This design comes from an exercise in tuning for small area and a short achievable clock period on the open sky130 flow, not from production work.
At most, simulation tests tie the RTL to the original design; equivalence was not proved.
The series may have gaps, and a smaller design here may also do less where the tests do not look.
No functional check of the RTL was part of run 3.

$ cat design/flow/config.mk
export PLATFORM = sky130hd
export DESIGN_NAME = bubble_sort
export DESIGN_NICKNAME = bubble_sort
export VERILOG_FILES = /design/flow/design.v
export SDC_FILE = /design/flow/constraint.sdc
export NUM_CORES = 4
export LEC_CHECK = 0
export CAP_MARGIN = 20
export CORE_MARGIN = 2
export CORE_UTILIZATION = 45
export PLACE_DENSITY = 0.6
export SLEW_MARGIN = 20
$ cat design/flow/constraint.sdc
create_clock -name core_clock -period 70.0 [get_ports {clk}]
set_input_delay 14.0000 -clock core_clock [delete_from_list [all_inputs] [get_ports {clk}]]
set_output_delay 14.0000 -clock core_clock [all_outputs]
set_load 0.01 [all_outputs]
$ cat design/flow/design.v
module cmp_swap
(input  [7:0] a, b,
 output [7:0] lo, hi);
	wire sw = a > b;
	assign lo = sw ? b : a;
	assign hi = sw ? a : b;
endmodule
module bubble_sort
#(
parameter BW = 8,
parameter N = 16
)
(input clk, rstn,
 input [N*BW-1:0] inNum,
 output logic [N*BW-1:0] outNum);
logic [N*BW-1:0] array;
always @(posedge clk) begin
	array <= inNum;
end
wire [7:0] s1_0, s1_13;
cmp_swap u1_0_13 (.a(array[7:0]), .b(array[111:104]), .lo(s1_0), .hi(s1_13));
wire [7:0] s1_1, s1_12;
cmp_swap u1_1_12 (.a(array[15:8]), .b(array[103:96]), .lo(s1_1), .hi(s1_12));
wire [7:0] s1_2, s1_15;
cmp_swap u1_2_15 (.a(array[23:16]), .b(array[127:120]), .lo(s1_2), .hi(s1_15));
wire [7:0] s1_3, s1_14;
cmp_swap u1_3_14 (.a(array[31:24]), .b(array[119:112]), .lo(s1_3), .hi(s1_14));
wire [7:0] s1_4, s1_8;
cmp_swap u1_4_8 (.a(array[39:32]), .b(array[71:64]), .lo(s1_4), .hi(s1_8));
wire [7:0] s1_5, s1_6;
cmp_swap u1_5_6 (.a(array[47:40]), .b(array[55:48]), .lo(s1_5), .hi(s1_6));
wire [7:0] s1_7, s1_11;
cmp_swap u1_7_11 (.a(array[63:56]), .b(array[95:88]), .lo(s1_7), .hi(s1_11));
wire [7:0] s1_9, s1_10;
cmp_swap u1_9_10 (.a(array[79:72]), .b(array[87:80]), .lo(s1_9), .hi(s1_10));
wire [7:0] s2_0, s2_5;
cmp_swap u2_0_5 (.a(s1_0), .b(s1_5), .lo(s2_0), .hi(s2_5));
wire [7:0] s2_1, s2_7;
cmp_swap u2_1_7 (.a(s1_1), .b(s1_7), .lo(s2_1), .hi(s2_7));
wire [7:0] s2_2, s2_9;
cmp_swap u2_2_9 (.a(s1_2), .b(s1_9), .lo(s2_2), .hi(s2_9));
wire [7:0] s2_3, s2_4;
cmp_swap u2_3_4 (.a(s1_3), .b(s1_4), .lo(s2_3), .hi(s2_4));
wire [7:0] s2_6, s2_13;
cmp_swap u2_6_13 (.a(s1_6), .b(s1_13), .lo(s2_6), .hi(s2_13));
wire [7:0] s2_8, s2_14;
cmp_swap u2_8_14 (.a(s1_8), .b(s1_14), .lo(s2_8), .hi(s2_14));
wire [7:0] s2_10, s2_15;
cmp_swap u2_10_15 (.a(s1_10), .b(s1_15), .lo(s2_10), .hi(s2_15));
wire [7:0] s2_11, s2_12;
cmp_swap u2_11_12 (.a(s1_11), .b(s1_12), .lo(s2_11), .hi(s2_12));
wire [7:0] s3_0, s3_1;
cmp_swap u3_0_1 (.a(s2_0), .b(s2_1), .lo(s3_0), .hi(s3_1));
wire [7:0] s3_2, s3_3;
cmp_swap u3_2_3 (.a(s2_2), .b(s2_3), .lo(s3_2), .hi(s3_3));
wire [7:0] s3_4, s3_5;
cmp_swap u3_4_5 (.a(s2_4), .b(s2_5), .lo(s3_4), .hi(s3_5));
wire [7:0] s3_6, s3_8;
cmp_swap u3_6_8 (.a(s2_6), .b(s2_8), .lo(s3_6), .hi(s3_8));
wire [7:0] s3_7, s3_9;
cmp_swap u3_7_9 (.a(s2_7), .b(s2_9), .lo(s3_7), .hi(s3_9));
wire [7:0] s3_10, s3_11;
cmp_swap u3_10_11 (.a(s2_10), .b(s2_11), .lo(s3_10), .hi(s3_11));
wire [7:0] s3_12, s3_13;
cmp_swap u3_12_13 (.a(s2_12), .b(s2_13), .lo(s3_12), .hi(s3_13));
wire [7:0] s3_14, s3_15;
cmp_swap u3_14_15 (.a(s2_14), .b(s2_15), .lo(s3_14), .hi(s3_15));
wire [7:0] s4_0, s4_2;
cmp_swap u4_0_2 (.a(s3_0), .b(s3_2), .lo(s4_0), .hi(s4_2));
wire [7:0] s4_1, s4_3;
cmp_swap u4_1_3 (.a(s3_1), .b(s3_3), .lo(s4_1), .hi(s4_3));
wire [7:0] s4_4, s4_10;
cmp_swap u4_4_10 (.a(s3_4), .b(s3_10), .lo(s4_4), .hi(s4_10));
wire [7:0] s4_5, s4_11;
cmp_swap u4_5_11 (.a(s3_5), .b(s3_11), .lo(s4_5), .hi(s4_11));
wire [7:0] s4_6, s4_7;
cmp_swap u4_6_7 (.a(s3_6), .b(s3_7), .lo(s4_6), .hi(s4_7));
wire [7:0] s4_8, s4_9;
cmp_swap u4_8_9 (.a(s3_8), .b(s3_9), .lo(s4_8), .hi(s4_9));
wire [7:0] s4_12, s4_14;
cmp_swap u4_12_14 (.a(s3_12), .b(s3_14), .lo(s4_12), .hi(s4_14));
wire [7:0] s4_13, s4_15;
cmp_swap u4_13_15 (.a(s3_13), .b(s3_15), .lo(s4_13), .hi(s4_15));
wire [7:0] s5_1, s5_2;
cmp_swap u5_1_2 (.a(s4_1), .b(s4_2), .lo(s5_1), .hi(s5_2));
wire [7:0] s5_3, s5_12;
cmp_swap u5_3_12 (.a(s4_3), .b(s4_12), .lo(s5_3), .hi(s5_12));
wire [7:0] s5_4, s5_6;
cmp_swap u5_4_6 (.a(s4_4), .b(s4_6), .lo(s5_4), .hi(s5_6));
wire [7:0] s5_5, s5_7;
cmp_swap u5_5_7 (.a(s4_5), .b(s4_7), .lo(s5_5), .hi(s5_7));
wire [7:0] s5_8, s5_10;
cmp_swap u5_8_10 (.a(s4_8), .b(s4_10), .lo(s5_8), .hi(s5_10));
wire [7:0] s5_9, s5_11;
cmp_swap u5_9_11 (.a(s4_9), .b(s4_11), .lo(s5_9), .hi(s5_11));
wire [7:0] s5_13, s5_14;
cmp_swap u5_13_14 (.a(s4_13), .b(s4_14), .lo(s5_13), .hi(s5_14));
wire [7:0] s6_1, s6_4;
cmp_swap u6_1_4 (.a(s5_1), .b(s5_4), .lo(s6_1), .hi(s6_4));
wire [7:0] s6_2, s6_6;
cmp_swap u6_2_6 (.a(s5_2), .b(s5_6), .lo(s6_2), .hi(s6_6));
wire [7:0] s6_5, s6_8;
cmp_swap u6_5_8 (.a(s5_5), .b(s5_8), .lo(s6_5), .hi(s6_8));
wire [7:0] s6_7, s6_10;
cmp_swap u6_7_10 (.a(s5_7), .b(s5_10), .lo(s6_7), .hi(s6_10));
wire [7:0] s6_9, s6_13;
cmp_swap u6_9_13 (.a(s5_9), .b(s5_13), .lo(s6_9), .hi(s6_13));
wire [7:0] s6_11, s6_14;
cmp_swap u6_11_14 (.a(s5_11), .b(s5_14), .lo(s6_11), .hi(s6_14));
wire [7:0] s7_2, s7_4;
cmp_swap u7_2_4 (.a(s6_2), .b(s6_4), .lo(s7_2), .hi(s7_4));
wire [7:0] s7_3, s7_6;
cmp_swap u7_3_6 (.a(s5_3), .b(s6_6), .lo(s7_3), .hi(s7_6));
wire [7:0] s7_9, s7_12;
cmp_swap u7_9_12 (.a(s6_9), .b(s5_12), .lo(s7_9), .hi(s7_12));
wire [7:0] s7_11, s7_13;
cmp_swap u7_11_13 (.a(s6_11), .b(s6_13), .lo(s7_11), .hi(s7_13));
wire [7:0] s8_3, s8_5;
cmp_swap u8_3_5 (.a(s7_3), .b(s6_5), .lo(s8_3), .hi(s8_5));
wire [7:0] s8_6, s8_8;
cmp_swap u8_6_8 (.a(s7_6), .b(s6_8), .lo(s8_6), .hi(s8_8));
wire [7:0] s8_7, s8_9;
cmp_swap u8_7_9 (.a(s6_7), .b(s7_9), .lo(s8_7), .hi(s8_9));
wire [7:0] s8_10, s8_12;
cmp_swap u8_10_12 (.a(s6_10), .b(s7_12), .lo(s8_10), .hi(s8_12));
wire [7:0] s9_3, s9_4;
cmp_swap u9_3_4 (.a(s8_3), .b(s7_4), .lo(s9_3), .hi(s9_4));
wire [7:0] s9_5, s9_6;
cmp_swap u9_5_6 (.a(s8_5), .b(s8_6), .lo(s9_5), .hi(s9_6));
wire [7:0] s9_7, s9_8;
cmp_swap u9_7_8 (.a(s8_7), .b(s8_8), .lo(s9_7), .hi(s9_8));
wire [7:0] s9_9, s9_10;
cmp_swap u9_9_10 (.a(s8_9), .b(s8_10), .lo(s9_9), .hi(s9_10));
wire [7:0] s9_11, s9_12;
cmp_swap u9_11_12 (.a(s7_11), .b(s8_12), .lo(s9_11), .hi(s9_12));
wire [7:0] s10_6, s10_7;
cmp_swap u10_6_7 (.a(s9_6), .b(s9_7), .lo(s10_6), .hi(s10_7));
wire [7:0] s10_8, s10_9;
cmp_swap u10_8_9 (.a(s9_8), .b(s9_9), .lo(s10_8), .hi(s10_9));
always @(posedge clk) begin
	outNum <= {s4_15, s6_14, s7_13, s9_12, s9_11, s9_10, s10_9, s10_8, s10_7, s10_6, s9_5, s9_4, s9_3, s7_2, s6_1, s4_0};
end
endmodule
$ cat design/flow/run.sh
#!/bin/bash
# synth_recipe.tcl (not shown) runs the flow's synth.tcl, then flattens the netlist and writes it again
# the make line also repeats each setting of config.mk as NAME=value (left out here)
make -C /OpenROAD-flow-scripts/flow DESIGN_CONFIG=/design/flow/config.mk WORK_HOME=/design/flow/orfs CLKGATE_MAP_FILE= SYNTH_SCRIPT=/design/flow/synth_recipe.tcl finish
Figure 1. Cells by drive strength (run 1).
Scale bar: 100 um.
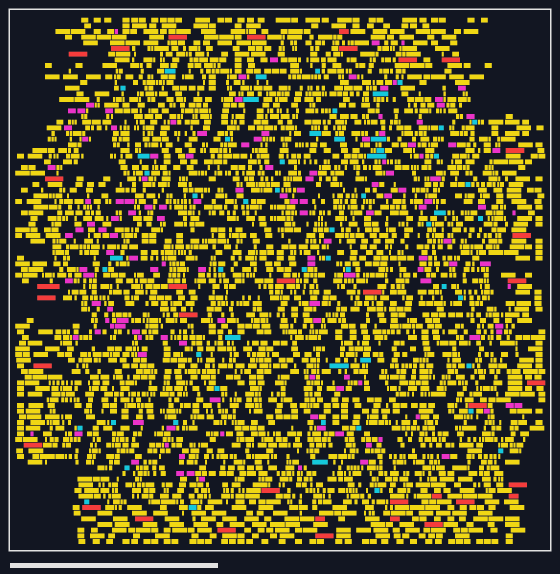
_2 cells: marked magenta, cells 137. _6 and larger: marked red, cells 35. _3 and _4 cells: marked cyan, cells 55. _0 and _1 cells: marked yellow, cells 3606.

Figure 2. A small window of the routed layout (run 1).
Region (105, 53) to (155, 103) um. Cells in grey, sequential cells in the stronger grey; small squares are vias.
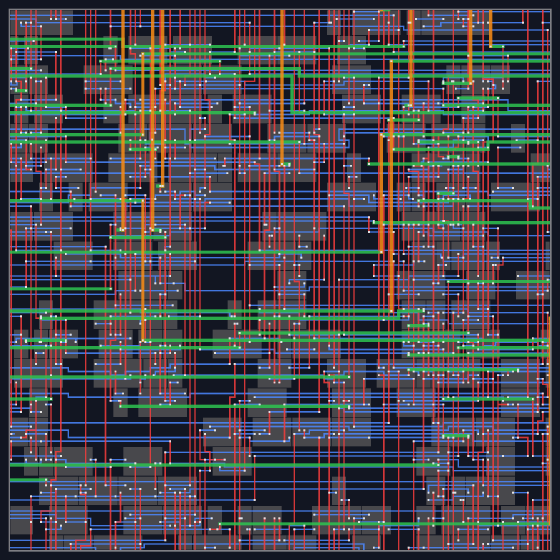
metal 3: marked green. metal 2: marked red. metal 4: marked orange. metal 1: marked blue.
Most frequent: mux2i_1 (49), inv_1 (30), ha_1 (24). Sequential cells in the window: 0. 178 logic cells have their middle in the window.

==> impl_metrics.xml, run 1 <==
<?xml version="1.0" encoding="UTF-8"?>
<metrics>
  <group name="final_layout">
    <metric name="final.fill_count" unit="">6271</metric>
    <metric name="final_layout_size_suffix_gt1_share" unit="%">5.92</metric>
    <metric name="layout.core_utilization" unit="%">52.3</metric>
    <metric name="final.signal_buffer_count" unit="">292</metric>
    <metric name="inverters" unit="">445</metric>
    <metric name="clock_buffer_count" unit="">39</metric>
    <metric name="seq-cell-share" unit="%">15.2</metric>
    <metric name="final-nonclk-buf-share" unit="%">8.41</metric>
    <metric name="nNetsFinal" unit="">4367</metric>
    <metric name="diodes" unit="">0</metric>
    <metric name="regArea" unit="mm2">0.00512</metric>
    <metric name="final_common_cell" unit="">sky130_fd_sc_hd__mux2i_1</metric>
    <metric name="dominant-cell-class" unit="">multi-input combinational cells</metric>
    <metric name="multiInputCombCellCount" unit="">2793</metric>
    <metric name="stdcell_area" unit="mm2">0.0337</metric>
    <metric name="mostFrequentLayoutCells" unit="">sky130_fd_sc_hd__mux2i_1 (577), sky130_fd_sc_hd__inv_1 (445), sky130_fd_sc_hd__ha_1 (421)</metric>
    <metric name="largestRegisters" unit="">array x128, outNum x128</metric>
    <metric name="area_share_clock_buf_inv" unit="%">2.62</metric>
    <metric name="area_growth_syn_to_layout" unit="%">15.0</metric>
    <metric name="multi_input_comb_area" unit="mm2">0.0221</metric>
    <metric name="multi_input_gate_share_of_total_cell_area" unit="%">65.6</metric>
    <metric name="finish.cell_count_without_fillers" unit="">4688</metric>
  </group>
  <group name="critical_path">
    <metric name="cpLargestDelayFamily" unit="">compound AO/OA/AOI/OAI gates</metric>
    <metric name="regToRegStartpoint" unit="">array[55]$_DFF_P_</metric>
    <metric name="critical_path.endpoint_type" unit="">register</metric>
    <metric name="critical_path.max_stage_delay" unit="ns">0.81</metric>
    <metric name="timing.critical_path.slowest_stage_cell" unit="">sky130_fd_sc_hd__a21oi_2</metric>
    <metric name="buffers_plus_inverters_on_the_worst_setup_path" unit="">6</metric>
    <metric name="regToRegSetupSlack" unit="ns">45.83</metric>
    <metric name="worstReg2RegEnd" unit="">outNum[63]$_DFF_P_</metric>
    <metric name="criticalPathCategory" unit="">reg -&gt; reg</metric>
    <metric name="setup.worst_path.start_class" unit="">register</metric>
    <metric name="crit_path_start" unit="">array[55]$_DFF_P_</metric>
    <metric name="critPathMostFrequentCell" unit="">sky130_fd_sc_hd__mux2i_1</metric>
    <metric name="cp_num_cells" unit="">87</metric>
    <metric name="rr_worst_depth" unit="">87</metric>
    <metric name="worst_ep_required_time" unit="ns">70.47</metric>
    <metric name="setup.worst_path.end" unit="">outNum[63]$_DFF_P_</metric>
    <metric name="path_max_fanout" unit="">19</metric>
    <metric name="cp.arrival" unit="ns">24.64</metric>
  </group>
  <group name="logic_synthesis">
    <metric name="synth.most_common_cell" unit="">sky130_fd_sc_hd__mux2i_1</metric>
    <metric name="post_synth.cell_area_avg" unit="um2">8.15</metric>
    <metric name="ys_async_sr_fraction" unit="%">0</metric>
    <metric name="synthDistinctLibCells" unit="">110</metric>
    <metric name="synth_simple_gate_area_share" unit="%">12.9</metric>
    <metric name="ys_dominant_reg_cell" unit="">sky130_fd_sc_hd__dfxtp_1</metric>
    <metric name="synth_common_cells" unit="">sky130_fd_sc_hd__mux2i_1 (577), sky130_fd_sc_hd__inv_1 (445), sky130_fd_sc_hd__ha_1 (421)</metric>
    <metric name="post-synth-top-area-cell" unit="">sky130_fd_sc_hd__mux2i_1</metric>
    <metric name="synth_edf_count" unit="">0</metric>
    <metric name="synth_xor_xnor_area_share" unit="%">0.867</metric>
    <metric name="synth_seq_area_share" unit="%">17.5</metric>
    <metric name="synth_warnings" unit="">1</metric>
    <metric name="synth.net_count" unit="">4147</metric>
    <metric name="yosys_register_bits" unit="">256</metric>
    <metric name="synth_area" unit="mm2">0.0293</metric>
    <metric name="netlist_top_cells_area" unit="">sky130_fd_sc_hd__mux2i_1 (20%), sky130_fd_sc_hd__ha_1 (18%), sky130_fd_sc_hd__dfxtp_1 (17%)</metric>
    <metric name="synth_top_family_by_area" unit="">multiplexers</metric>
    <metric name="area_share_of_fa_ha_maj_cells_after_synthesis" unit="%">18.5</metric>
    <metric name="synthesis.instances" unit="">3596</metric>
    <metric name="synth.area.mux_share" unit="%">22.9</metric>
    <metric name="synth-compound-area-share" unit="%">20.2</metric>
    <metric name="synth_top_cell_area_share" unit="%">19.7</metric>
  </group>
  <group name="timing">
    <metric name="slew_headroom" unit="%">26.1</metric>
    <metric name="setup_total_negative_slack" unit="ns">0</metric>
    <metric name="fin_ws" unit="ns">45.83</metric>
    <metric name="timing.final.hold_violations" unit="">0</metric>
    <metric name="finalSetupViolCount" unit="">0</metric>
    <metric name="layout_worst_path_cycle_share" unit="%">34.5</metric>
    <metric name="worst_pin_slew" unit="ns">1.10</metric>
    <metric name="grt_setup_unrepaired" unit="">no</metric>
    <metric name="clock-skew-final" unit="ns">0.0257</metric>
    <metric name="fmax" unit="GHz">0.0414</metric>
    <metric name="timing.hold.ws" unit="ns">1.17</metric>
    <metric name="finalWorstPathRequiredPeriod" unit="ns">24.17</metric>
    <metric name="drv_slew" unit="">0</metric>
  </group>
  <group name="worst_hold_path">
    <metric name="holdCritStartpoint" unit="">array[96]$_DFF_P_</metric>
    <metric name="hold_depth" unit="">4</metric>
    <metric name="whs_endpoint" unit="">outNum[120]$_DFF_P_</metric>
    <metric name="hold_class" unit="">reg -&gt; reg</metric>
  </group>
  <group name="placement">
    <metric name="globalplace.congestion" unit="">1.01</metric>
    <metric name="dp_hpwl" unit="um">75300</metric>
    <metric name="dpl-instance-area" unit="mm2">0.0328</metric>
    <metric name="post-place-cells" unit="">4641</metric>
    <metric name="pre_cts_ws" unit="ns">46.34</metric>
    <metric name="placement.io_buffers" unit="">256</metric>
  </group>
  <group name="detailed_routing">
    <metric name="highest_metal_layer_with_signal_wires" unit="">met4</metric>
    <metric name="route.met3.wl" unit="um">4700</metric>
    <metric name="via_count" unit="">26300</metric>
    <metric name="first_pass_iters" unit="">5</metric>
    <metric name="avgRoutedWirePerCell" unit="um">18.7</metric>
    <metric name="totalWireLength" unit="um">87800</metric>
    <metric name="met1_length" unit="um">42100</metric>
    <metric name="drt-vias-per-instance" unit="">5.60</metric>
    <metric name="drc_marker_count_from_the_first_detailed_route_iteration" unit="">1802</metric>
    <metric name="met2_length" unit="um">39200</metric>
    <metric name="final_routed_drc_violation_total" unit="">0</metric>
    <metric name="final_antenna_net_count" unit="">0</metric>
  </group>
  <group name="global_route">
    <metric name="grt_use_met2" unit="%">42.2</metric>
    <metric name="grt_use_met1" unit="%">36.0</metric>
    <metric name="grt_pass1_vias" unit="">24300</metric>
    <metric name="grt_antenna_before_repair" unit="">0</metric>
    <metric name="met3_usage" unit="%">2.96</metric>
    <metric name="busiest_metal_layer_after_global_routing" unit="">met2</metric>
    <metric name="maximum_number_of_pins_on_one_net_before_global_route_repair" unit="">38</metric>
    <metric name="grt_util_all_layers" unit="%">25.6</metric>
    <metric name="global_route_wire_length_before_repair" unit="um">136000</metric>
    <metric name="grt-ovfl-total" unit="">0</metric>
  </group>
  <group name="outcome">
    <metric name="outcome" unit="">complete, no violations</metric>
  </group>
  <group name="clocking">
    <metric name="skew_pair_late_insertion_delay" unit="ns">0.59</metric>
    <metric name="cts_setup_buffers" unit="">0</metric>
    <metric name="cts_resized" unit="">0</metric>
    <metric name="cts_buffer_depth" unit="">3</metric>
    <metric name="cts.hold.buffers_added" unit="">0</metric>
    <metric name="worst_setup_hold_path_clk_slew" unit="ns">0.06</metric>
    <metric name="cts_tree" unit="">built</metric>
    <metric name="root_buffer" unit="">sky130_fd_sc_hd__clkbuf_16</metric>
    <metric name="cts_max_level" unit="">1</metric>
  </group>
  <group name="die">
    <metric name="core_area" unit="mm2">0.0645</metric>
    <metric name="dieWidth" unit="um">259</metric>
    <metric name="num_rows" unit="">93</metric>
    <metric name="die_outline_area" unit="mm2">0.0672</metric>
    <metric name="initial_utilization" unit="%">45.5</metric>
    <metric name="ios" unit="">258</metric>
    <metric name="die_height" unit="um">259</metric>
    <metric name="well_tap_count" unit="">855</metric>
  </group>
  <group name="run">
    <metric name="timing.max_cap.violations" unit="">0</metric>
  </group>
</metrics>
Figure 3. The clock network (run 1).
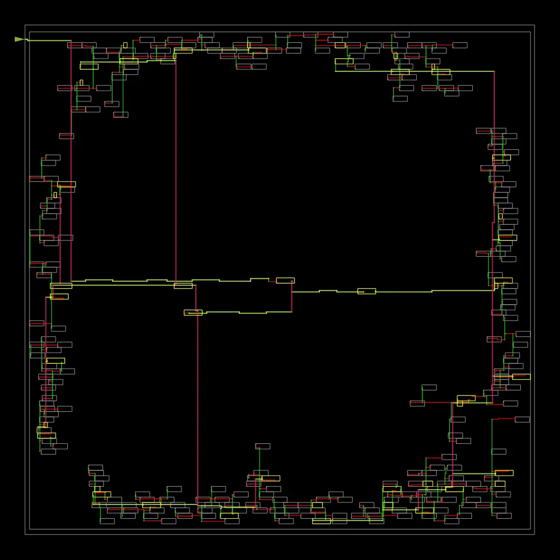
cts bufs inserted: 28
sequential cell count of the final layout: 256
clk sink count: 256

==> inputs of run 2 (changes only) <==
--- a/design/flow/config.mk
+++ b/design/flow/config.mk
@@ -5,6 +5,7 @@
 export SDC_FILE = /design/flow/constraint.sdc
 export NUM_CORES = 4
 export LEC_CHECK = 0
+export ABC_AREA = 1
 export CAP_MARGIN = 20
 export CORE_MARGIN = 2
 export CORE_UTILIZATION = 45
Figure 4. The clock network (run 2).
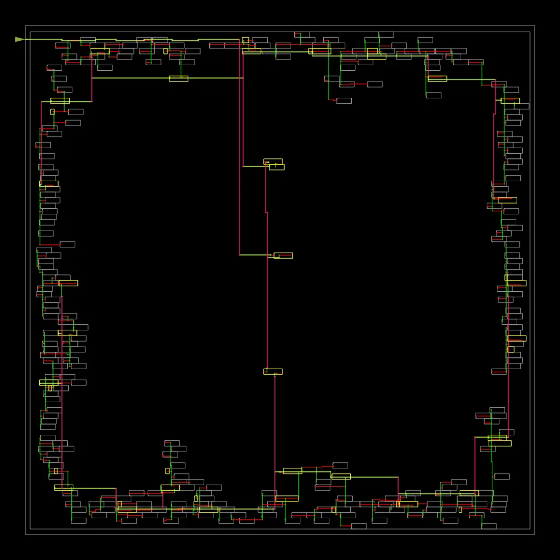
cts bufs inserted: 27
Fin Clk Skew: 0.0216 ns
number of clock-tree buffers in the layout: 34

==> impl_metrics.xml, run 2 <==
<?xml version="1.0" encoding="UTF-8"?>
<metrics>
  <group name="outcome">
    <metric name="outcome" unit="">complete, no violations</metric>
  </group>
  <group name="logic_synthesis">
    <metric name="ys_async_sr_fraction" unit="%">0</metric>
    <metric name="synth_seq_area_share" unit="%">18.7</metric>
    <metric name="area_share_of_fa_ha_maj_cells_after_synthesis" unit="%">19.2</metric>
    <metric name="post-synth-top-area-cell" unit="">sky130_fd_sc_hd__nand2_1</metric>
    <metric name="synthDistinctLibCells" unit="">43</metric>
    <metric name="synth.net_count" unit="">4992</metric>
    <metric name="netlist_top_cells_area" unit="">sky130_fd_sc_hd__nand2_1 (20%), sky130_fd_sc_hd__ha_1 (19%), sky130_fd_sc_hd__dfxtp_1 (19%)</metric>
    <metric name="synth_edf_count" unit="">0</metric>
    <metric name="synth_warnings" unit="">1</metric>
    <metric name="synth.most_common_cell" unit="">sky130_fd_sc_hd__nand2_1</metric>
    <metric name="synth_top_cell_area_share" unit="%">20.3</metric>
    <metric name="synth_top_family_by_area" unit="">simple AND/OR/NAND/NOR gates</metric>
    <metric name="ys_dominant_reg_cell" unit="">sky130_fd_sc_hd__dfxtp_1</metric>
    <metric name="synth.area.mux_share" unit="%">0</metric>
    <metric name="synth_area" unit="mm2">0.0274</metric>
  </group>
  <group name="clocking">
    <metric name="cts.hold.buffers_added" unit="">0</metric>
    <metric name="cts_resized" unit="">0</metric>
    <metric name="root_buffer" unit="">sky130_fd_sc_hd__clkbuf_16</metric>
    <metric name="cts_max_level" unit="">1</metric>
    <metric name="clk_sink_count" unit="">256</metric>
    <metric name="cts_setup_buffers" unit="">0</metric>
    <metric name="worst_setup_hold_path_clk_slew" unit="ns">0.06</metric>
    <metric name="cts_buffer_depth" unit="">3</metric>
  </group>
  <group name="critical_path">
    <metric name="setup.worst_path.end" unit="">outNum[61]$_DFF_P_</metric>
    <metric name="criticalPathCategory" unit="">reg -&gt; reg</metric>
    <metric name="worst_ep_required_time" unit="ns">70.44</metric>
    <metric name="critPathMostFrequentCell" unit="">sky130_fd_sc_hd__nand2_1</metric>
    <metric name="cpLargestDelayFamily" unit="">compound AO/OA/AOI/OAI gates</metric>
    <metric name="regToRegSetupSlack" unit="ns">51.56</metric>
    <metric name="rr_worst_depth" unit="">77</metric>
    <metric name="setup.worst_path.start_class" unit="">register</metric>
    <metric name="crit_path_start" unit="">array[55]$_DFF_P_</metric>
    <metric name="cp_num_cells" unit="">77</metric>
    <metric name="buffers_plus_inverters_on_the_worst_setup_path" unit="">9</metric>
    <metric name="timing.critical_path.slowest_stage_cell" unit="">sky130_fd_sc_hd__o21ai_0</metric>
    <metric name="critical_path.max_stage_delay" unit="ns">0.92</metric>
    <metric name="path_max_fanout" unit="">31</metric>
    <metric name="cp.arrival" unit="ns">18.88</metric>
    <metric name="regToRegStartpoint" unit="">array[55]$_DFF_P_</metric>
  </group>
  <group name="final_layout">
    <metric name="regArea" unit="mm2">0.00512</metric>
    <metric name="final.signal_buffer_count" unit="">265</metric>
    <metric name="final_layout_size_suffix_gt1_share" unit="%">5.18</metric>
    <metric name="area_share_clock_buf_inv" unit="%">2.69</metric>
    <metric name="seq-cell-share" unit="%">16.4</metric>
    <metric name="inverters" unit="">445</metric>
    <metric name="layout.core_utilization" unit="%">51.9</metric>
    <metric name="layout.sequential_cells" unit="">256</metric>
    <metric name="mostFrequentLayoutCells" unit="">sky130_fd_sc_hd__nand2_1 (1479), sky130_fd_sc_hd__o21ai_0 (767), sky130_fd_sc_hd__ha_1 (421)</metric>
    <metric name="multi_input_comb_area" unit="mm2">0.0200</metric>
    <metric name="final-nonclk-buf-share" unit="%">8.40</metric>
    <metric name="stdcell_area" unit="mm2">0.0312</metric>
    <metric name="nNetsFinal" unit="">5153</metric>
    <metric name="multiInputCombCellCount" unit="">3607</metric>
  </group>
  <group name="timing">
    <metric name="worst_pin_slew" unit="ns">1.13</metric>
    <metric name="timing.hold.ws" unit="ns">1.05</metric>
    <metric name="slew_headroom" unit="%">23.9</metric>
    <metric name="fmax" unit="GHz">0.0542</metric>
    <metric name="grt_setup_unrepaired" unit="">no</metric>
    <metric name="finalSetupViolCount" unit="">0</metric>
    <metric name="finalWorstPathRequiredPeriod" unit="ns">18.44</metric>
    <metric name="layout_worst_path_cycle_share" unit="%">26.3</metric>
  </group>
  <group name="die">
    <metric name="ios" unit="">258</metric>
    <metric name="die_height" unit="um">251</metric>
    <metric name="dieWidth" unit="um">251</metric>
    <metric name="well_tap_count" unit="">782</metric>
    <metric name="num_rows" unit="">90</metric>
  </group>
  <group name="global_route">
    <metric name="grt_use_met1" unit="%">33.0</metric>
    <metric name="grt_util_all_layers" unit="%">25.7</metric>
    <metric name="grt_pass1_vias" unit="">25000</metric>
    <metric name="grt_antenna_before_repair" unit="">0</metric>
    <metric name="met3_usage" unit="%">1.57</metric>
    <metric name="busiest_metal_layer_after_global_routing" unit="">met2</metric>
    <metric name="grt_use_met2" unit="%">46.3</metric>
    <metric name="maximum_number_of_pins_on_one_net_before_global_route_repair" unit="">33</metric>
    <metric name="global_route_wire_length_before_repair" unit="um">130000</metric>
  </group>
  <group name="placement">
    <metric name="pre_cts_ws" unit="ns">51.77</metric>
    <metric name="dp_hpwl" unit="um">70700</metric>
    <metric name="globalplace.congestion" unit="">1.02</metric>
  </group>
  <group name="detailed_routing">
    <metric name="final_routed_drc_violation_total" unit="">0</metric>
    <metric name="met2_length" unit="um">39400</metric>
    <metric name="drt-vias-per-instance" unit="">5.21</metric>
    <metric name="met1_length" unit="um">37300</metric>
    <metric name="route.met3.wl" unit="um">3240</metric>
    <metric name="avgRoutedWirePerCell" unit="um">15.2</metric>
    <metric name="first_pass_iters" unit="">6</metric>
    <metric name="via_count" unit="">28100</metric>
  </group>
  <group name="worst_hold_path">
    <metric name="whs_endpoint" unit="">outNum[2]$_DFF_P_</metric>
    <metric name="hold_depth" unit="">8</metric>
  </group>
  <group name="run">
    <metric name="timing.max_cap.violations" unit="">0</metric>
  </group>
</metrics>
Figure 5. Cells by drive strength (run 2).
Scale bar: 100 um.
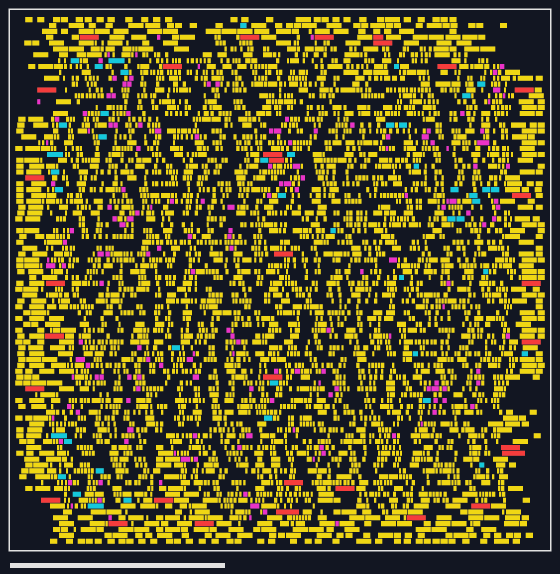
_3 and _4 cells: marked cyan, cells 44. _6 and larger: marked red, cells 31. _2 cells: marked magenta, cells 164. _0 and _1 cells: marked yellow, cells 4379.

## Run 3: files that changed since run 2, shown whole
removed: design/flow/run.sh
==> design/flow/design.v <==
module cmp_swap_w
(input  [7:0] a, b,
 output [7:0] lo, hi);
	wire [8:0] g, l;
	assign g[8] = 1'b0;
	assign l[8] = 1'b0;
	genvar i;
	for (i = 7; i >= 0; i--) begin : g_bit
		assign lo[i] = (a[i] | g[i+1]) & (b[i] | l[i+1]);
		assign hi[i] = (a[i] & ~l[i+1]) | (b[i] & ~g[i+1]);
		assign g[i] = g[i+1] | (a[i] & ~lo[i]);
		assign l[i] = l[i+1] | (b[i] & ~lo[i]);
	end
endmodule
module cmp_swap_c
(input  [7:0] a, b,
 output [7:0] lo, hi);
	wire [8:0] c;
	assign c[0] = 1'b0;
	genvar i;
	for (i = 0; i < 8; i++) begin : g_bit
		assign c[i+1] = (a[i] & ~b[i]) | (a[i] & c[i]) | (~b[i] & c[i]);
	end
	wire sw = c[8];
	assign lo = sw ? b : a;
	assign hi = sw ? a : b;
endmodule
module bubble_sort
#(
parameter BW = 8,
parameter N = 16
)
(input clk, rstn,
 input [N*BW-1:0] inNum,
 output logic [N*BW-1:0] outNum);
logic [N*BW-1:0] array;
always @(posedge clk) begin
	array <= {inNum[127:120], inNum[119:112], inNum[111:104], inNum[103:96], inNum[95:88], inNum[87:80], inNum[79:72], inNum[71:64], inNum[63:56], inNum[55:48], inNum[47:40], inNum[39:32], inNum[31:24], inNum[23:16], inNum[15:8], inNum[7:0]};
end
wire [7:0] s1_0, s1_13;
cmp_swap_w u1_0_13 (.a(array[7:0]), .b(array[111:104]), .lo(s1_0), .hi(s1_13));
wire [7:0] s1_1, s1_12;
cmp_swap_w u1_1_12 (.a(array[15:8]), .b(array[103:96]), .lo(s1_1), .hi(s1_12));
wire [7:0] s1_2, s1_15;
cmp_swap_w u1_2_15 (.a(array[23:16]), .b(array[127:120]), .lo(s1_2), .hi(s1_15));
wire [7:0] s1_3, s1_14;
cmp_swap_w u1_3_14 (.a(array[31:24]), .b(array[119:112]), .lo(s1_3), .hi(s1_14));
wire [7:0] s1_4, s1_8;
cmp_swap_w u1_4_8 (.a(array[39:32]), .b(array[71:64]), .lo(s1_4), .hi(s1_8));
wire [7:0] s1_5, s1_6;
cmp_swap_w u1_5_6 (.a(array[47:40]), .b(array[55:48]), .lo(s1_5), .hi(s1_6));
wire [7:0] s1_7, s1_11;
cmp_swap_w u1_7_11 (.a(array[63:56]), .b(array[95:88]), .lo(s1_7), .hi(s1_11));
wire [7:0] s1_9, s1_10;
cmp_swap_w u1_9_10 (.a(array[79:72]), .b(array[87:80]), .lo(s1_9), .hi(s1_10));
wire [7:0] s2_0, s2_5;
cmp_swap_w u2_0_5 (.a(s1_0), .b(s1_5), .lo(s2_0), .hi(s2_5));
wire [7:0] s2_1, s2_7;
cmp_swap_w u2_1_7 (.a(s1_1), .b(s1_7), .lo(s2_1), .hi(s2_7));
wire [7:0] s2_2, s2_9;
cmp_swap_w u2_2_9 (.a(s1_2), .b(s1_9), .lo(s2_2), .hi(s2_9));
wire [7:0] s2_3, s2_4;
cmp_swap_w u2_3_4 (.a(s1_3), .b(s1_4), .lo(s2_3), .hi(s2_4));
wire [7:0] s2_6, s2_13;
cmp_swap_w u2_6_13 (.a(s1_6), .b(s1_13), .lo(s2_6), .hi(s2_13));
wire [7:0] s2_8, s2_14;
cmp_swap_w u2_8_14 (.a(s1_8), .b(s1_14), .lo(s2_8), .hi(s2_14));
wire [7:0] s2_10, s2_15;
cmp_swap_w u2_10_15 (.a(s1_10), .b(s1_15), .lo(s2_10), .hi(s2_15));
wire [7:0] s2_11, s2_12;
cmp_swap_w u2_11_12 (.a(s1_11), .b(s1_12), .lo(s2_11), .hi(s2_12));
wire [7:0] s3_0, s3_1;
cmp_swap_w u3_0_1 (.a(s2_0), .b(s2_1), .lo(s3_0), .hi(s3_1));
wire [7:0] s3_2, s3_3;
cmp_swap_w u3_2_3 (.a(s2_2), .b(s2_3), .lo(s3_2), .hi(s3_3));
wire [7:0] s3_4, s3_5;
cmp_swap_w u3_4_5 (.a(s2_4), .b(s2_5), .lo(s3_4), .hi(s3_5));
wire [7:0] s3_6, s3_8;
cmp_swap_w u3_6_8 (.a(s2_6), .b(s2_8), .lo(s3_6), .hi(s3_8));
wire [7:0] s3_7, s3_9;
cmp_swap_w u3_7_9 (.a(s2_7), .b(s2_9), .lo(s3_7), .hi(s3_9));
wire [7:0] s3_10, s3_11;
cmp_swap_w u3_10_11 (.a(s2_10), .b(s2_11), .lo(s3_10), .hi(s3_11));
wire [7:0] s3_12, s3_13;
cmp_swap_w u3_12_13 (.a(s2_12), .b(s2_13), .lo(s3_12), .hi(s3_13));
wire [7:0] s3_14, s3_15;
cmp_swap_w u3_14_15 (.a(s2_14), .b(s2_15), .lo(s3_14), .hi(s3_15));
wire [7:0] s4_0, s4_2;
cmp_swap_w u4_0_2 (.a(s3_0), .b(s3_2), .lo(s4_0), .hi(s4_2));
wire [7:0] s4_1, s4_3;
cmp_swap_w u4_1_3 (.a(s3_1), .b(s3_3), .lo(s4_1), .hi(s4_3));
wire [7:0] s4_4, s4_10;
cmp_swap_w u4_4_10 (.a(s3_4), .b(s3_10), .lo(s4_4), .hi(s4_10));
wire [7:0] s4_5, s4_11;
cmp_swap_w u4_5_11 (.a(s3_5), .b(s3_11), .lo(s4_5), .hi(s4_11));
wire [7:0] s4_6, s4_7;
cmp_swap_w u4_6_7 (.a(s3_6), .b(s3_7), .lo(s4_6), .hi(s4_7));
wire [7:0] s4_8, s4_9;
cmp_swap_w u4_8_9 (.a(s3_8), .b(s3_9), .lo(s4_8), .hi(s4_9));
wire [7:0] s4_12, s4_14;
cmp_swap_w u4_12_14 (.a(s3_12), .b(s3_14), .lo(s4_12), .hi(s4_14));
wire [7:0] s4_13, s4_15;
cmp_swap_w u4_13_15 (.a(s3_13), .b(s3_15), .lo(s4_13), .hi(s4_15));
wire [7:0] s5_1, s5_2;
cmp_swap_w u5_1_2 (.a(s4_1), .b(s4_2), .lo(s5_1), .hi(s5_2));
wire [7:0] s5_3, s5_12;
cmp_swap_w u5_3_12 (.a(s4_3), .b(s4_12), .lo(s5_3), .hi(s5_12));
wire [7:0] s5_4, s5_6;
cmp_swap_w u5_4_6 (.a(s4_4), .b(s4_6), .lo(s5_4), .hi(s5_6));
wire [7:0] s5_5, s5_7;
cmp_swap_w u5_5_7 (.a(s4_5), .b(s4_7), .lo(s5_5), .hi(s5_7));
wire [7:0] s5_8, s5_10;
cmp_swap_w u5_8_10 (.a(s4_8), .b(s4_10), .lo(s5_8), .hi(s5_10));
wire [7:0] s5_9, s5_11;
cmp_swap_w u5_9_11 (.a(s4_9), .b(s4_11), .lo(s5_9), .hi(s5_11));
wire [7:0] s5_13, s5_14;
cmp_swap_w u5_13_14 (.a(s4_13), .b(s4_14), .lo(s5_13), .hi(s5_14));
wire [7:0] s6_1, s6_4;
cmp_swap_w u6_1_4 (.a(s5_1), .b(s5_4), .lo(s6_1), .hi(s6_4));
wire [7:0] s6_2, s6_6;
cmp_swap_w u6_2_6 (.a(s5_2), .b(s5_6), .lo(s6_2), .hi(s6_6));
wire [7:0] s6_5, s6_8;
cmp_swap_w u6_5_8 (.a(s5_5), .b(s5_8), .lo(s6_5), .hi(s6_8));
wire [7:0] s6_7, s6_10;
cmp_swap_w u6_7_10 (.a(s5_7), .b(s5_10), .lo(s6_7), .hi(s6_10));
wire [7:0] s6_9, s6_13;
cmp_swap_w u6_9_13 (.a(s5_9), .b(s5_13), .lo(s6_9), .hi(s6_13));
wire [7:0] s6_11, s6_14;
cmp_swap_w u6_11_14 (.a(s5_11), .b(s5_14), .lo(s6_11), .hi(s6_14));
wire [7:0] s7_2, s7_4;
cmp_swap_w u7_2_4 (.a(s6_2), .b(s6_4), .lo(s7_2), .hi(s7_4));
wire [7:0] s7_3, s7_6;
cmp_swap_w u7_3_6 (.a(s5_3), .b(s6_6), .lo(s7_3), .hi(s7_6));
wire [7:0] s7_9, s7_12;
cmp_swap_w u7_9_12 (.a(s6_9), .b(s5_12), .lo(s7_9), .hi(s7_12));
wire [7:0] s7_11, s7_13;
cmp_swap_w u7_11_13 (.a(s6_11), .b(s6_13), .lo(s7_11), .hi(s7_13));
wire [7:0] s8_3, s8_5;
cmp_swap_w u8_3_5 (.a(s7_3), .b(s6_5), .lo(s8_3), .hi(s8_5));
wire [7:0] s8_6, s8_8;
cmp_swap_w u8_6_8 (.a(s7_6), .b(s6_8), .lo(s8_6), .hi(s8_8));
wire [7:0] s8_7, s8_9;
cmp_swap_w u8_7_9 (.a(s6_7), .b(s7_9), .lo(s8_7), .hi(s8_9));
wire [7:0] s8_10, s8_12;
cmp_swap_w u8_10_12 (.a(s6_10), .b(s7_12), .lo(s8_10), .hi(s8_12));
wire [7:0] s9_3, s9_4;
cmp_swap_w u9_3_4 (.a(s8_3), .b(s7_4), .lo(s9_3), .hi(s9_4));
wire [7:0] s9_5, s9_6;
cmp_swap_w u9_5_6 (.a(s8_5), .b(s8_6), .lo(s9_5), .hi(s9_6));
wire [7:0] s9_7, s9_8;
cmp_swap_w u9_7_8 (.a(s8_7), .b(s8_8), .lo(s9_7), .hi(s9_8));
wire [7:0] s9_9, s9_10;
cmp_swap_w u9_9_10 (.a(s8_9), .b(s8_10), .lo(s9_9), .hi(s9_10));
wire [7:0] s9_11, s9_12;
cmp_swap_w u9_11_12 (.a(s7_11), .b(s8_12), .lo(s9_11), .hi(s9_12));
wire [7:0] s10_6, s10_7;
cmp_swap_w u10_6_7 (.a(s9_6), .b(s9_7), .lo(s10_6), .hi(s10_7));
wire [7:0] s10_8, s10_9;
cmp_swap_w u10_8_9 (.a(s9_8), .b(s9_9), .lo(s10_8), .hi(s10_9));
always @(posedge clk) begin
	outNum <= {s4_15, s6_14, s7_13, s9_12, s9_11, s9_10, s10_9, s10_8, s10_7, s10_6, s9_5, s9_4, s9_3, s7_2, s6_1, s4_0};
end
endmodule
==> design/flow/flow/run.sh <==
#!/bin/bash
# Standard ORFS layout with two changes: ABC maps with an area-recovering
# script (flow/abc.script) instead of ORFS's, and ports get sky130 buf_1 buffers.
set -euo pipefail
W=$(pwd)
# synth_recipe.tcl with every abc call's -script replaced by flow/abc.script.
{
  head -n 1 synth_recipe.tcl
  echo "proc abc {args} { set i [lsearch -exact \$args -script]; if {\$i >= 0} { lset args [expr {\$i + 1}] $W/flow/abc.script }; yosys abc {*}\$args }"
  tail -n +2 synth_recipe.tcl
} > my_synth.tcl
bash standard.sh SYNTH_SCRIPT=$W/my_synth.tcl \
  "BUFFER_PORTS_ARGS=-buffer_cell sky130_fd_sc_hd__buf_1" finish > flow.log 2>&1
==> design/flow/flow/abc.script <==
strash
dch -f
amap
topo
stime -c
==> design/flow/standard.sh <==
#!/bin/bash
# synth_recipe.tcl (not shown) runs the flow's synth.tcl, then flattens the netlist and writes it again
# the make line also repeats each setting of config.mk as NAME=value (left out here)
make -C /OpenROAD-flow-scripts/flow DESIGN_CONFIG=/design/flow/config.mk WORK_HOME=/design/flow/orfs CLKGATE_MAP_FILE= SYNTH_SCRIPT=/design/flow/synth_recipe.tcl "${@:-finish}"
==> design/flow/config.mk <==
export PLATFORM = sky130hd
export DESIGN_NAME = bubble_sort
export DESIGN_NICKNAME = bubble_sort
export VERILOG_FILES = /design/flow/design.v
export SDC_FILE = /design/flow/constraint.sdc
export NUM_CORES = 4
export LEC_CHECK = 0
export CAP_MARGIN = 20
export CORE_MARGIN = 2
export CORE_UTILIZATION = 45
export PLACE_DENSITY = 0.6
export SLEW_MARGIN = 20
Figure 6. Signal wires on met1 (run 3).
Scale bar: 50 um. Supply wires on this layer in grey. Cells faint in the background.
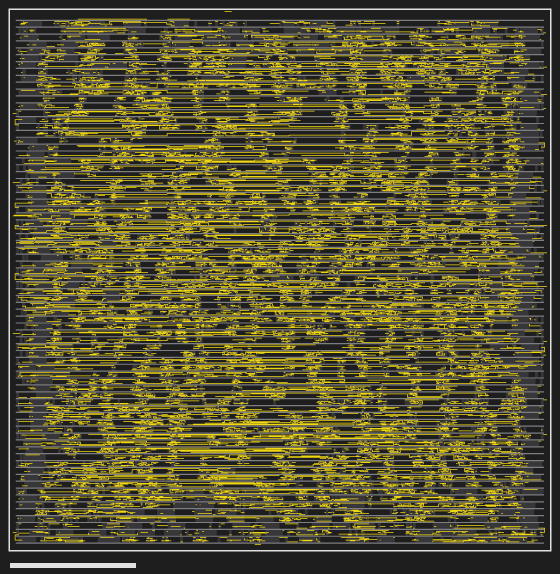
The longest straight run is 93.4 um. The layer holds 43% of the routed length.
Via Count: 23700
GR met1 Demand/Resource: 37.6%

==> impl_metrics.xml, run 3 <==
<?xml version="1.0" encoding="UTF-8"?>
<metrics>
  <group name="critical_path">
    <metric name="path_max_fanout" unit="">1</metric>
    <metric name="critical_path.max_stage_delay" unit="ns">0.31</metric>
    <metric name="cp_num_cells" unit="">1</metric>
    <metric name="regToRegStartpoint" unit="">array[63]$_DFF_P_</metric>
    <metric name="cpLargestDelayFamily" unit="">flip-flops</metric>
    <metric name="criticalPathCategory" unit="">reg -&gt; out</metric>
    <metric name="worstReg2RegEnd" unit="">outNum[72]$_DFF_P_</metric>
    <metric name="crit_path_start" unit="">outNum[1]$_DFF_P_</metric>
    <metric name="setup.worst_path.start_class" unit="">register</metric>
    <metric name="worst_ep_required_time" unit="ns">56.00</metric>
    <metric name="rr_worst_depth" unit="">36</metric>
    <metric name="setup.worst_path.end" unit="">outNum[1]</metric>
    <metric name="cp.arrival" unit="ns">1.06</metric>
  </group>
  <group name="final_layout">
    <metric name="final-nonclk-buf-share" unit="%">4.31</metric>
    <metric name="clock_buffer_count" unit="">35</metric>
    <metric name="seq-cell-share" unit="%">23.0</metric>
    <metric name="nNetsFinal" unit="">3741</metric>
    <metric name="layout.sequential_cells" unit="">256</metric>
    <metric name="area_share_clock_buf_inv" unit="%">3.78</metric>
    <metric name="mostFrequentLayoutCells" unit="">sky130_fd_sc_hd__clkinv_1 (761), sky130_fd_sc_hd__nor2_1 (668), sky130_fd_sc_hd__o21ai_0 (399)</metric>
    <metric name="multi_input_comb_area" unit="mm2">0.0118</metric>
    <metric name="multiInputCombCellCount" unit="">2310</metric>
    <metric name="inverters" unit="">761</metric>
  </group>
  <group name="detailed_routing">
    <metric name="final_routed_drc_violation_total" unit="">0</metric>
    <metric name="route.met3.wl" unit="um">3900</metric>
    <metric name="drt-vias-per-instance" unit="">5.63</metric>
    <metric name="met2_length" unit="um">33100</metric>
    <metric name="first_pass_iters" unit="">6</metric>
    <metric name="avgRoutedWirePerCell" unit="um">16.7</metric>
  </group>
  <group name="placement">
    <metric name="globalplace.congestion" unit="">0.940</metric>
    <metric name="pre_cts_ws" unit="ns">55.53</metric>
    <metric name="dp_hpwl" unit="um">61500</metric>
  </group>
  <group name="worst_hold_path">
    <metric name="whs_endpoint" unit="">outNum[127]$_DFF_P_</metric>
    <metric name="hold_depth" unit="">6</metric>
  </group>
  <group name="clocking">
    <metric name="worst_setup_hold_path_clk_slew" unit="ns">0.06</metric>
    <metric name="cts_setup_buffers" unit="">0</metric>
    <metric name="cts.hold.buffers_added" unit="">0</metric>
    <metric name="root_buffer" unit="">sky130_fd_sc_hd__clkbuf_16</metric>
    <metric name="cts_resized" unit="">0</metric>
    <metric name="cts_max_level" unit="">1</metric>
    <metric name="cts_buffer_depth" unit="">3</metric>
  </group>
  <group name="die">
    <metric name="dieWidth" unit="um">214</metric>
    <metric name="ios" unit="">258</metric>
    <metric name="die_height" unit="um">214</metric>
    <metric name="num_rows" unit="">76</metric>
    <metric name="well_tap_count" unit="">585</metric>
  </group>
  <group name="outcome">
    <metric name="outcome" unit="">complete, no violations</metric>
  </group>
  <group name="logic_synthesis">
    <metric name="synth.area.mux_share" unit="%">0</metric>
    <metric name="synth_edf_count" unit="">0</metric>
    <metric name="area_share_of_fa_ha_maj_cells_after_synthesis" unit="%">0</metric>
    <metric name="netlist_top_cells_area" unit="">sky130_fd_sc_hd__dfxtp_1 (26%), sky130_fd_sc_hd__clkinv_1 (14%), sky130_fd_sc_hd__nor2_1 (13%)</metric>
    <metric name="synth_seq_area_share" unit="%">25.9</metric>
    <metric name="synth.most_common_cell" unit="">sky130_fd_sc_hd__clkinv_1</metric>
    <metric name="synthDistinctLibCells" unit="">27</metric>
    <metric name="synth_warnings" unit="">1</metric>
    <metric name="synth_top_family_by_area" unit="">compound AO/OA/AOI/OAI gates</metric>
    <metric name="ys_dominant_reg_cell" unit="">sky130_fd_sc_hd__dfxtp_1</metric>
    <metric name="synth_top_cell_area_share" unit="%">25.9</metric>
    <metric name="ys_async_sr_fraction" unit="%">0</metric>
    <metric name="post-synth-top-area-cell" unit="">sky130_fd_sc_hd__dfxtp_1</metric>
  </group>
  <group name="timing">
    <metric name="slew_headroom" unit="%">43.2</metric>
    <metric name="worst_pin_slew" unit="ns">0.844</metric>
    <metric name="timing.hold.ws" unit="ns">0.790</metric>
    <metric name="fmax" unit="GHz">0.0664</metric>
    <metric name="layout_worst_path_cycle_share" unit="%">21.5</metric>
    <metric name="clock-skew-final" unit="ns">0.0161</metric>
    <metric name="finalSetupViolCount" unit="">0</metric>
  </group>
  <group name="global_route">
    <metric name="maximum_number_of_pins_on_one_net_before_global_route_repair" unit="">14</metric>
    <metric name="grt_use_met2" unit="%">53.5</metric>
    <metric name="busiest_metal_layer_after_global_routing" unit="">met2</metric>
    <metric name="grt_util_all_layers" unit="%">30.3</metric>
    <metric name="met3_usage" unit="%">2.59</metric>
    <metric name="grt_pass1_vias" unit="">21100</metric>
    <metric name="grt_antenna_before_repair" unit="">0</metric>
  </group>
  <group name="run">
    <metric name="timing.max_cap.violations" unit="">0</metric>
  </group>
</metrics>
Figure 7. Cells by drive strength (run 3).
Scale bar: 50 um.
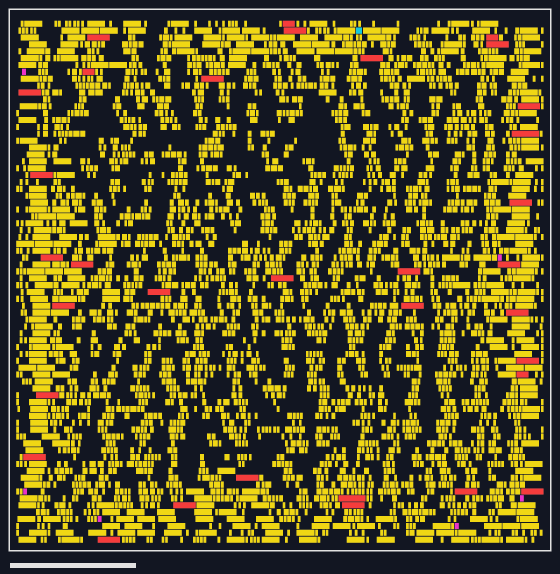
final instance area: 0.0223 mm2
P&R area growth vs syn: 12.8%
post-layout worst setup margin: 54.94 ns
Non-clock buffers: 256

## Run 4: large edit since run 3, in outline
design/flow/design.v: 163 -> 1587 lines; modules unchanged: 0
  xm0: new, 6 lines
  xm1: new, 6 lines
  ym0: new, 6 lines
  ym1: new, 6 lines
  xl0: new, 4 lines
  xl1: new, 4 lines
  yl0: new, 4 lines
  yl1: new, 4 lines
  xh0: new, 6 lines
  xh1: new, 6 lines
  yh0: new, 6 lines
  yh1: new, 6 lines
  bubble_sort: edited, 136 -> 1523 lines
  removed: cmp_swap_w, cmp_swap_c
==> module xm1 as of run 4 <==
module xm1 (input A, B, G, L, output F, S, GN, LN);
	assign F = ~((A | G) & (B | L));
	assign GN = ~((A & F) | G);
	assign LN = ~((B & F) | L);
	assign S = ~((A & LN) | (B & GN));
endmodule
==> module yl1 as of run 4 <==
module yl1 (input A, B, GN, LN, output F, S);
	assign F = ~((A & LN) | (B & GN));
	assign S = ~((A & B) | (A & F) | (B & F));
endmodule
==> module xm0 as of run 4 <==
module xm0 (input A, B, G, L, output F, S, GN, LN);
	assign F = ~((A | G) & (B | L));
	assign GN = ~((A & F) | G);
	assign LN = ~((B & F) | L);
	assign S = (A & LN) | (B & GN);
endmodule
==> module xh1 as of run 4 <==
module xh1 (input A, B, output F, S, GN, LN);
	assign F = ~(A & B);
	assign S = ~(A | B);
	assign GN = ~(A & F);
	assign LN = ~(B & F);
endmodule
==> module ym0 as of run 4 <==
module ym0 (input A, B, GN, LN, output F, S, G, L);
	assign F = ~((A & LN) | (B & GN));
	assign G = ~((B | F) & GN);
	assign L = ~((A | F) & LN);
	assign S = (A | G) & (B | L);
endmodule
==> module yh0 as of run 4 <==
module yh0 (input A, B, output F, S, G, L);
	assign F = ~(A | B);
	assign S = A & B;
	assign G = ~(B | F);
	assign L = ~(A | F);
endmodule
==> module yl0 as of run 4 <==
module yl0 (input A, B, GN, LN, output F, S);
	assign F = ~((A & LN) | (B & GN));
	assign S = (A & B) | (A & F) | (B & F);
endmodule
==> module xh0 as of run 4 <==
module xh0 (input A, B, output F, S, GN, LN);
	assign F = ~(A & B);
	assign S = A | B;
	assign GN = ~(A & F);
	assign LN = ~(B & F);
endmodule
==> module xl1 as of run 4 <==
module xl1 (input A, B, G, L, output F, S);
	assign F = ~((A | G) & (B | L));
	assign S = ~((A & B) | (A & F) | (B & F));
endmodule
==> module xl0 as of run 4 <==
module xl0 (input A, B, G, L, output F, S);
	assign F = ~((A | G) & (B | L));
	assign S = (A & B) | (A & F) | (B & F);
endmodule
==> module yh1 as of run 4 <==
module yh1 (input A, B, output F, S, G, L);
	assign F = ~(A | B);
	assign S = ~(A & B);
	assign G = ~(B | F);
	assign L = ~(A | F);
endmodule
==> module ym1 as of run 4 <==
module ym1 (input A, B, GN, LN, output F, S, G, L);
	assign F = ~((A & LN) | (B & GN));
	assign G = ~((B | F) & GN);
	assign L = ~((A | F) & LN);
	assign S = ~((A | G) & (B | L));
endmodule
==> design/flow/flow/run.sh (replaced) <==
#!/bin/bash
# The standard layout (standard.sh) with these changes:
#  - synthesis puts flow/cells.v's gate-level modules (sky130 cells) in place of
#    the RTL's x*/y* bit-cell modules before flattening; ABC maps what is left
#    with flow/abc.script;
#  - ports get sky130 buf_1 buffers;
#  - make variables listed in flow/make_args (one per line), e.g. CTS settings.
set -euo pipefail
W=$(pwd)
MODS=$(grep -o '^module [a-z0-9_]*' flow/cells.v | awk '{print $2}' | tr '\n' ' ')
{
  head -n 1 synth_recipe.tcl
  echo "proc abc {args} { set i [lsearch -exact \$args -script]; if {\$i >= 0} { lset args [expr {\$i + 1}] $W/flow/abc.script }; yosys abc {*}\$args }"
  echo "proc hierarchy {args} {"
  echo "  if {![info exists ::cells_swapped]} {"
  echo "    set ::cells_swapped 1"
  echo "    foreach m {$MODS} { yosys delete \$m }"
  echo "    yosys read_verilog $W/flow/cells.v"
  echo "  }"
  echo "  yosys hierarchy {*}\$args"
  echo "}"
  tail -n +2 synth_recipe.tcl
} > my_synth.tcl
ARGS=()
if [[ -f flow/make_args ]]; then
  while IFS= read -r line; do [[ -n "$line" ]] && ARGS+=("$line"); done < flow/make_args
fi
bash standard.sh SYNTH_SCRIPT=$W/my_synth.tcl \
  "BUFFER_PORTS_ARGS=-buffer_cell sky130_fd_sc_hd__buf_1" "${ARGS[@]}" finish > flow.log 2>&1
==> design/flow/flow/cells.v (new file) <==
// Gate-level versions of the x*/y* modules of rtl/bubble_sort.sv, from sky130_fd_sc_hd cells.
// Generated by gen/gen.py.
module xm0 (input A, B, G, L, output F, S, GN, LN);
	sky130_fd_sc_hd__o22ai_1 u0 (.A1(A), .A2(G), .B1(B), .B2(L), .Y(F));
	sky130_fd_sc_hd__a22o_1 u1 (.A1(A), .A2(LN), .B1(B), .B2(GN), .X(S));
	sky130_fd_sc_hd__a21oi_1 u2 (.A1(A), .A2(F), .B1(G), .Y(GN));
	sky130_fd_sc_hd__a21oi_1 u3 (.A1(B), .A2(F), .B1(L), .Y(LN));
endmodule

module xm1 (input A, B, G, L, output F, S, GN, LN);
	sky130_fd_sc_hd__o22ai_1 u0 (.A1(A), .A2(G), .B1(B), .B2(L), .Y(F));
	sky130_fd_sc_hd__a22oi_1 u1 (.A1(A), .A2(LN), .B1(B), .B2(GN), .Y(S));
	sky130_fd_sc_hd__a21oi_1 u2 (.A1(A), .A2(F), .B1(G), .Y(GN));
	sky130_fd_sc_hd__a21oi_1 u3 (.A1(B), .A2(F), .B1(L), .Y(LN));
endmodule

module ym0 (input A, B, GN, LN, output F, S, G, L);
	sky130_fd_sc_hd__a22oi_1 u0 (.A1(A), .A2(LN), .B1(B), .B2(GN), .Y(F));
	sky130_fd_sc_hd__o22a_1 u1 (.A1(A), .A2(G), .B1(B), .B2(L), .X(S));
	sky130_fd_sc_hd__o21ai_0 u2 (.A1(B), .A2(F), .B1(GN), .Y(G));
	sky130_fd_sc_hd__o21ai_0 u3 (.A1(A), .A2(F), .B1(LN), .Y(L));
endmodule

module ym1 (input A, B, GN, LN, output F, S, G, L);
	sky130_fd_sc_hd__a22oi_1 u0 (.A1(A), .A2(LN), .B1(B), .B2(GN), .Y(F));
	sky130_fd_sc_hd__o22ai_1 u1 (.A1(A), .A2(G), .B1(B), .B2(L), .Y(S));
	sky130_fd_sc_hd__o21ai_0 u2 (.A1(B), .A2(F), .B1(GN), .Y(G));
	sky130_fd_sc_hd__o21ai_0 u3 (.A1(A), .A2(F), .B1(LN), .Y(L));
endmodule

module xl0 (input A, B, G, L, output F, S);
	sky130_fd_sc_hd__o22ai_1 u0 (.A1(A), .A2(G), .B1(B), .B2(L), .Y(F));
	sky130_fd_sc_hd__maj3_1 u1 (.A(A), .B(B), .C(F), .X(S));
endmodule

module xl1 (input A, B, G, L, output F, S);
	sky130_fd_sc_hd__o22ai_1 u0 (.A1(A), .A2(G), .B1(B), .B2(L), .Y(F));
	sky130_fd_sc_hd__a222oi_1 u1 (.A1(A), .A2(B), .B1(A), .B2(F), .C1(B), .C2(F), .Y(S));
endmodule

module yl0 (input A, B, GN, LN, output F, S);
	sky130_fd_sc_hd__a22oi_1 u0 (.A1(A), .A2(LN), .B1(B), .B2(GN), .Y(F));
	sky130_fd_sc_hd__maj3_1 u1 (.A(A), .B(B), .C(F), .X(S));
endmodule

module yl1 (input A, B, GN, LN, output F, S);
	sky130_fd_sc_hd__a22oi_1 u0 (.A1(A), .A2(LN), .B1(B), .B2(GN), .Y(F));
	sky130_fd_sc_hd__a222oi_1 u1 (.A1(A), .A2(B), .B1(A), .B2(F), .C1(B), .C2(F), .Y(S));
endmodule

module xh0 (input A, B, output F, S, GN, LN);
	sky130_fd_sc_hd__nand2_1 u0 (.A(A), .B(B), .Y(F));
	sky130_fd_sc_hd__or2_0 u1 (.A(A), .B(B), .X(S));
	sky130_fd_sc_hd__nand2_1 u2 (.A(A), .B(F), .Y(GN));
	sky130_fd_sc_hd__nand2_1 u3 (.A(B), .B(F), .Y(LN));
endmodule

module xh1 (input A, B, output F, S, GN, LN);
	sky130_fd_sc_hd__nand2_1 u0 (.A(A), .B(B), .Y(F));
	sky130_fd_sc_hd__nor2_1 u1 (.A(A), .B(B), .Y(S));
	sky130_fd_sc_hd__nand2_1 u2 (.A(A), .B(F), .Y(GN));
	sky130_fd_sc_hd__nand2_1 u3 (.A(B), .B(F), .Y(LN));
endmodule

module yh0 (input A, B, output F, S, G, L);
	sky130_fd_sc_hd__nor2_1 u0 (.A(A), .B(B), .Y(F));
	sky130_fd_sc_hd__and2_0 u1 (.A(A), .B(B), .X(S));
	sky130_fd_sc_hd__nor2_1 u2 (.A(B), .B(F), .Y(G));
	sky130_fd_sc_hd__nor2_1 u3 (.A(A), .B(F), .Y(L));
endmodule

module yh1 (input A, B, output F, S, G, L);
	sky130_fd_sc_hd__nor2_1 u0 (.A(A), .B(B), .Y(F));
	sky130_fd_sc_hd__nand2_1 u1 (.A(A), .B(B), .Y(S));
	sky130_fd_sc_hd__nor2_1 u2 (.A(B), .B(F), .Y(G));
	sky130_fd_sc_hd__nor2_1 u3 (.A(A), .B(F), .Y(L));
endmodule

==> design/flow/flow/make_args (new file) <==
CTS_ARGS=-sink_clustering_enable -repair_clock_nets -sink_clustering_size 16 -sink_clustering_max_diameter 60 -buf_list sky130_fd_sc_hd__clkbuf_8 -root_buf sky130_fd_sc_hd__clkbuf_16 -dont_use_dummy_load
--- a/design/flow/config.mk
+++ b/design/flow/config.mk
@@ -8,5 +8,5 @@
 export CAP_MARGIN = 20
 export CORE_MARGIN = 2
-export CORE_UTILIZATION = 45
-export PLACE_DENSITY = 0.6
+export CORE_UTILIZATION = 66
+export PLACE_DENSITY = 0.75
 export SLEW_MARGIN = 20
Figure 8. A small window of the routed layout (run 4).
Region (54, 23) to (104, 73) um. Cells in grey, sequential cells in the stronger grey; small squares are vias.
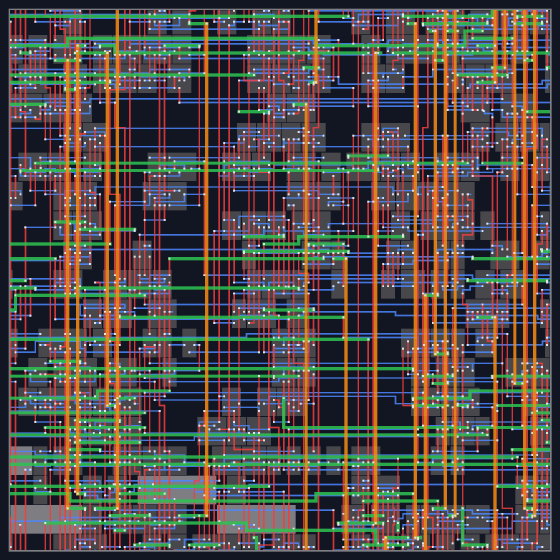
metal 3: marked green. metal 1: marked blue. metal 4: marked orange. metal 2: marked red.
Most frequent: a22oi_1 (48), o21ai_0 (48), a21oi_1 (47). Netlist names of flops here include array (3). 246 logic cells have their middle in the window. Sequential cells in the window: 3.

==> impl_metrics.xml, run 4 <==
<?xml version="1.0" encoding="UTF-8"?>
<metrics>
  <group name="outcome">
    <metric name="outcome" unit="">complete, no violations</metric>
  </group>
  <group name="critical_path">
    <metric name="cp_cell_sequence" unit="">buf_1</metric>
    <metric name="regToRegStartpoint" unit="">array[95]$_DFF_P_</metric>
    <metric name="buffers_plus_inverters_on_the_worst_setup_path" unit="">1</metric>
    <metric name="rr_worst_depth" unit="">41</metric>
    <metric name="setup.worst_path.end" unit="">outNum[29]</metric>
    <metric name="criticalPathCategory" unit="">reg -&gt; out</metric>
    <metric name="worstReg2RegEnd" unit="">outNum[72]$_DFF_P_</metric>
    <metric name="critical_path.endpoint_type" unit="">output pin</metric>
    <metric name="setup.worst_path.start_class" unit="">register</metric>
    <metric name="cpLargestDelayFamily" unit="">flip-flops</metric>
    <metric name="path_max_fanout" unit="">1</metric>
    <metric name="timing.critical_path.slowest_stage_cell" unit="">sky130_fd_sc_hd__dfxtp_1</metric>
    <metric name="regToRegSetupSlack" unit="ns">56.39</metric>
    <metric name="crit_path_start" unit="">outNum[29]$_DFF_P_</metric>
    <metric name="cp.arrival" unit="ns">1.02</metric>
    <metric name="worst_ep_required_time" unit="ns">56.00</metric>
    <metric name="critical_path.max_stage_delay" unit="ns">0.36</metric>
    <metric name="cp_num_cells" unit="">1</metric>
  </group>
  <group name="clocking">
    <metric name="root_buffer" unit="">sky130_fd_sc_hd__clkbuf_16</metric>
    <metric name="cts_buffers" unit="">20</metric>
    <metric name="cts_buffer_depth" unit="">3</metric>
    <metric name="cts_setup_buffers" unit="">0</metric>
    <metric name="cts_max_level" unit="">1</metric>
    <metric name="clk_sink_count" unit="">256</metric>
    <metric name="cts.hold.buffers_added" unit="">0</metric>
    <metric name="cts_resized" unit="">0</metric>
    <metric name="worst_setup_hold_path_clk_slew" unit="ns">0.11</metric>
  </group>
  <group name="die">
    <metric name="core_area" unit="mm2">0.0235</metric>
    <metric name="dieWidth" unit="um">158</metric>
    <metric name="initial_utilization" unit="%">67.1</metric>
    <metric name="ios" unit="">258</metric>
    <metric name="well_tap_count" unit="">319</metric>
    <metric name="num_rows" unit="">56</metric>
    <metric name="die_outline_area" unit="mm2">0.0251</metric>
    <metric name="die_height" unit="um">158</metric>
  </group>
  <group name="final_layout">
    <metric name="regArea" unit="mm2">0.00512</metric>
    <metric name="multiInputCombCellCount" unit="">1800</metric>
    <metric name="nNetsFinal" unit="">2485</metric>
    <metric name="dominant-cell-class" unit="">multi-input combinational cells</metric>
    <metric name="final-nonclk-buf-share" unit="%">5.52</metric>
    <metric name="finish.cell_count_without_fillers" unit="">2672</metric>
    <metric name="clock_buffer_count" unit="">20</metric>
    <metric name="mostFrequentLayoutCells" unit="">sky130_fd_sc_hd__o22ai_1 (382), sky130_fd_sc_hd__a22oi_1 (362), sky130_fd_sc_hd__o21ai_0 (360), sky130_fd_sc_hd__a21oi_1 (360)</metric>
    <metric name="layout.sequential_cells" unit="">256</metric>
    <metric name="inverters" unit="">21</metric>
    <metric name="diodes" unit="">0</metric>
    <metric name="multi_input_gate_share_of_total_cell_area" unit="%">60.5</metric>
    <metric name="layout.core_utilization" unit="%">74.2</metric>
    <metric name="area_share_clock_buf_inv" unit="%">1.78</metric>
    <metric name="final.signal_buffer_count" unit="">256</metric>
    <metric name="final_common_cell" unit="">sky130_fd_sc_hd__o22ai_1</metric>
    <metric name="seq-cell-share" unit="%">29.4</metric>
    <metric name="stdcell_area" unit="mm2">0.0174</metric>
    <metric name="final.fill_count" unit="">1832</metric>
    <metric name="final_layout_size_suffix_gt1_share" unit="%">0.850</metric>
    <metric name="largestRegisters" unit="">array x128, outNum x128</metric>
    <metric name="area_growth_syn_to_layout" unit="%">10.6</metric>
    <metric name="multi_input_comb_area" unit="mm2">0.0105</metric>
  </group>
  <group name="logic_synthesis">
    <metric name="ys_async_sr_fraction" unit="%">0</metric>
    <metric name="synth.most_common_cell" unit="">sky130_fd_sc_hd__o22ai_1</metric>
    <metric name="synth_simple_gate_area_share" unit="%">5.79</metric>
    <metric name="synth_warnings" unit="">1</metric>
    <metric name="ys_dominant_reg_cell" unit="">sky130_fd_sc_hd__dfxtp_1</metric>
    <metric name="post-synth-top-area-cell" unit="">sky130_fd_sc_hd__dfxtp_1</metric>
    <metric name="synth.area.mux_share" unit="%">0</metric>
    <metric name="post_synth.cell_area_avg" unit="um2">7.58</metric>
    <metric name="synth_top_cell_area_share" unit="%">32.6</metric>
    <metric name="synth_common_cells" unit="">sky130_fd_sc_hd__o22ai_1 (382), sky130_fd_sc_hd__a22oi_1 (362), sky130_fd_sc_hd__a21oi_1 (360), sky130_fd_sc_hd__o21ai_0 (360), sky130_fd_sc_hd__dfxtp_1 (256)</metric>
    <metric name="area_share_of_fa_ha_maj_cells_after_synthesis" unit="%">1.21</metric>
    <metric name="synth_edf_count" unit="">0</metric>
    <metric name="synth_top_family_by_area" unit="">compound AO/OA/AOI/OAI gates</metric>
    <metric name="yosys_register_bits" unit="">256</metric>
    <metric name="synthesis.instances" unit="">2077</metric>
    <metric name="netlist_top_cells_area" unit="">sky130_fd_sc_hd__dfxtp_1 (33%), sky130_fd_sc_hd__a22oi_1 (17%), sky130_fd_sc_hd__o22ai_1 (15%)</metric>
    <metric name="synth_seq_area_share" unit="%">32.6</metric>
    <metric name="synth-compound-area-share" unit="%">59.9</metric>
    <metric name="synth.net_count" unit="">2207</metric>
    <metric name="synth_xor_xnor_area_share" unit="%">0</metric>
    <metric name="synthDistinctLibCells" unit="">14</metric>
    <metric name="synth_area" unit="mm2">0.0157</metric>
  </group>
  <group name="global_route">
    <metric name="grt_antenna_before_repair" unit="">0</metric>
    <metric name="grt_use_met1" unit="%">52.3</metric>
    <metric name="grt_util_all_layers" unit="%">43.8</metric>
    <metric name="busiest_metal_layer_after_global_routing" unit="">met2</metric>
    <metric name="global_route_wire_length_before_repair" unit="um">87100</metric>
    <metric name="met3_usage" unit="%">6.94</metric>
    <metric name="maximum_number_of_pins_on_one_net_before_global_route_repair" unit="">17</metric>
    <metric name="grt_use_met2" unit="%">73.9</metric>
    <metric name="grt-ovfl-total" unit="">0</metric>
    <metric name="grt_pass1_vias" unit="">18100</metric>
  </group>
  <group name="run">
    <metric name="timing.max_cap.violations" unit="">0</metric>
  </group>
  <group name="timing">
    <metric name="slew_headroom" unit="%">43.3</metric>
    <metric name="finalWorstPathRequiredPeriod" unit="ns">15.02</metric>
    <metric name="setup_total_negative_slack" unit="ns">0</metric>
    <metric name="finalSetupViolCount" unit="">0</metric>
    <metric name="timing.hold.ws" unit="ns">0.824</metric>
    <metric name="drv_slew" unit="">0</metric>
    <metric name="fin_ws" unit="ns">54.98</metric>
    <metric name="timing.final.hold_violations" unit="">0</metric>
    <metric name="fmax" unit="GHz">0.0666</metric>
    <metric name="grt_setup_unrepaired" unit="">no</metric>
    <metric name="worst_pin_slew" unit="ns">0.850</metric>
    <metric name="layout_worst_path_cycle_share" unit="%">21.5</metric>
  </group>
  <group name="placement">
    <metric name="placement.io_buffers" unit="">256</metric>
    <metric name="dpl-instance-area" unit="mm2">0.0171</metric>
    <metric name="pre_cts_ws" unit="ns">55.52</metric>
    <metric name="dp_hpwl" unit="um">46600</metric>
    <metric name="globalplace.congestion" unit="">1.03</metric>
    <metric name="post-place-cells" unit="">2652</metric>
  </group>
  <group name="detailed_routing">
    <metric name="final_routed_drc_violation_total" unit="">0</metric>
    <metric name="highest_metal_layer_with_signal_wires" unit="">met4</metric>
    <metric name="first_pass_iters" unit="">21</metric>
    <metric name="totalWireLength" unit="um">58300</metric>
    <metric name="met2_length" unit="um">26200</metric>
    <metric name="final_antenna_net_count" unit="">0</metric>
    <metric name="route.met3.wl" unit="um">7150</metric>
    <metric name="via_count" unit="">20900</metric>
    <metric name="met1_length" unit="um">20400</metric>
    <metric name="drc_marker_count_from_the_first_detailed_route_iteration" unit="">3750</metric>
    <metric name="avgRoutedWirePerCell" unit="um">21.8</metric>
    <metric name="drt-vias-per-instance" unit="">7.82</metric>
  </group>
  <group name="worst_hold_path">
    <metric name="whs_endpoint" unit="">outNum[7]$_DFF_P_</metric>
    <metric name="hold_depth" unit="">4</metric>
    <metric name="hold_class" unit="">reg -&gt; reg</metric>
    <metric name="holdCritStartpoint" unit="">array[39]$_DFF_P_</metric>
  </group>
</metrics>
Figure 9. The clock network (run 4).
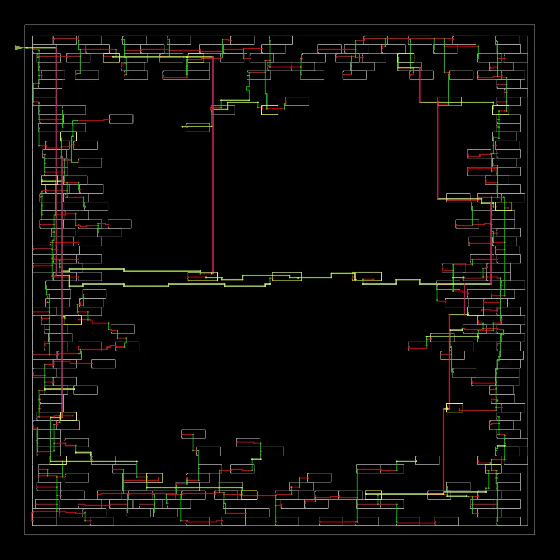
Skew-Pair Late Insertion Delay: 0.51 ns
Fin Clk Skew: 0.0404 ns

## Run 5: large edit since run 4, in outline
design/flow/design.v: 1587 -> 1587 lines; modules unchanged: 8
  xm0: edited, 6 -> 6 lines
  xm1: edited, 6 -> 6 lines
  ym0: edited, 6 -> 6 lines
  ym1: edited, 6 -> 6 lines
  bubble_sort: edited, 1523 -> 1523 lines
==> module ym1 as of run 5 <==
module ym1 (input A, B, GN, LN, output F, S, G, L);
	assign F = ~((A & LN) | (B & GN));
	assign S = ~((A & B) | (A & F) | (B & F));
	assign G = ~((B | F) & GN);
	assign L = ~((A | F) & LN);
endmodule
==> module xm1 as of run 5 <==
module xm1 (input A, B, G, L, output F, S, GN, LN);
	assign F = ~((A | G) & (B | L));
	assign S = ~((A & B) | (A & F) | (B & F));
	assign GN = ~((A & F) | G);
	assign LN = ~((B & F) | L);
endmodule
==> module xm0 as of run 5 <==
module xm0 (input A, B, G, L, output F, S, GN, LN);
	assign F = ~((A | G) & (B | L));
	assign S = (A & B) | (A & F) | (B & F);
	assign GN = ~((A & F) | G);
	assign LN = ~((B & F) | L);
endmodule
==> module ym0 as of run 5 <==
module ym0 (input A, B, GN, LN, output F, S, G, L);
	assign F = ~((A & LN) | (B & GN));
	assign S = (A & B) | (A & F) | (B & F);
	assign G = ~((B | F) & GN);
	assign L = ~((A | F) & LN);
endmodule
--- a/design/flow/flow/cells.v
+++ b/design/flow/flow/cells.v
@@ -3,5 +3,5 @@
 module xm0 (input A, B, G, L, output F, S, GN, LN);
 	sky130_fd_sc_hd__o22ai_1 u0 (.A1(A), .A2(G), .B1(B), .B2(L), .Y(F));
-	sky130_fd_sc_hd__a22o_1 u1 (.A1(A), .A2(LN), .B1(B), .B2(GN), .X(S));
+	sky130_fd_sc_hd__maj3_1 u1 (.A(A), .B(B), .C(F), .X(S));
 	sky130_fd_sc_hd__a21oi_1 u2 (.A1(A), .A2(F), .B1(G), .Y(GN));
 	sky130_fd_sc_hd__a21oi_1 u3 (.A1(B), .A2(F), .B1(L), .Y(LN));
@@ -10,5 +10,5 @@
 module xm1 (input A, B, G, L, output F, S, GN, LN);
 	sky130_fd_sc_hd__o22ai_1 u0 (.A1(A), .A2(G), .B1(B), .B2(L), .Y(F));
-	sky130_fd_sc_hd__a22oi_1 u1 (.A1(A), .A2(LN), .B1(B), .B2(GN), .Y(S));
+	sky130_fd_sc_hd__a222oi_1 u1 (.A1(A), .A2(B), .B1(A), .B2(F), .C1(B), .C2(F), .Y(S));
 	sky130_fd_sc_hd__a21oi_1 u2 (.A1(A), .A2(F), .B1(G), .Y(GN));
 	sky130_fd_sc_hd__a21oi_1 u3 (.A1(B), .A2(F), .B1(L), .Y(LN));
@@ -17,5 +17,5 @@
 module ym0 (input A, B, GN, LN, output F, S, G, L);
 	sky130_fd_sc_hd__a22oi_1 u0 (.A1(A), .A2(LN), .B1(B), .B2(GN), .Y(F));
-	sky130_fd_sc_hd__o22a_1 u1 (.A1(A), .A2(G), .B1(B), .B2(L), .X(S));
+	sky130_fd_sc_hd__maj3_1 u1 (.A(A), .B(B), .C(F), .X(S));
 	sky130_fd_sc_hd__o21ai_0 u2 (.A1(B), .A2(F), .B1(GN), .Y(G));
 	sky130_fd_sc_hd__o21ai_0 u3 (.A1(A), .A2(F), .B1(LN), .Y(L));
@@ -24,5 +24,5 @@
 module ym1 (input A, B, GN, LN, output F, S, G, L);
 	sky130_fd_sc_hd__a22oi_1 u0 (.A1(A), .A2(LN), .B1(B), .B2(GN), .Y(F));
-	sky130_fd_sc_hd__o22ai_1 u1 (.A1(A), .A2(G), .B1(B), .B2(L), .Y(S));
+	sky130_fd_sc_hd__a222oi_1 u1 (.A1(A), .A2(B), .B1(A), .B2(F), .C1(B), .C2(F), .Y(S));
 	sky130_fd_sc_hd__o21ai_0 u2 (.A1(B), .A2(F), .B1(GN), .Y(G));
 	sky130_fd_sc_hd__o21ai_0 u3 (.A1(A), .A2(F), .B1(LN), .Y(L));
==> design/flow/flow/make_args (replaced) <==
CTS_ARGS=-sink_clustering_enable -repair_clock_nets -sink_clustering_size 10 -sink_clustering_max_diameter 40 -buf_list sky130_fd_sc_hd__clkbuf_4 -root_buf sky130_fd_sc_hd__clkbuf_16 -dont_use_dummy_load
--- a/design/flow/config.mk
+++ b/design/flow/config.mk
@@ -8,5 +8,5 @@
 export CAP_MARGIN = 20
 export CORE_MARGIN = 2
-export CORE_UTILIZATION = 66
-export PLACE_DENSITY = 0.75
+export CORE_UTILIZATION = 72
+export PLACE_DENSITY = 0.8
 export SLEW_MARGIN = 20
Figure 10. A small window of the routed layout (run 5).
Region (53, 22) to (103, 72) um. Cells in grey, sequential cells in the stronger grey; small squares are vias.
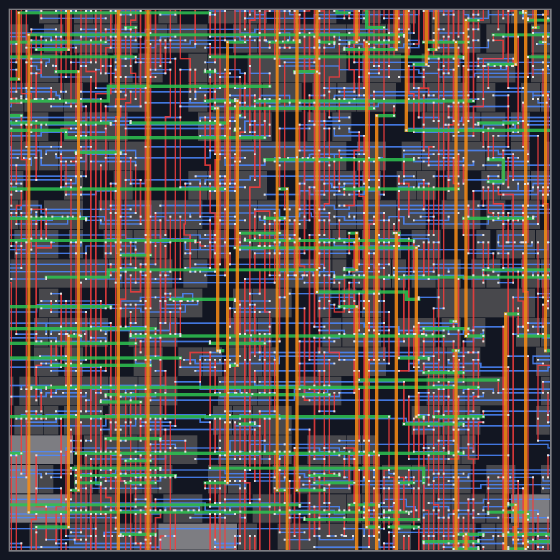

==> impl_metrics.xml, run 5 <==
<?xml version="1.0" encoding="UTF-8"?>
<metrics>
  <group name="critical_path">
    <metric name="cp.arrival" unit="ns">1.03</metric>
    <metric name="cp_cell_sequence" unit="">buf_1</metric>
    <metric name="crit_path_start" unit="">outNum[91]$_DFF_P_</metric>
    <metric name="critical_path.endpoint_type" unit="">output pin</metric>
    <metric name="setup.worst_path.start_class" unit="">register</metric>
    <metric name="rr_worst_depth" unit="">33</metric>
    <metric name="regToRegSetupSlack" unit="ns">57.21</metric>
    <metric name="timing.critical_path.slowest_stage_cell" unit="">sky130_fd_sc_hd__dfxtp_1</metric>
    <metric name="cp_num_cells" unit="">1</metric>
    <metric name="critical_path.max_stage_delay" unit="ns">0.37</metric>
    <metric name="regToRegStartpoint" unit="">array[39]$_DFF_P_</metric>
    <metric name="buffers_plus_inverters_on_the_worst_setup_path" unit="">1</metric>
    <metric name="setup.worst_path.end" unit="">outNum[91]</metric>
  </group>
  <group name="final_layout">
    <metric name="area_share_clock_buf_inv" unit="%">1.85</metric>
    <metric name="dominant-cell-class" unit="">multi-input combinational cells</metric>
    <metric name="layout.sequential_cells" unit="">256</metric>
    <metric name="largestRegisters" unit="">array x128, outNum x128</metric>
    <metric name="final_layout_size_suffix_gt1_share" unit="%">1.48</metric>
    <metric name="final-nonclk-buf-share" unit="%">5.23</metric>
    <metric name="seq-cell-share" unit="%">27.7</metric>
    <metric name="mostFrequentLayoutCells" unit="">sky130_fd_sc_hd__a21oi_1 (360), sky130_fd_sc_hd__o21ai_0 (360), sky130_fd_sc_hd__maj3_1 (257)</metric>
    <metric name="finish.cell_count_without_fillers" unit="">2677</metric>
    <metric name="stdcell_area" unit="mm2">0.0185</metric>
    <metric name="multi_input_gate_share_of_total_cell_area" unit="%">62.7</metric>
    <metric name="multiInputCombCellCount" unit="">1800</metric>
    <metric name="final.fill_count" unit="">1553</metric>
    <metric name="final.signal_buffer_count" unit="">257</metric>
    <metric name="inverters" unit="">17</metric>
    <metric name="multi_input_comb_area" unit="mm2">0.0116</metric>
    <metric name="regArea" unit="mm2">0.00512</metric>
  </group>
  <group name="logic_synthesis">
    <metric name="synth_common_cells" unit="">sky130_fd_sc_hd__a21oi_1 (360), sky130_fd_sc_hd__o21ai_0 (360), sky130_fd_sc_hd__maj3_1 (257)</metric>
    <metric name="ys_dominant_reg_cell" unit="">sky130_fd_sc_hd__dfxtp_1</metric>
    <metric name="synthDistinctLibCells" unit="">12</metric>
    <metric name="synth_simple_gate_area_share" unit="%">5.42</metric>
    <metric name="synth_warnings" unit="">1</metric>
    <metric name="synth.area.mux_share" unit="%">0</metric>
    <metric name="post-synth-top-area-cell" unit="">sky130_fd_sc_hd__dfxtp_1</metric>
    <metric name="synth-compound-area-share" unit="%">48.4</metric>
    <metric name="yosys_register_bits" unit="">256</metric>
    <metric name="ys_async_sr_fraction" unit="%">0</metric>
    <metric name="synth_edf_count" unit="">0</metric>
    <metric name="synthesis.instances" unit="">2073</metric>
    <metric name="synth_seq_area_share" unit="%">30.5</metric>
    <metric name="synth_top_cell_area_share" unit="%">30.5</metric>
    <metric name="synth_top_family_by_area" unit="">compound AO/OA/AOI/OAI gates</metric>
    <metric name="area_share_of_fa_ha_maj_cells_after_synthesis" unit="%">15.3</metric>
    <metric name="synth_xor_xnor_area_share" unit="%">0</metric>
  </group>
  <group name="placement">
    <metric name="dpl-instance-area" unit="mm2">0.0182</metric>
    <metric name="pre_cts_ws" unit="ns">55.51</metric>
    <metric name="placement.io_buffers" unit="">256</metric>
    <metric name="dp_hpwl" unit="um">45200</metric>
    <metric name="post-place-cells" unit="">2643</metric>
  </group>
  <group name="clocking">
    <metric name="clk_sink_count" unit="">256</metric>
    <metric name="skew_pair_late_insertion_delay" unit="ns">0.51</metric>
    <metric name="worst_setup_hold_path_clk_slew" unit="ns">0.11</metric>
    <metric name="cts_setup_buffers" unit="">0</metric>
    <metric name="root_buffer" unit="">sky130_fd_sc_hd__clkbuf_16</metric>
    <metric name="cts.hold.buffers_added" unit="">0</metric>
    <metric name="cts_max_level" unit="">2</metric>
  </group>
  <group name="detailed_routing">
    <metric name="totalWireLength" unit="um">57300</metric>
    <metric name="final_antenna_net_count" unit="">0</metric>
    <metric name="met2_length" unit="um">25100</metric>
    <metric name="drt-vias-per-instance" unit="">7.62</metric>
    <metric name="drc_marker_count_from_the_first_detailed_route_iteration" unit="">3422</metric>
    <metric name="route.met3.wl" unit="um">6680</metric>
    <metric name="met1_length" unit="um">20300</metric>
    <metric name="final_routed_drc_violation_total" unit="">0</metric>
    <metric name="avgRoutedWirePerCell" unit="um">21.4</metric>
  </group>
  <group name="global_route">
    <metric name="grt_use_met2" unit="%">72.8</metric>
    <metric name="grt_util_all_layers" unit="%">44.9</metric>
    <metric name="maximum_number_of_pins_on_one_net_before_global_route_repair" unit="">11</metric>
    <metric name="busiest_metal_layer_after_global_routing" unit="">met2</metric>
    <metric name="grt_pass1_vias" unit="">17900</metric>
    <metric name="grt_use_met1" unit="%">53.0</metric>
    <metric name="grt_antenna_before_repair" unit="">1</metric>
  </group>
  <group name="worst_hold_path">
    <metric name="hold_depth" unit="">4</metric>
    <metric name="holdCritStartpoint" unit="">array[7]$_DFF_P_</metric>
    <metric name="whs_endpoint" unit="">outNum[7]$_DFF_P_</metric>
    <metric name="hold_class" unit="">reg -&gt; reg</metric>
  </group>
  <group name="timing">
    <metric name="worst_pin_slew" unit="ns">0.872</metric>
    <metric name="timing.final.hold_violations" unit="">0</metric>
    <metric name="setup_total_negative_slack" unit="ns">0</metric>
    <metric name="slew_headroom" unit="%">41.2</metric>
    <metric name="timing.hold.ws" unit="ns">0.791</metric>
    <metric name="finalSetupViolCount" unit="">0</metric>
    <metric name="drv_slew" unit="">0</metric>
    <metric name="layout_worst_path_cycle_share" unit="%">21.5</metric>
    <metric name="fin_ws" unit="ns">54.97</metric>
    <metric name="grt_setup_unrepaired" unit="">no</metric>
    <metric name="fmax" unit="GHz">0.0665</metric>
  </group>
  <group name="die">
    <metric name="well_tap_count" unit="">313</metric>
    <metric name="num_rows" unit="">55</metric>
    <metric name="ios" unit="">258</metric>
    <metric name="die_height" unit="um">157</metric>
    <metric name="core_area" unit="mm2">0.0228</metric>
  </group>
  <group name="run">
    <metric name="timing.max_cap.violations" unit="">0</metric>
  </group>
  <group name="outcome">
    <metric name="outcome" unit="">complete, no violations</metric>
  </group>
</metrics>
Figure 11. The clock network (run 5).
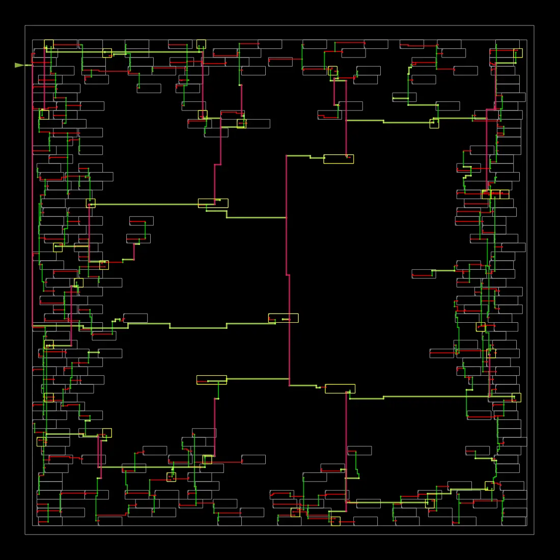
cts bufs inserted: 34
Fin Clk Skew: 0.0579 ns

==> inputs of run 6 (changes only) <==
==> design/flow/flow/make_args (replaced) <==
CTS_ARGS=-sink_clustering_enable -repair_clock_nets -sink_clustering_size 16 -sink_clustering_max_diameter 60 -buf_list sky130_fd_sc_hd__clkbuf_8 -root_buf sky130_fd_sc_hd__clkbuf_16 -dont_use_dummy_load
--- a/design/flow/config.mk
+++ b/design/flow/config.mk
@@ -7,6 +7,6 @@
 export LEC_CHECK = 0
 export CAP_MARGIN = 20
 export CORE_MARGIN = 2
-export CORE_UTILIZATION = 72
-export PLACE_DENSITY = 0.8
+export CORE_UTILIZATION = 66
+export PLACE_DENSITY = 0.75
 export SLEW_MARGIN = 20
Figure 12. Signal wires on met1 (run 6).
Scale bar: 50 um. Supply wires on this layer in grey. Cells faint in the background.
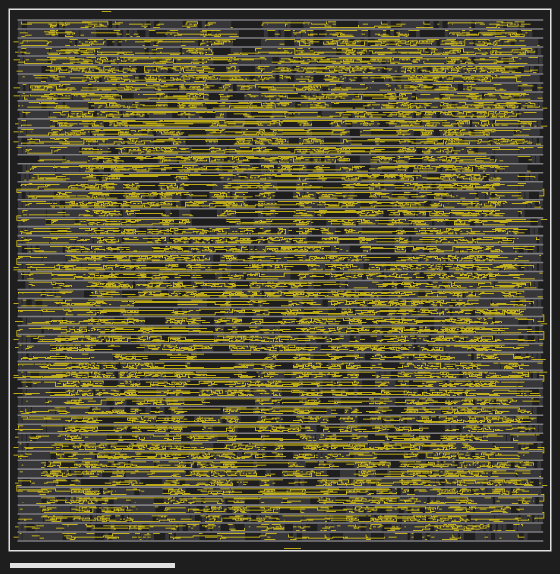
Routed Wire Length: 59000 um
Via Count: 20000
GR met1 Demand/Resource: 51.2%

==> impl_metrics.xml, run 6 <==
<?xml version="1.0" encoding="UTF-8"?>
<metrics>
  <group name="worst_hold_path">
    <metric name="whs_endpoint" unit="">outNum[127]$_DFF_P_</metric>
    <metric name="holdCritStartpoint" unit="">array[87]$_DFF_P_</metric>
    <metric name="hold_class" unit="">reg -&gt; reg</metric>
    <metric name="hold_depth" unit="">4</metric>
  </group>
  <group name="placement">
    <metric name="placement.io_buffers" unit="">256</metric>
    <metric name="pre_cts_ws" unit="ns">55.53</metric>
    <metric name="post-place-cells" unit="">2659</metric>
  </group>
  <group name="clocking">
    <metric name="skew_pair_late_insertion_delay" unit="ns">0.52</metric>
    <metric name="root_buffer" unit="">sky130_fd_sc_hd__clkbuf_16</metric>
    <metric name="cts.hold.buffers_added" unit="">0</metric>
    <metric name="worst_setup_hold_path_clk_slew" unit="ns">0.10</metric>
  </group>
  <group name="logic_synthesis">
    <metric name="ys_async_sr_fraction" unit="%">0</metric>
    <metric name="ys_dominant_reg_cell" unit="">sky130_fd_sc_hd__dfxtp_1</metric>
    <metric name="synth.area.mux_share" unit="%">0</metric>
    <metric name="yosys_register_bits" unit="">256</metric>
    <metric name="synth_common_cells" unit="">sky130_fd_sc_hd__a21oi_1 (360), sky130_fd_sc_hd__o21ai_0 (360), sky130_fd_sc_hd__maj3_1 (257)</metric>
    <metric name="synth_xor_xnor_area_share" unit="%">0</metric>
    <metric name="post-synth-top-area-cell" unit="">sky130_fd_sc_hd__dfxtp_1</metric>
    <metric name="synth_seq_area_share" unit="%">30.5</metric>
    <metric name="area_share_of_fa_ha_maj_cells_after_synthesis" unit="%">15.3</metric>
    <metric name="synth-compound-area-share" unit="%">48.4</metric>
    <metric name="synth_top_cell_area_share" unit="%">30.5</metric>
    <metric name="synth_top_family_by_area" unit="">compound AO/OA/AOI/OAI gates</metric>
  </group>
  <group name="timing">
    <metric name="worst_pin_slew" unit="ns">0.919</metric>
    <metric name="grt_setup_unrepaired" unit="">no</metric>
    <metric name="layout_worst_path_cycle_share" unit="%">21.5</metric>
    <metric name="finalSetupViolCount" unit="">0</metric>
    <metric name="setup_total_negative_slack" unit="ns">0</metric>
    <metric name="clock-skew-final" unit="ns">0.0372</metric>
    <metric name="fmax" unit="GHz">0.0664</metric>
    <metric name="slew_headroom" unit="%">38.8</metric>
    <metric name="timing.hold.ws" unit="ns">0.785</metric>
  </group>
  <group name="final_layout">
    <metric name="dominant-cell-class" unit="">multi-input combinational cells</metric>
    <metric name="final-nonclk-buf-share" unit="%">5.20</metric>
    <metric name="final.fill_count" unit="">1962</metric>
    <metric name="area_share_clock_buf_inv" unit="%">1.75</metric>
    <metric name="regArea" unit="mm2">0.00512</metric>
    <metric name="finish.cell_count_without_fillers" unit="">2680</metric>
    <metric name="layout.sequential_cells" unit="">256</metric>
    <metric name="final_layout_size_suffix_gt1_share" unit="%">0.894</metric>
    <metric name="multi_input_gate_share_of_total_cell_area" unit="%">62.8</metric>
    <metric name="seq-cell-share" unit="%">27.7</metric>
    <metric name="multiInputCombCellCount" unit="">1800</metric>
    <metric name="largestRegisters" unit="">array x128, outNum x128</metric>
  </group>
  <group name="critical_path">
    <metric name="cp_cell_sequence" unit="">buf_1</metric>
    <metric name="cp_num_cells" unit="">1</metric>
    <metric name="regToRegStartpoint" unit="">array[23]$_DFF_P_</metric>
    <metric name="timing.critical_path.slowest_stage_cell" unit="">sky130_fd_sc_hd__dfxtp_1</metric>
    <metric name="regToRegSetupSlack" unit="ns">57.23</metric>
    <metric name="setup.worst_path.end" unit="">outNum[94]</metric>
    <metric name="setup.worst_path.start_class" unit="">register</metric>
  </group>
  <group name="outcome">
    <metric name="outcome" unit="">complete, no violations</metric>
  </group>
  <group name="global_route">
    <metric name="grt_util_all_layers" unit="%">42.3</metric>
    <metric name="grt_pass1_vias" unit="">17600</metric>
    <metric name="busiest_metal_layer_after_global_routing" unit="">met2</metric>
  </group>
  <group name="detailed_routing">
    <metric name="drt-vias-per-instance" unit="">7.46</metric>
    <metric name="final_antenna_net_count" unit="">0</metric>
    <metric name="met2_length" unit="um">26800</metric>
    <metric name="route.met3.wl" unit="um">5950</metric>
    <metric name="drc_marker_count_from_the_first_detailed_route_iteration" unit="">3090</metric>
    <metric name="final_routed_drc_violation_total" unit="">0</metric>
  </group>
  <group name="die">
    <metric name="die_height" unit="um">164</metric>
    <metric name="well_tap_count" unit="">330</metric>
    <metric name="core_area" unit="mm2">0.0251</metric>
  </group>
</metrics>
Figure 13. Cells by drive strength (run 6).
Scale bar: 50 um.
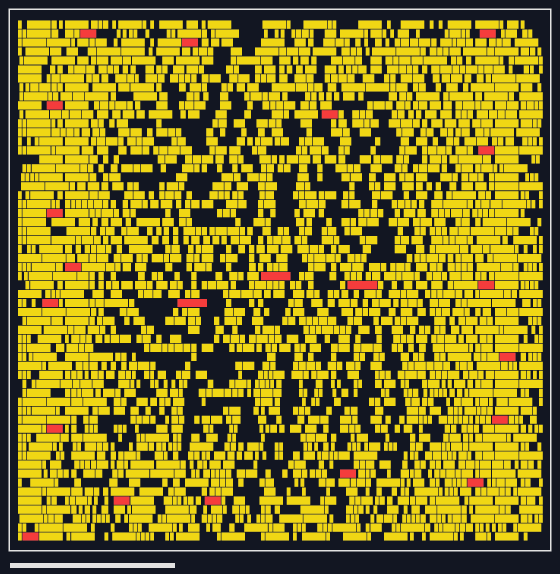
final instance area: 0.0185 mm2
P&R area growth vs syn: 10.1%
post-layout worst setup margin: 54.95 ns

==> inputs of run 7 (changes only) <==
==> design/flow/flow/make_args (replaced) <==
CTS_ARGS=-sink_clustering_enable -repair_clock_nets -sink_clustering_size 12 -sink_clustering_max_diameter 50 -buf_list sky130_fd_sc_hd__clkbuf_8 -root_buf sky130_fd_sc_hd__clkbuf_16 -dont_use_dummy_load
--- a/design/flow/config.mk
+++ b/design/flow/config.mk
@@ -7,6 +7,6 @@
 export LEC_CHECK = 0
 export CAP_MARGIN = 20
 export CORE_MARGIN = 2
-export CORE_UTILIZATION = 66
-export PLACE_DENSITY = 0.75
+export CORE_UTILIZATION = 60
+export PLACE_DENSITY = 0.7
 export SLEW_MARGIN = 20
Figure 14. The clock network (run 7).
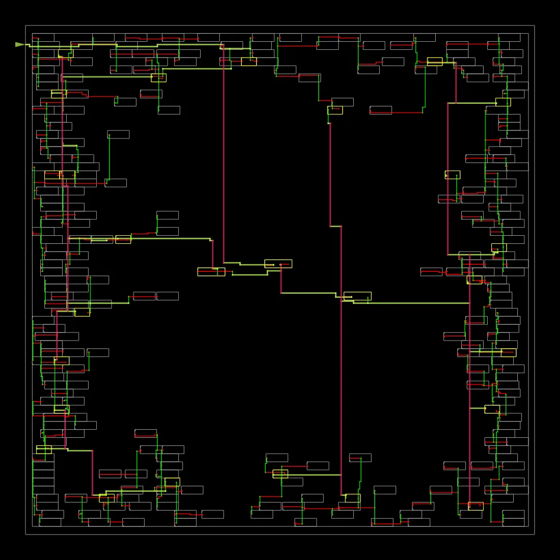
cts bufs inserted: 27
number of clock-tree buffers in the layout: 27
Fin Clk Skew: 0.0324 ns

==> impl_metrics.xml, run 7 <==
<?xml version="1.0" encoding="UTF-8"?>
<metrics>
  <group name="outcome">
    <metric name="outcome" unit="">complete, no violations</metric>
  </group>
  <group name="global_route">
    <metric name="grt_use_met2" unit="%">63.1</metric>
    <metric name="grt_pass1_vias" unit="">17000</metric>
    <metric name="busiest_metal_layer_after_global_routing" unit="">met2</metric>
    <metric name="maximum_number_of_pins_on_one_net_before_global_route_repair" unit="">14</metric>
    <metric name="grt_util_all_layers" unit="%">37.4</metric>
    <metric name="global_route_wire_length_before_repair" unit="um">85400</metric>
    <metric name="met3_usage" unit="%">4.81</metric>
    <metric name="grt-ovfl-total" unit="">0</metric>
    <metric name="grt_antenna_before_repair" unit="">2</metric>
    <metric name="grt_use_met1" unit="%">44.8</metric>
  </group>
  <group name="final_layout">
    <metric name="multiInputCombCellCount" unit="">1800</metric>
    <metric name="final_layout_size_suffix_gt1_share" unit="%">1.15</metric>
    <metric name="final.signal_buffer_count" unit="">256</metric>
    <metric name="stdcell_area" unit="mm2">0.0186</metric>
    <metric name="largestRegisters" unit="">array x128, outNum x128</metric>
    <metric name="regArea" unit="mm2">0.00512</metric>
    <metric name="final.fill_count" unit="">2381</metric>
    <metric name="dominant-cell-class" unit="">multi-input combinational cells</metric>
    <metric name="seq-cell-share" unit="%">27.5</metric>
    <metric name="area_growth_syn_to_layout" unit="%">11.0</metric>
    <metric name="multi_input_gate_share_of_total_cell_area" unit="%">62.3</metric>
    <metric name="diodes" unit="">1</metric>
    <metric name="inverters" unit="">17</metric>
    <metric name="final-nonclk-buf-share" unit="%">5.16</metric>
    <metric name="mostFrequentLayoutCells" unit="">sky130_fd_sc_hd__a21oi_1 (360), sky130_fd_sc_hd__o21ai_0 (360), sky130_fd_sc_hd__maj3_1 (257)</metric>
    <metric name="layout.sequential_cells" unit="">256</metric>
    <metric name="area_share_clock_buf_inv" unit="%">2.17</metric>
    <metric name="multi_input_comb_area" unit="mm2">0.0116</metric>
    <metric name="layout.core_utilization" unit="%">67.3</metric>
    <metric name="nNetsFinal" unit="">2488</metric>
    <metric name="finish.cell_count_without_fillers" unit="">2735</metric>
  </group>
  <group name="logic_synthesis">
    <metric name="post_synth.cell_area_avg" unit="um2">8.10</metric>
    <metric name="synth.area.mux_share" unit="%">0</metric>
    <metric name="synthDistinctLibCells" unit="">12</metric>
    <metric name="synth_warnings" unit="">1</metric>
    <metric name="synth_simple_gate_area_share" unit="%">5.42</metric>
    <metric name="synth-compound-area-share" unit="%">48.4</metric>
    <metric name="synth_edf_count" unit="">0</metric>
    <metric name="synth_xor_xnor_area_share" unit="%">0</metric>
    <metric name="synth_top_family_by_area" unit="">compound AO/OA/AOI/OAI gates</metric>
    <metric name="area_share_of_fa_ha_maj_cells_after_synthesis" unit="%">15.3</metric>
    <metric name="post-synth-top-area-cell" unit="">sky130_fd_sc_hd__dfxtp_1</metric>
    <metric name="ys_dominant_reg_cell" unit="">sky130_fd_sc_hd__dfxtp_1</metric>
    <metric name="synth_top_cell_area_share" unit="%">30.5</metric>
    <metric name="ys_async_sr_fraction" unit="%">0</metric>
    <metric name="synth_area" unit="mm2">0.0168</metric>
    <metric name="netlist_top_cells_area" unit="">sky130_fd_sc_hd__dfxtp_1 (31%), sky130_fd_sc_hd__maj3_1 (15%), sky130_fd_sc_hd__a21oi_1 (11%)</metric>
    <metric name="synth_common_cells" unit="">sky130_fd_sc_hd__a21oi_1 (360), sky130_fd_sc_hd__o21ai_0 (360), sky130_fd_sc_hd__maj3_1 (257)</metric>
    <metric name="yosys_register_bits" unit="">256</metric>
    <metric name="synth_seq_area_share" unit="%">30.5</metric>
    <metric name="synth.net_count" unit="">2203</metric>
  </group>
  <group name="timing">
    <metric name="drv_slew" unit="">0</metric>
    <metric name="fmax" unit="GHz">0.0666</metric>
    <metric name="grt_setup_unrepaired" unit="">no</metric>
    <metric name="timing.hold.ws" unit="ns">0.761</metric>
    <metric name="timing.final.hold_violations" unit="">0</metric>
    <metric name="finalWorstPathRequiredPeriod" unit="ns">15.02</metric>
    <metric name="worst_pin_slew" unit="ns">0.913</metric>
    <metric name="setup_total_negative_slack" unit="ns">0</metric>
    <metric name="fin_ws" unit="ns">54.98</metric>
    <metric name="layout_worst_path_cycle_share" unit="%">21.5</metric>
    <metric name="slew_headroom" unit="%">39.1</metric>
    <metric name="finalSetupViolCount" unit="">0</metric>
  </group>
  <group name="detailed_routing">
    <metric name="drc_marker_count_from_the_first_detailed_route_iteration" unit="">2328</metric>
    <metric name="totalWireLength" unit="um">57700</metric>
    <metric name="met2_length" unit="um">25900</metric>
    <metric name="via_count" unit="">19600</metric>
    <metric name="highest_metal_layer_with_signal_wires" unit="">met4</metric>
    <metric name="avgRoutedWirePerCell" unit="um">21.1</metric>
    <metric name="first_pass_iters" unit="">12</metric>
    <metric name="final_antenna_net_count" unit="">0</metric>
    <metric name="route.met3.wl" unit="um">5000</metric>
    <metric name="drt-vias-per-instance" unit="">7.15</metric>
    <metric name="final_routed_drc_violation_total" unit="">0</metric>
    <metric name="met1_length" unit="um">22400</metric>
  </group>
  <group name="die">
    <metric name="dieWidth" unit="um">171</metric>
    <metric name="num_rows" unit="">61</metric>
    <metric name="core_area" unit="mm2">0.0277</metric>
    <metric name="die_height" unit="um">171</metric>
    <metric name="die_outline_area" unit="mm2">0.0294</metric>
    <metric name="ios" unit="">258</metric>
    <metric name="well_tap_count" unit="">378</metric>
  </group>
  <group name="critical_path">
    <metric name="rr_worst_depth" unit="">33</metric>
    <metric name="worst_ep_required_time" unit="ns">56.00</metric>
    <metric name="setup.worst_path.end" unit="">outNum[127]</metric>
    <metric name="worstReg2RegEnd" unit="">outNum[64]$_DFF_P_</metric>
    <metric name="buffers_plus_inverters_on_the_worst_setup_path" unit="">1</metric>
    <metric name="cp_num_cells" unit="">1</metric>
    <metric name="cpLargestDelayFamily" unit="">flip-flops</metric>
    <metric name="regToRegStartpoint" unit="">array[71]$_DFF_P_</metric>
    <metric name="critical_path.max_stage_delay" unit="ns">0.34</metric>
    <metric name="crit_path_start" unit="">outNum[127]$_DFF_P_</metric>
    <metric name="critical_path.endpoint_type" unit="">output pin</metric>
    <metric name="cp.arrival" unit="ns">1.02</metric>
    <metric name="criticalPathCategory" unit="">reg -&gt; out</metric>
    <metric name="setup.worst_path.start_class" unit="">register</metric>
    <metric name="timing.critical_path.slowest_stage_cell" unit="">sky130_fd_sc_hd__dfxtp_1</metric>
    <metric name="path_max_fanout" unit="">1</metric>
    <metric name="cp_cell_sequence" unit="">buf_1</metric>
    <metric name="regToRegSetupSlack" unit="ns">57.51</metric>
  </group>
  <group name="clocking">
    <metric name="clk_sink_count" unit="">256</metric>
    <metric name="cts_max_level" unit="">1</metric>
    <metric name="cts_resized" unit="">0</metric>
    <metric name="worst_setup_hold_path_clk_slew" unit="ns">0.07</metric>
    <metric name="skew_pair_late_insertion_delay" unit="ns">0.51</metric>
    <metric name="cts.hold.buffers_added" unit="">0</metric>
    <metric name="cts_setup_buffers" unit="">0</metric>
    <metric name="cts_tree" unit="">built</metric>
    <metric name="root_buffer" unit="">sky130_fd_sc_hd__clkbuf_16</metric>
    <metric name="cts_buffer_depth" unit="">3</metric>
  </group>
  <group name="placement">
    <metric name="placement.io_buffers" unit="">256</metric>
    <metric name="globalplace.congestion" unit="">0.921</metric>
    <metric name="dpl-instance-area" unit="mm2">0.0182</metric>
    <metric name="dp_hpwl" unit="um">47200</metric>
    <metric name="post-place-cells" unit="">2707</metric>
    <metric name="pre_cts_ws" unit="ns">55.52</metric>
  </group>
  <group name="run">
    <metric name="timing.max_cap.violations" unit="">0</metric>
  </group>
  <group name="worst_hold_path">
    <metric name="hold_depth" unit="">4</metric>
    <metric name="whs_endpoint" unit="">outNum[127]$_DFF_P_</metric>
    <metric name="holdCritStartpoint" unit="">array[23]$_DFF_P_</metric>
    <metric name="hold_class" unit="">reg -&gt; reg</metric>
  </group>
</metrics>
Figure 15. A small window of the routed layout (run 7).
Region (61, 26) to (111, 76) um. Cells in grey, sequential cells in the stronger grey; small squares are vias.
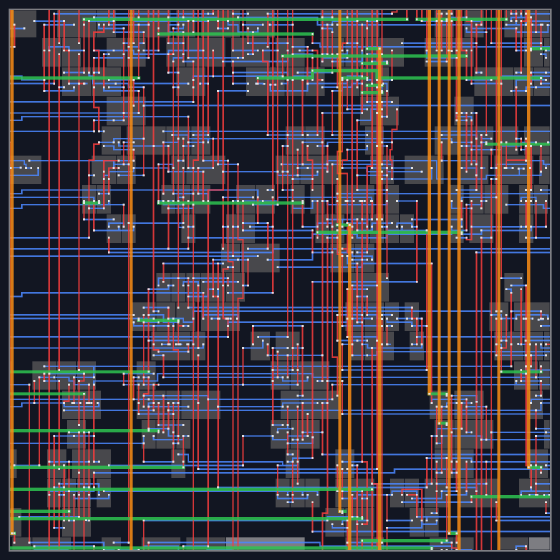
metal 4: marked orange. metal 3: marked green. metal 2: marked red. metal 1: marked blue.
Sequential cells in the window: 0. 175 logic cells have their middle in the window. Most frequent: o21ai_0 (34), a21oi_1 (28).

==> static timing again, ports no longer ideal <==
The results above use ideal ports. As a check the final layouts listed here were re-extracted and re-timed, cells and wires unchanged.
Step 1 assumes that a clkbuf_16 drives the clock port and a buf_2 every other input.
Step 2 times the ports against the registers' clock, not the clock port: input delays grow and output delays shrink by t, the midpoint of the rising clock arrivals with the driver on.
Slacks: ideal / step 1 / step 2; pairs: ideal / step 1.
run	t (ns)	slack for setup (ns)	worst hold slack (ns)
run 1	0.637	45.829 / 45.829 / 45.829	1.166 / 1.166 / 1.166
run 2	0.627	51.563 / 51.563 / 51.563	1.050 / 1.050 / 1.050
run 3	0.619	54.942 / 54.880 / 55.499	0.790 / 0.790 / 0.790
run 4	0.543	54.980 / 54.929 / 55.472	0.824 / 0.824 / 0.824
run 5	0.533	54.971 / 54.916 / 55.449	0.791 / 0.791 / 0.791
run 6	0.547	54.947 / 54.897 / 55.444	0.785 / 0.785 / 0.785
run 7	0.546	54.985 / 54.932 / 55.479	0.761 / 0.761 / 0.761
After both steps setup and hold are still met in every run listed.
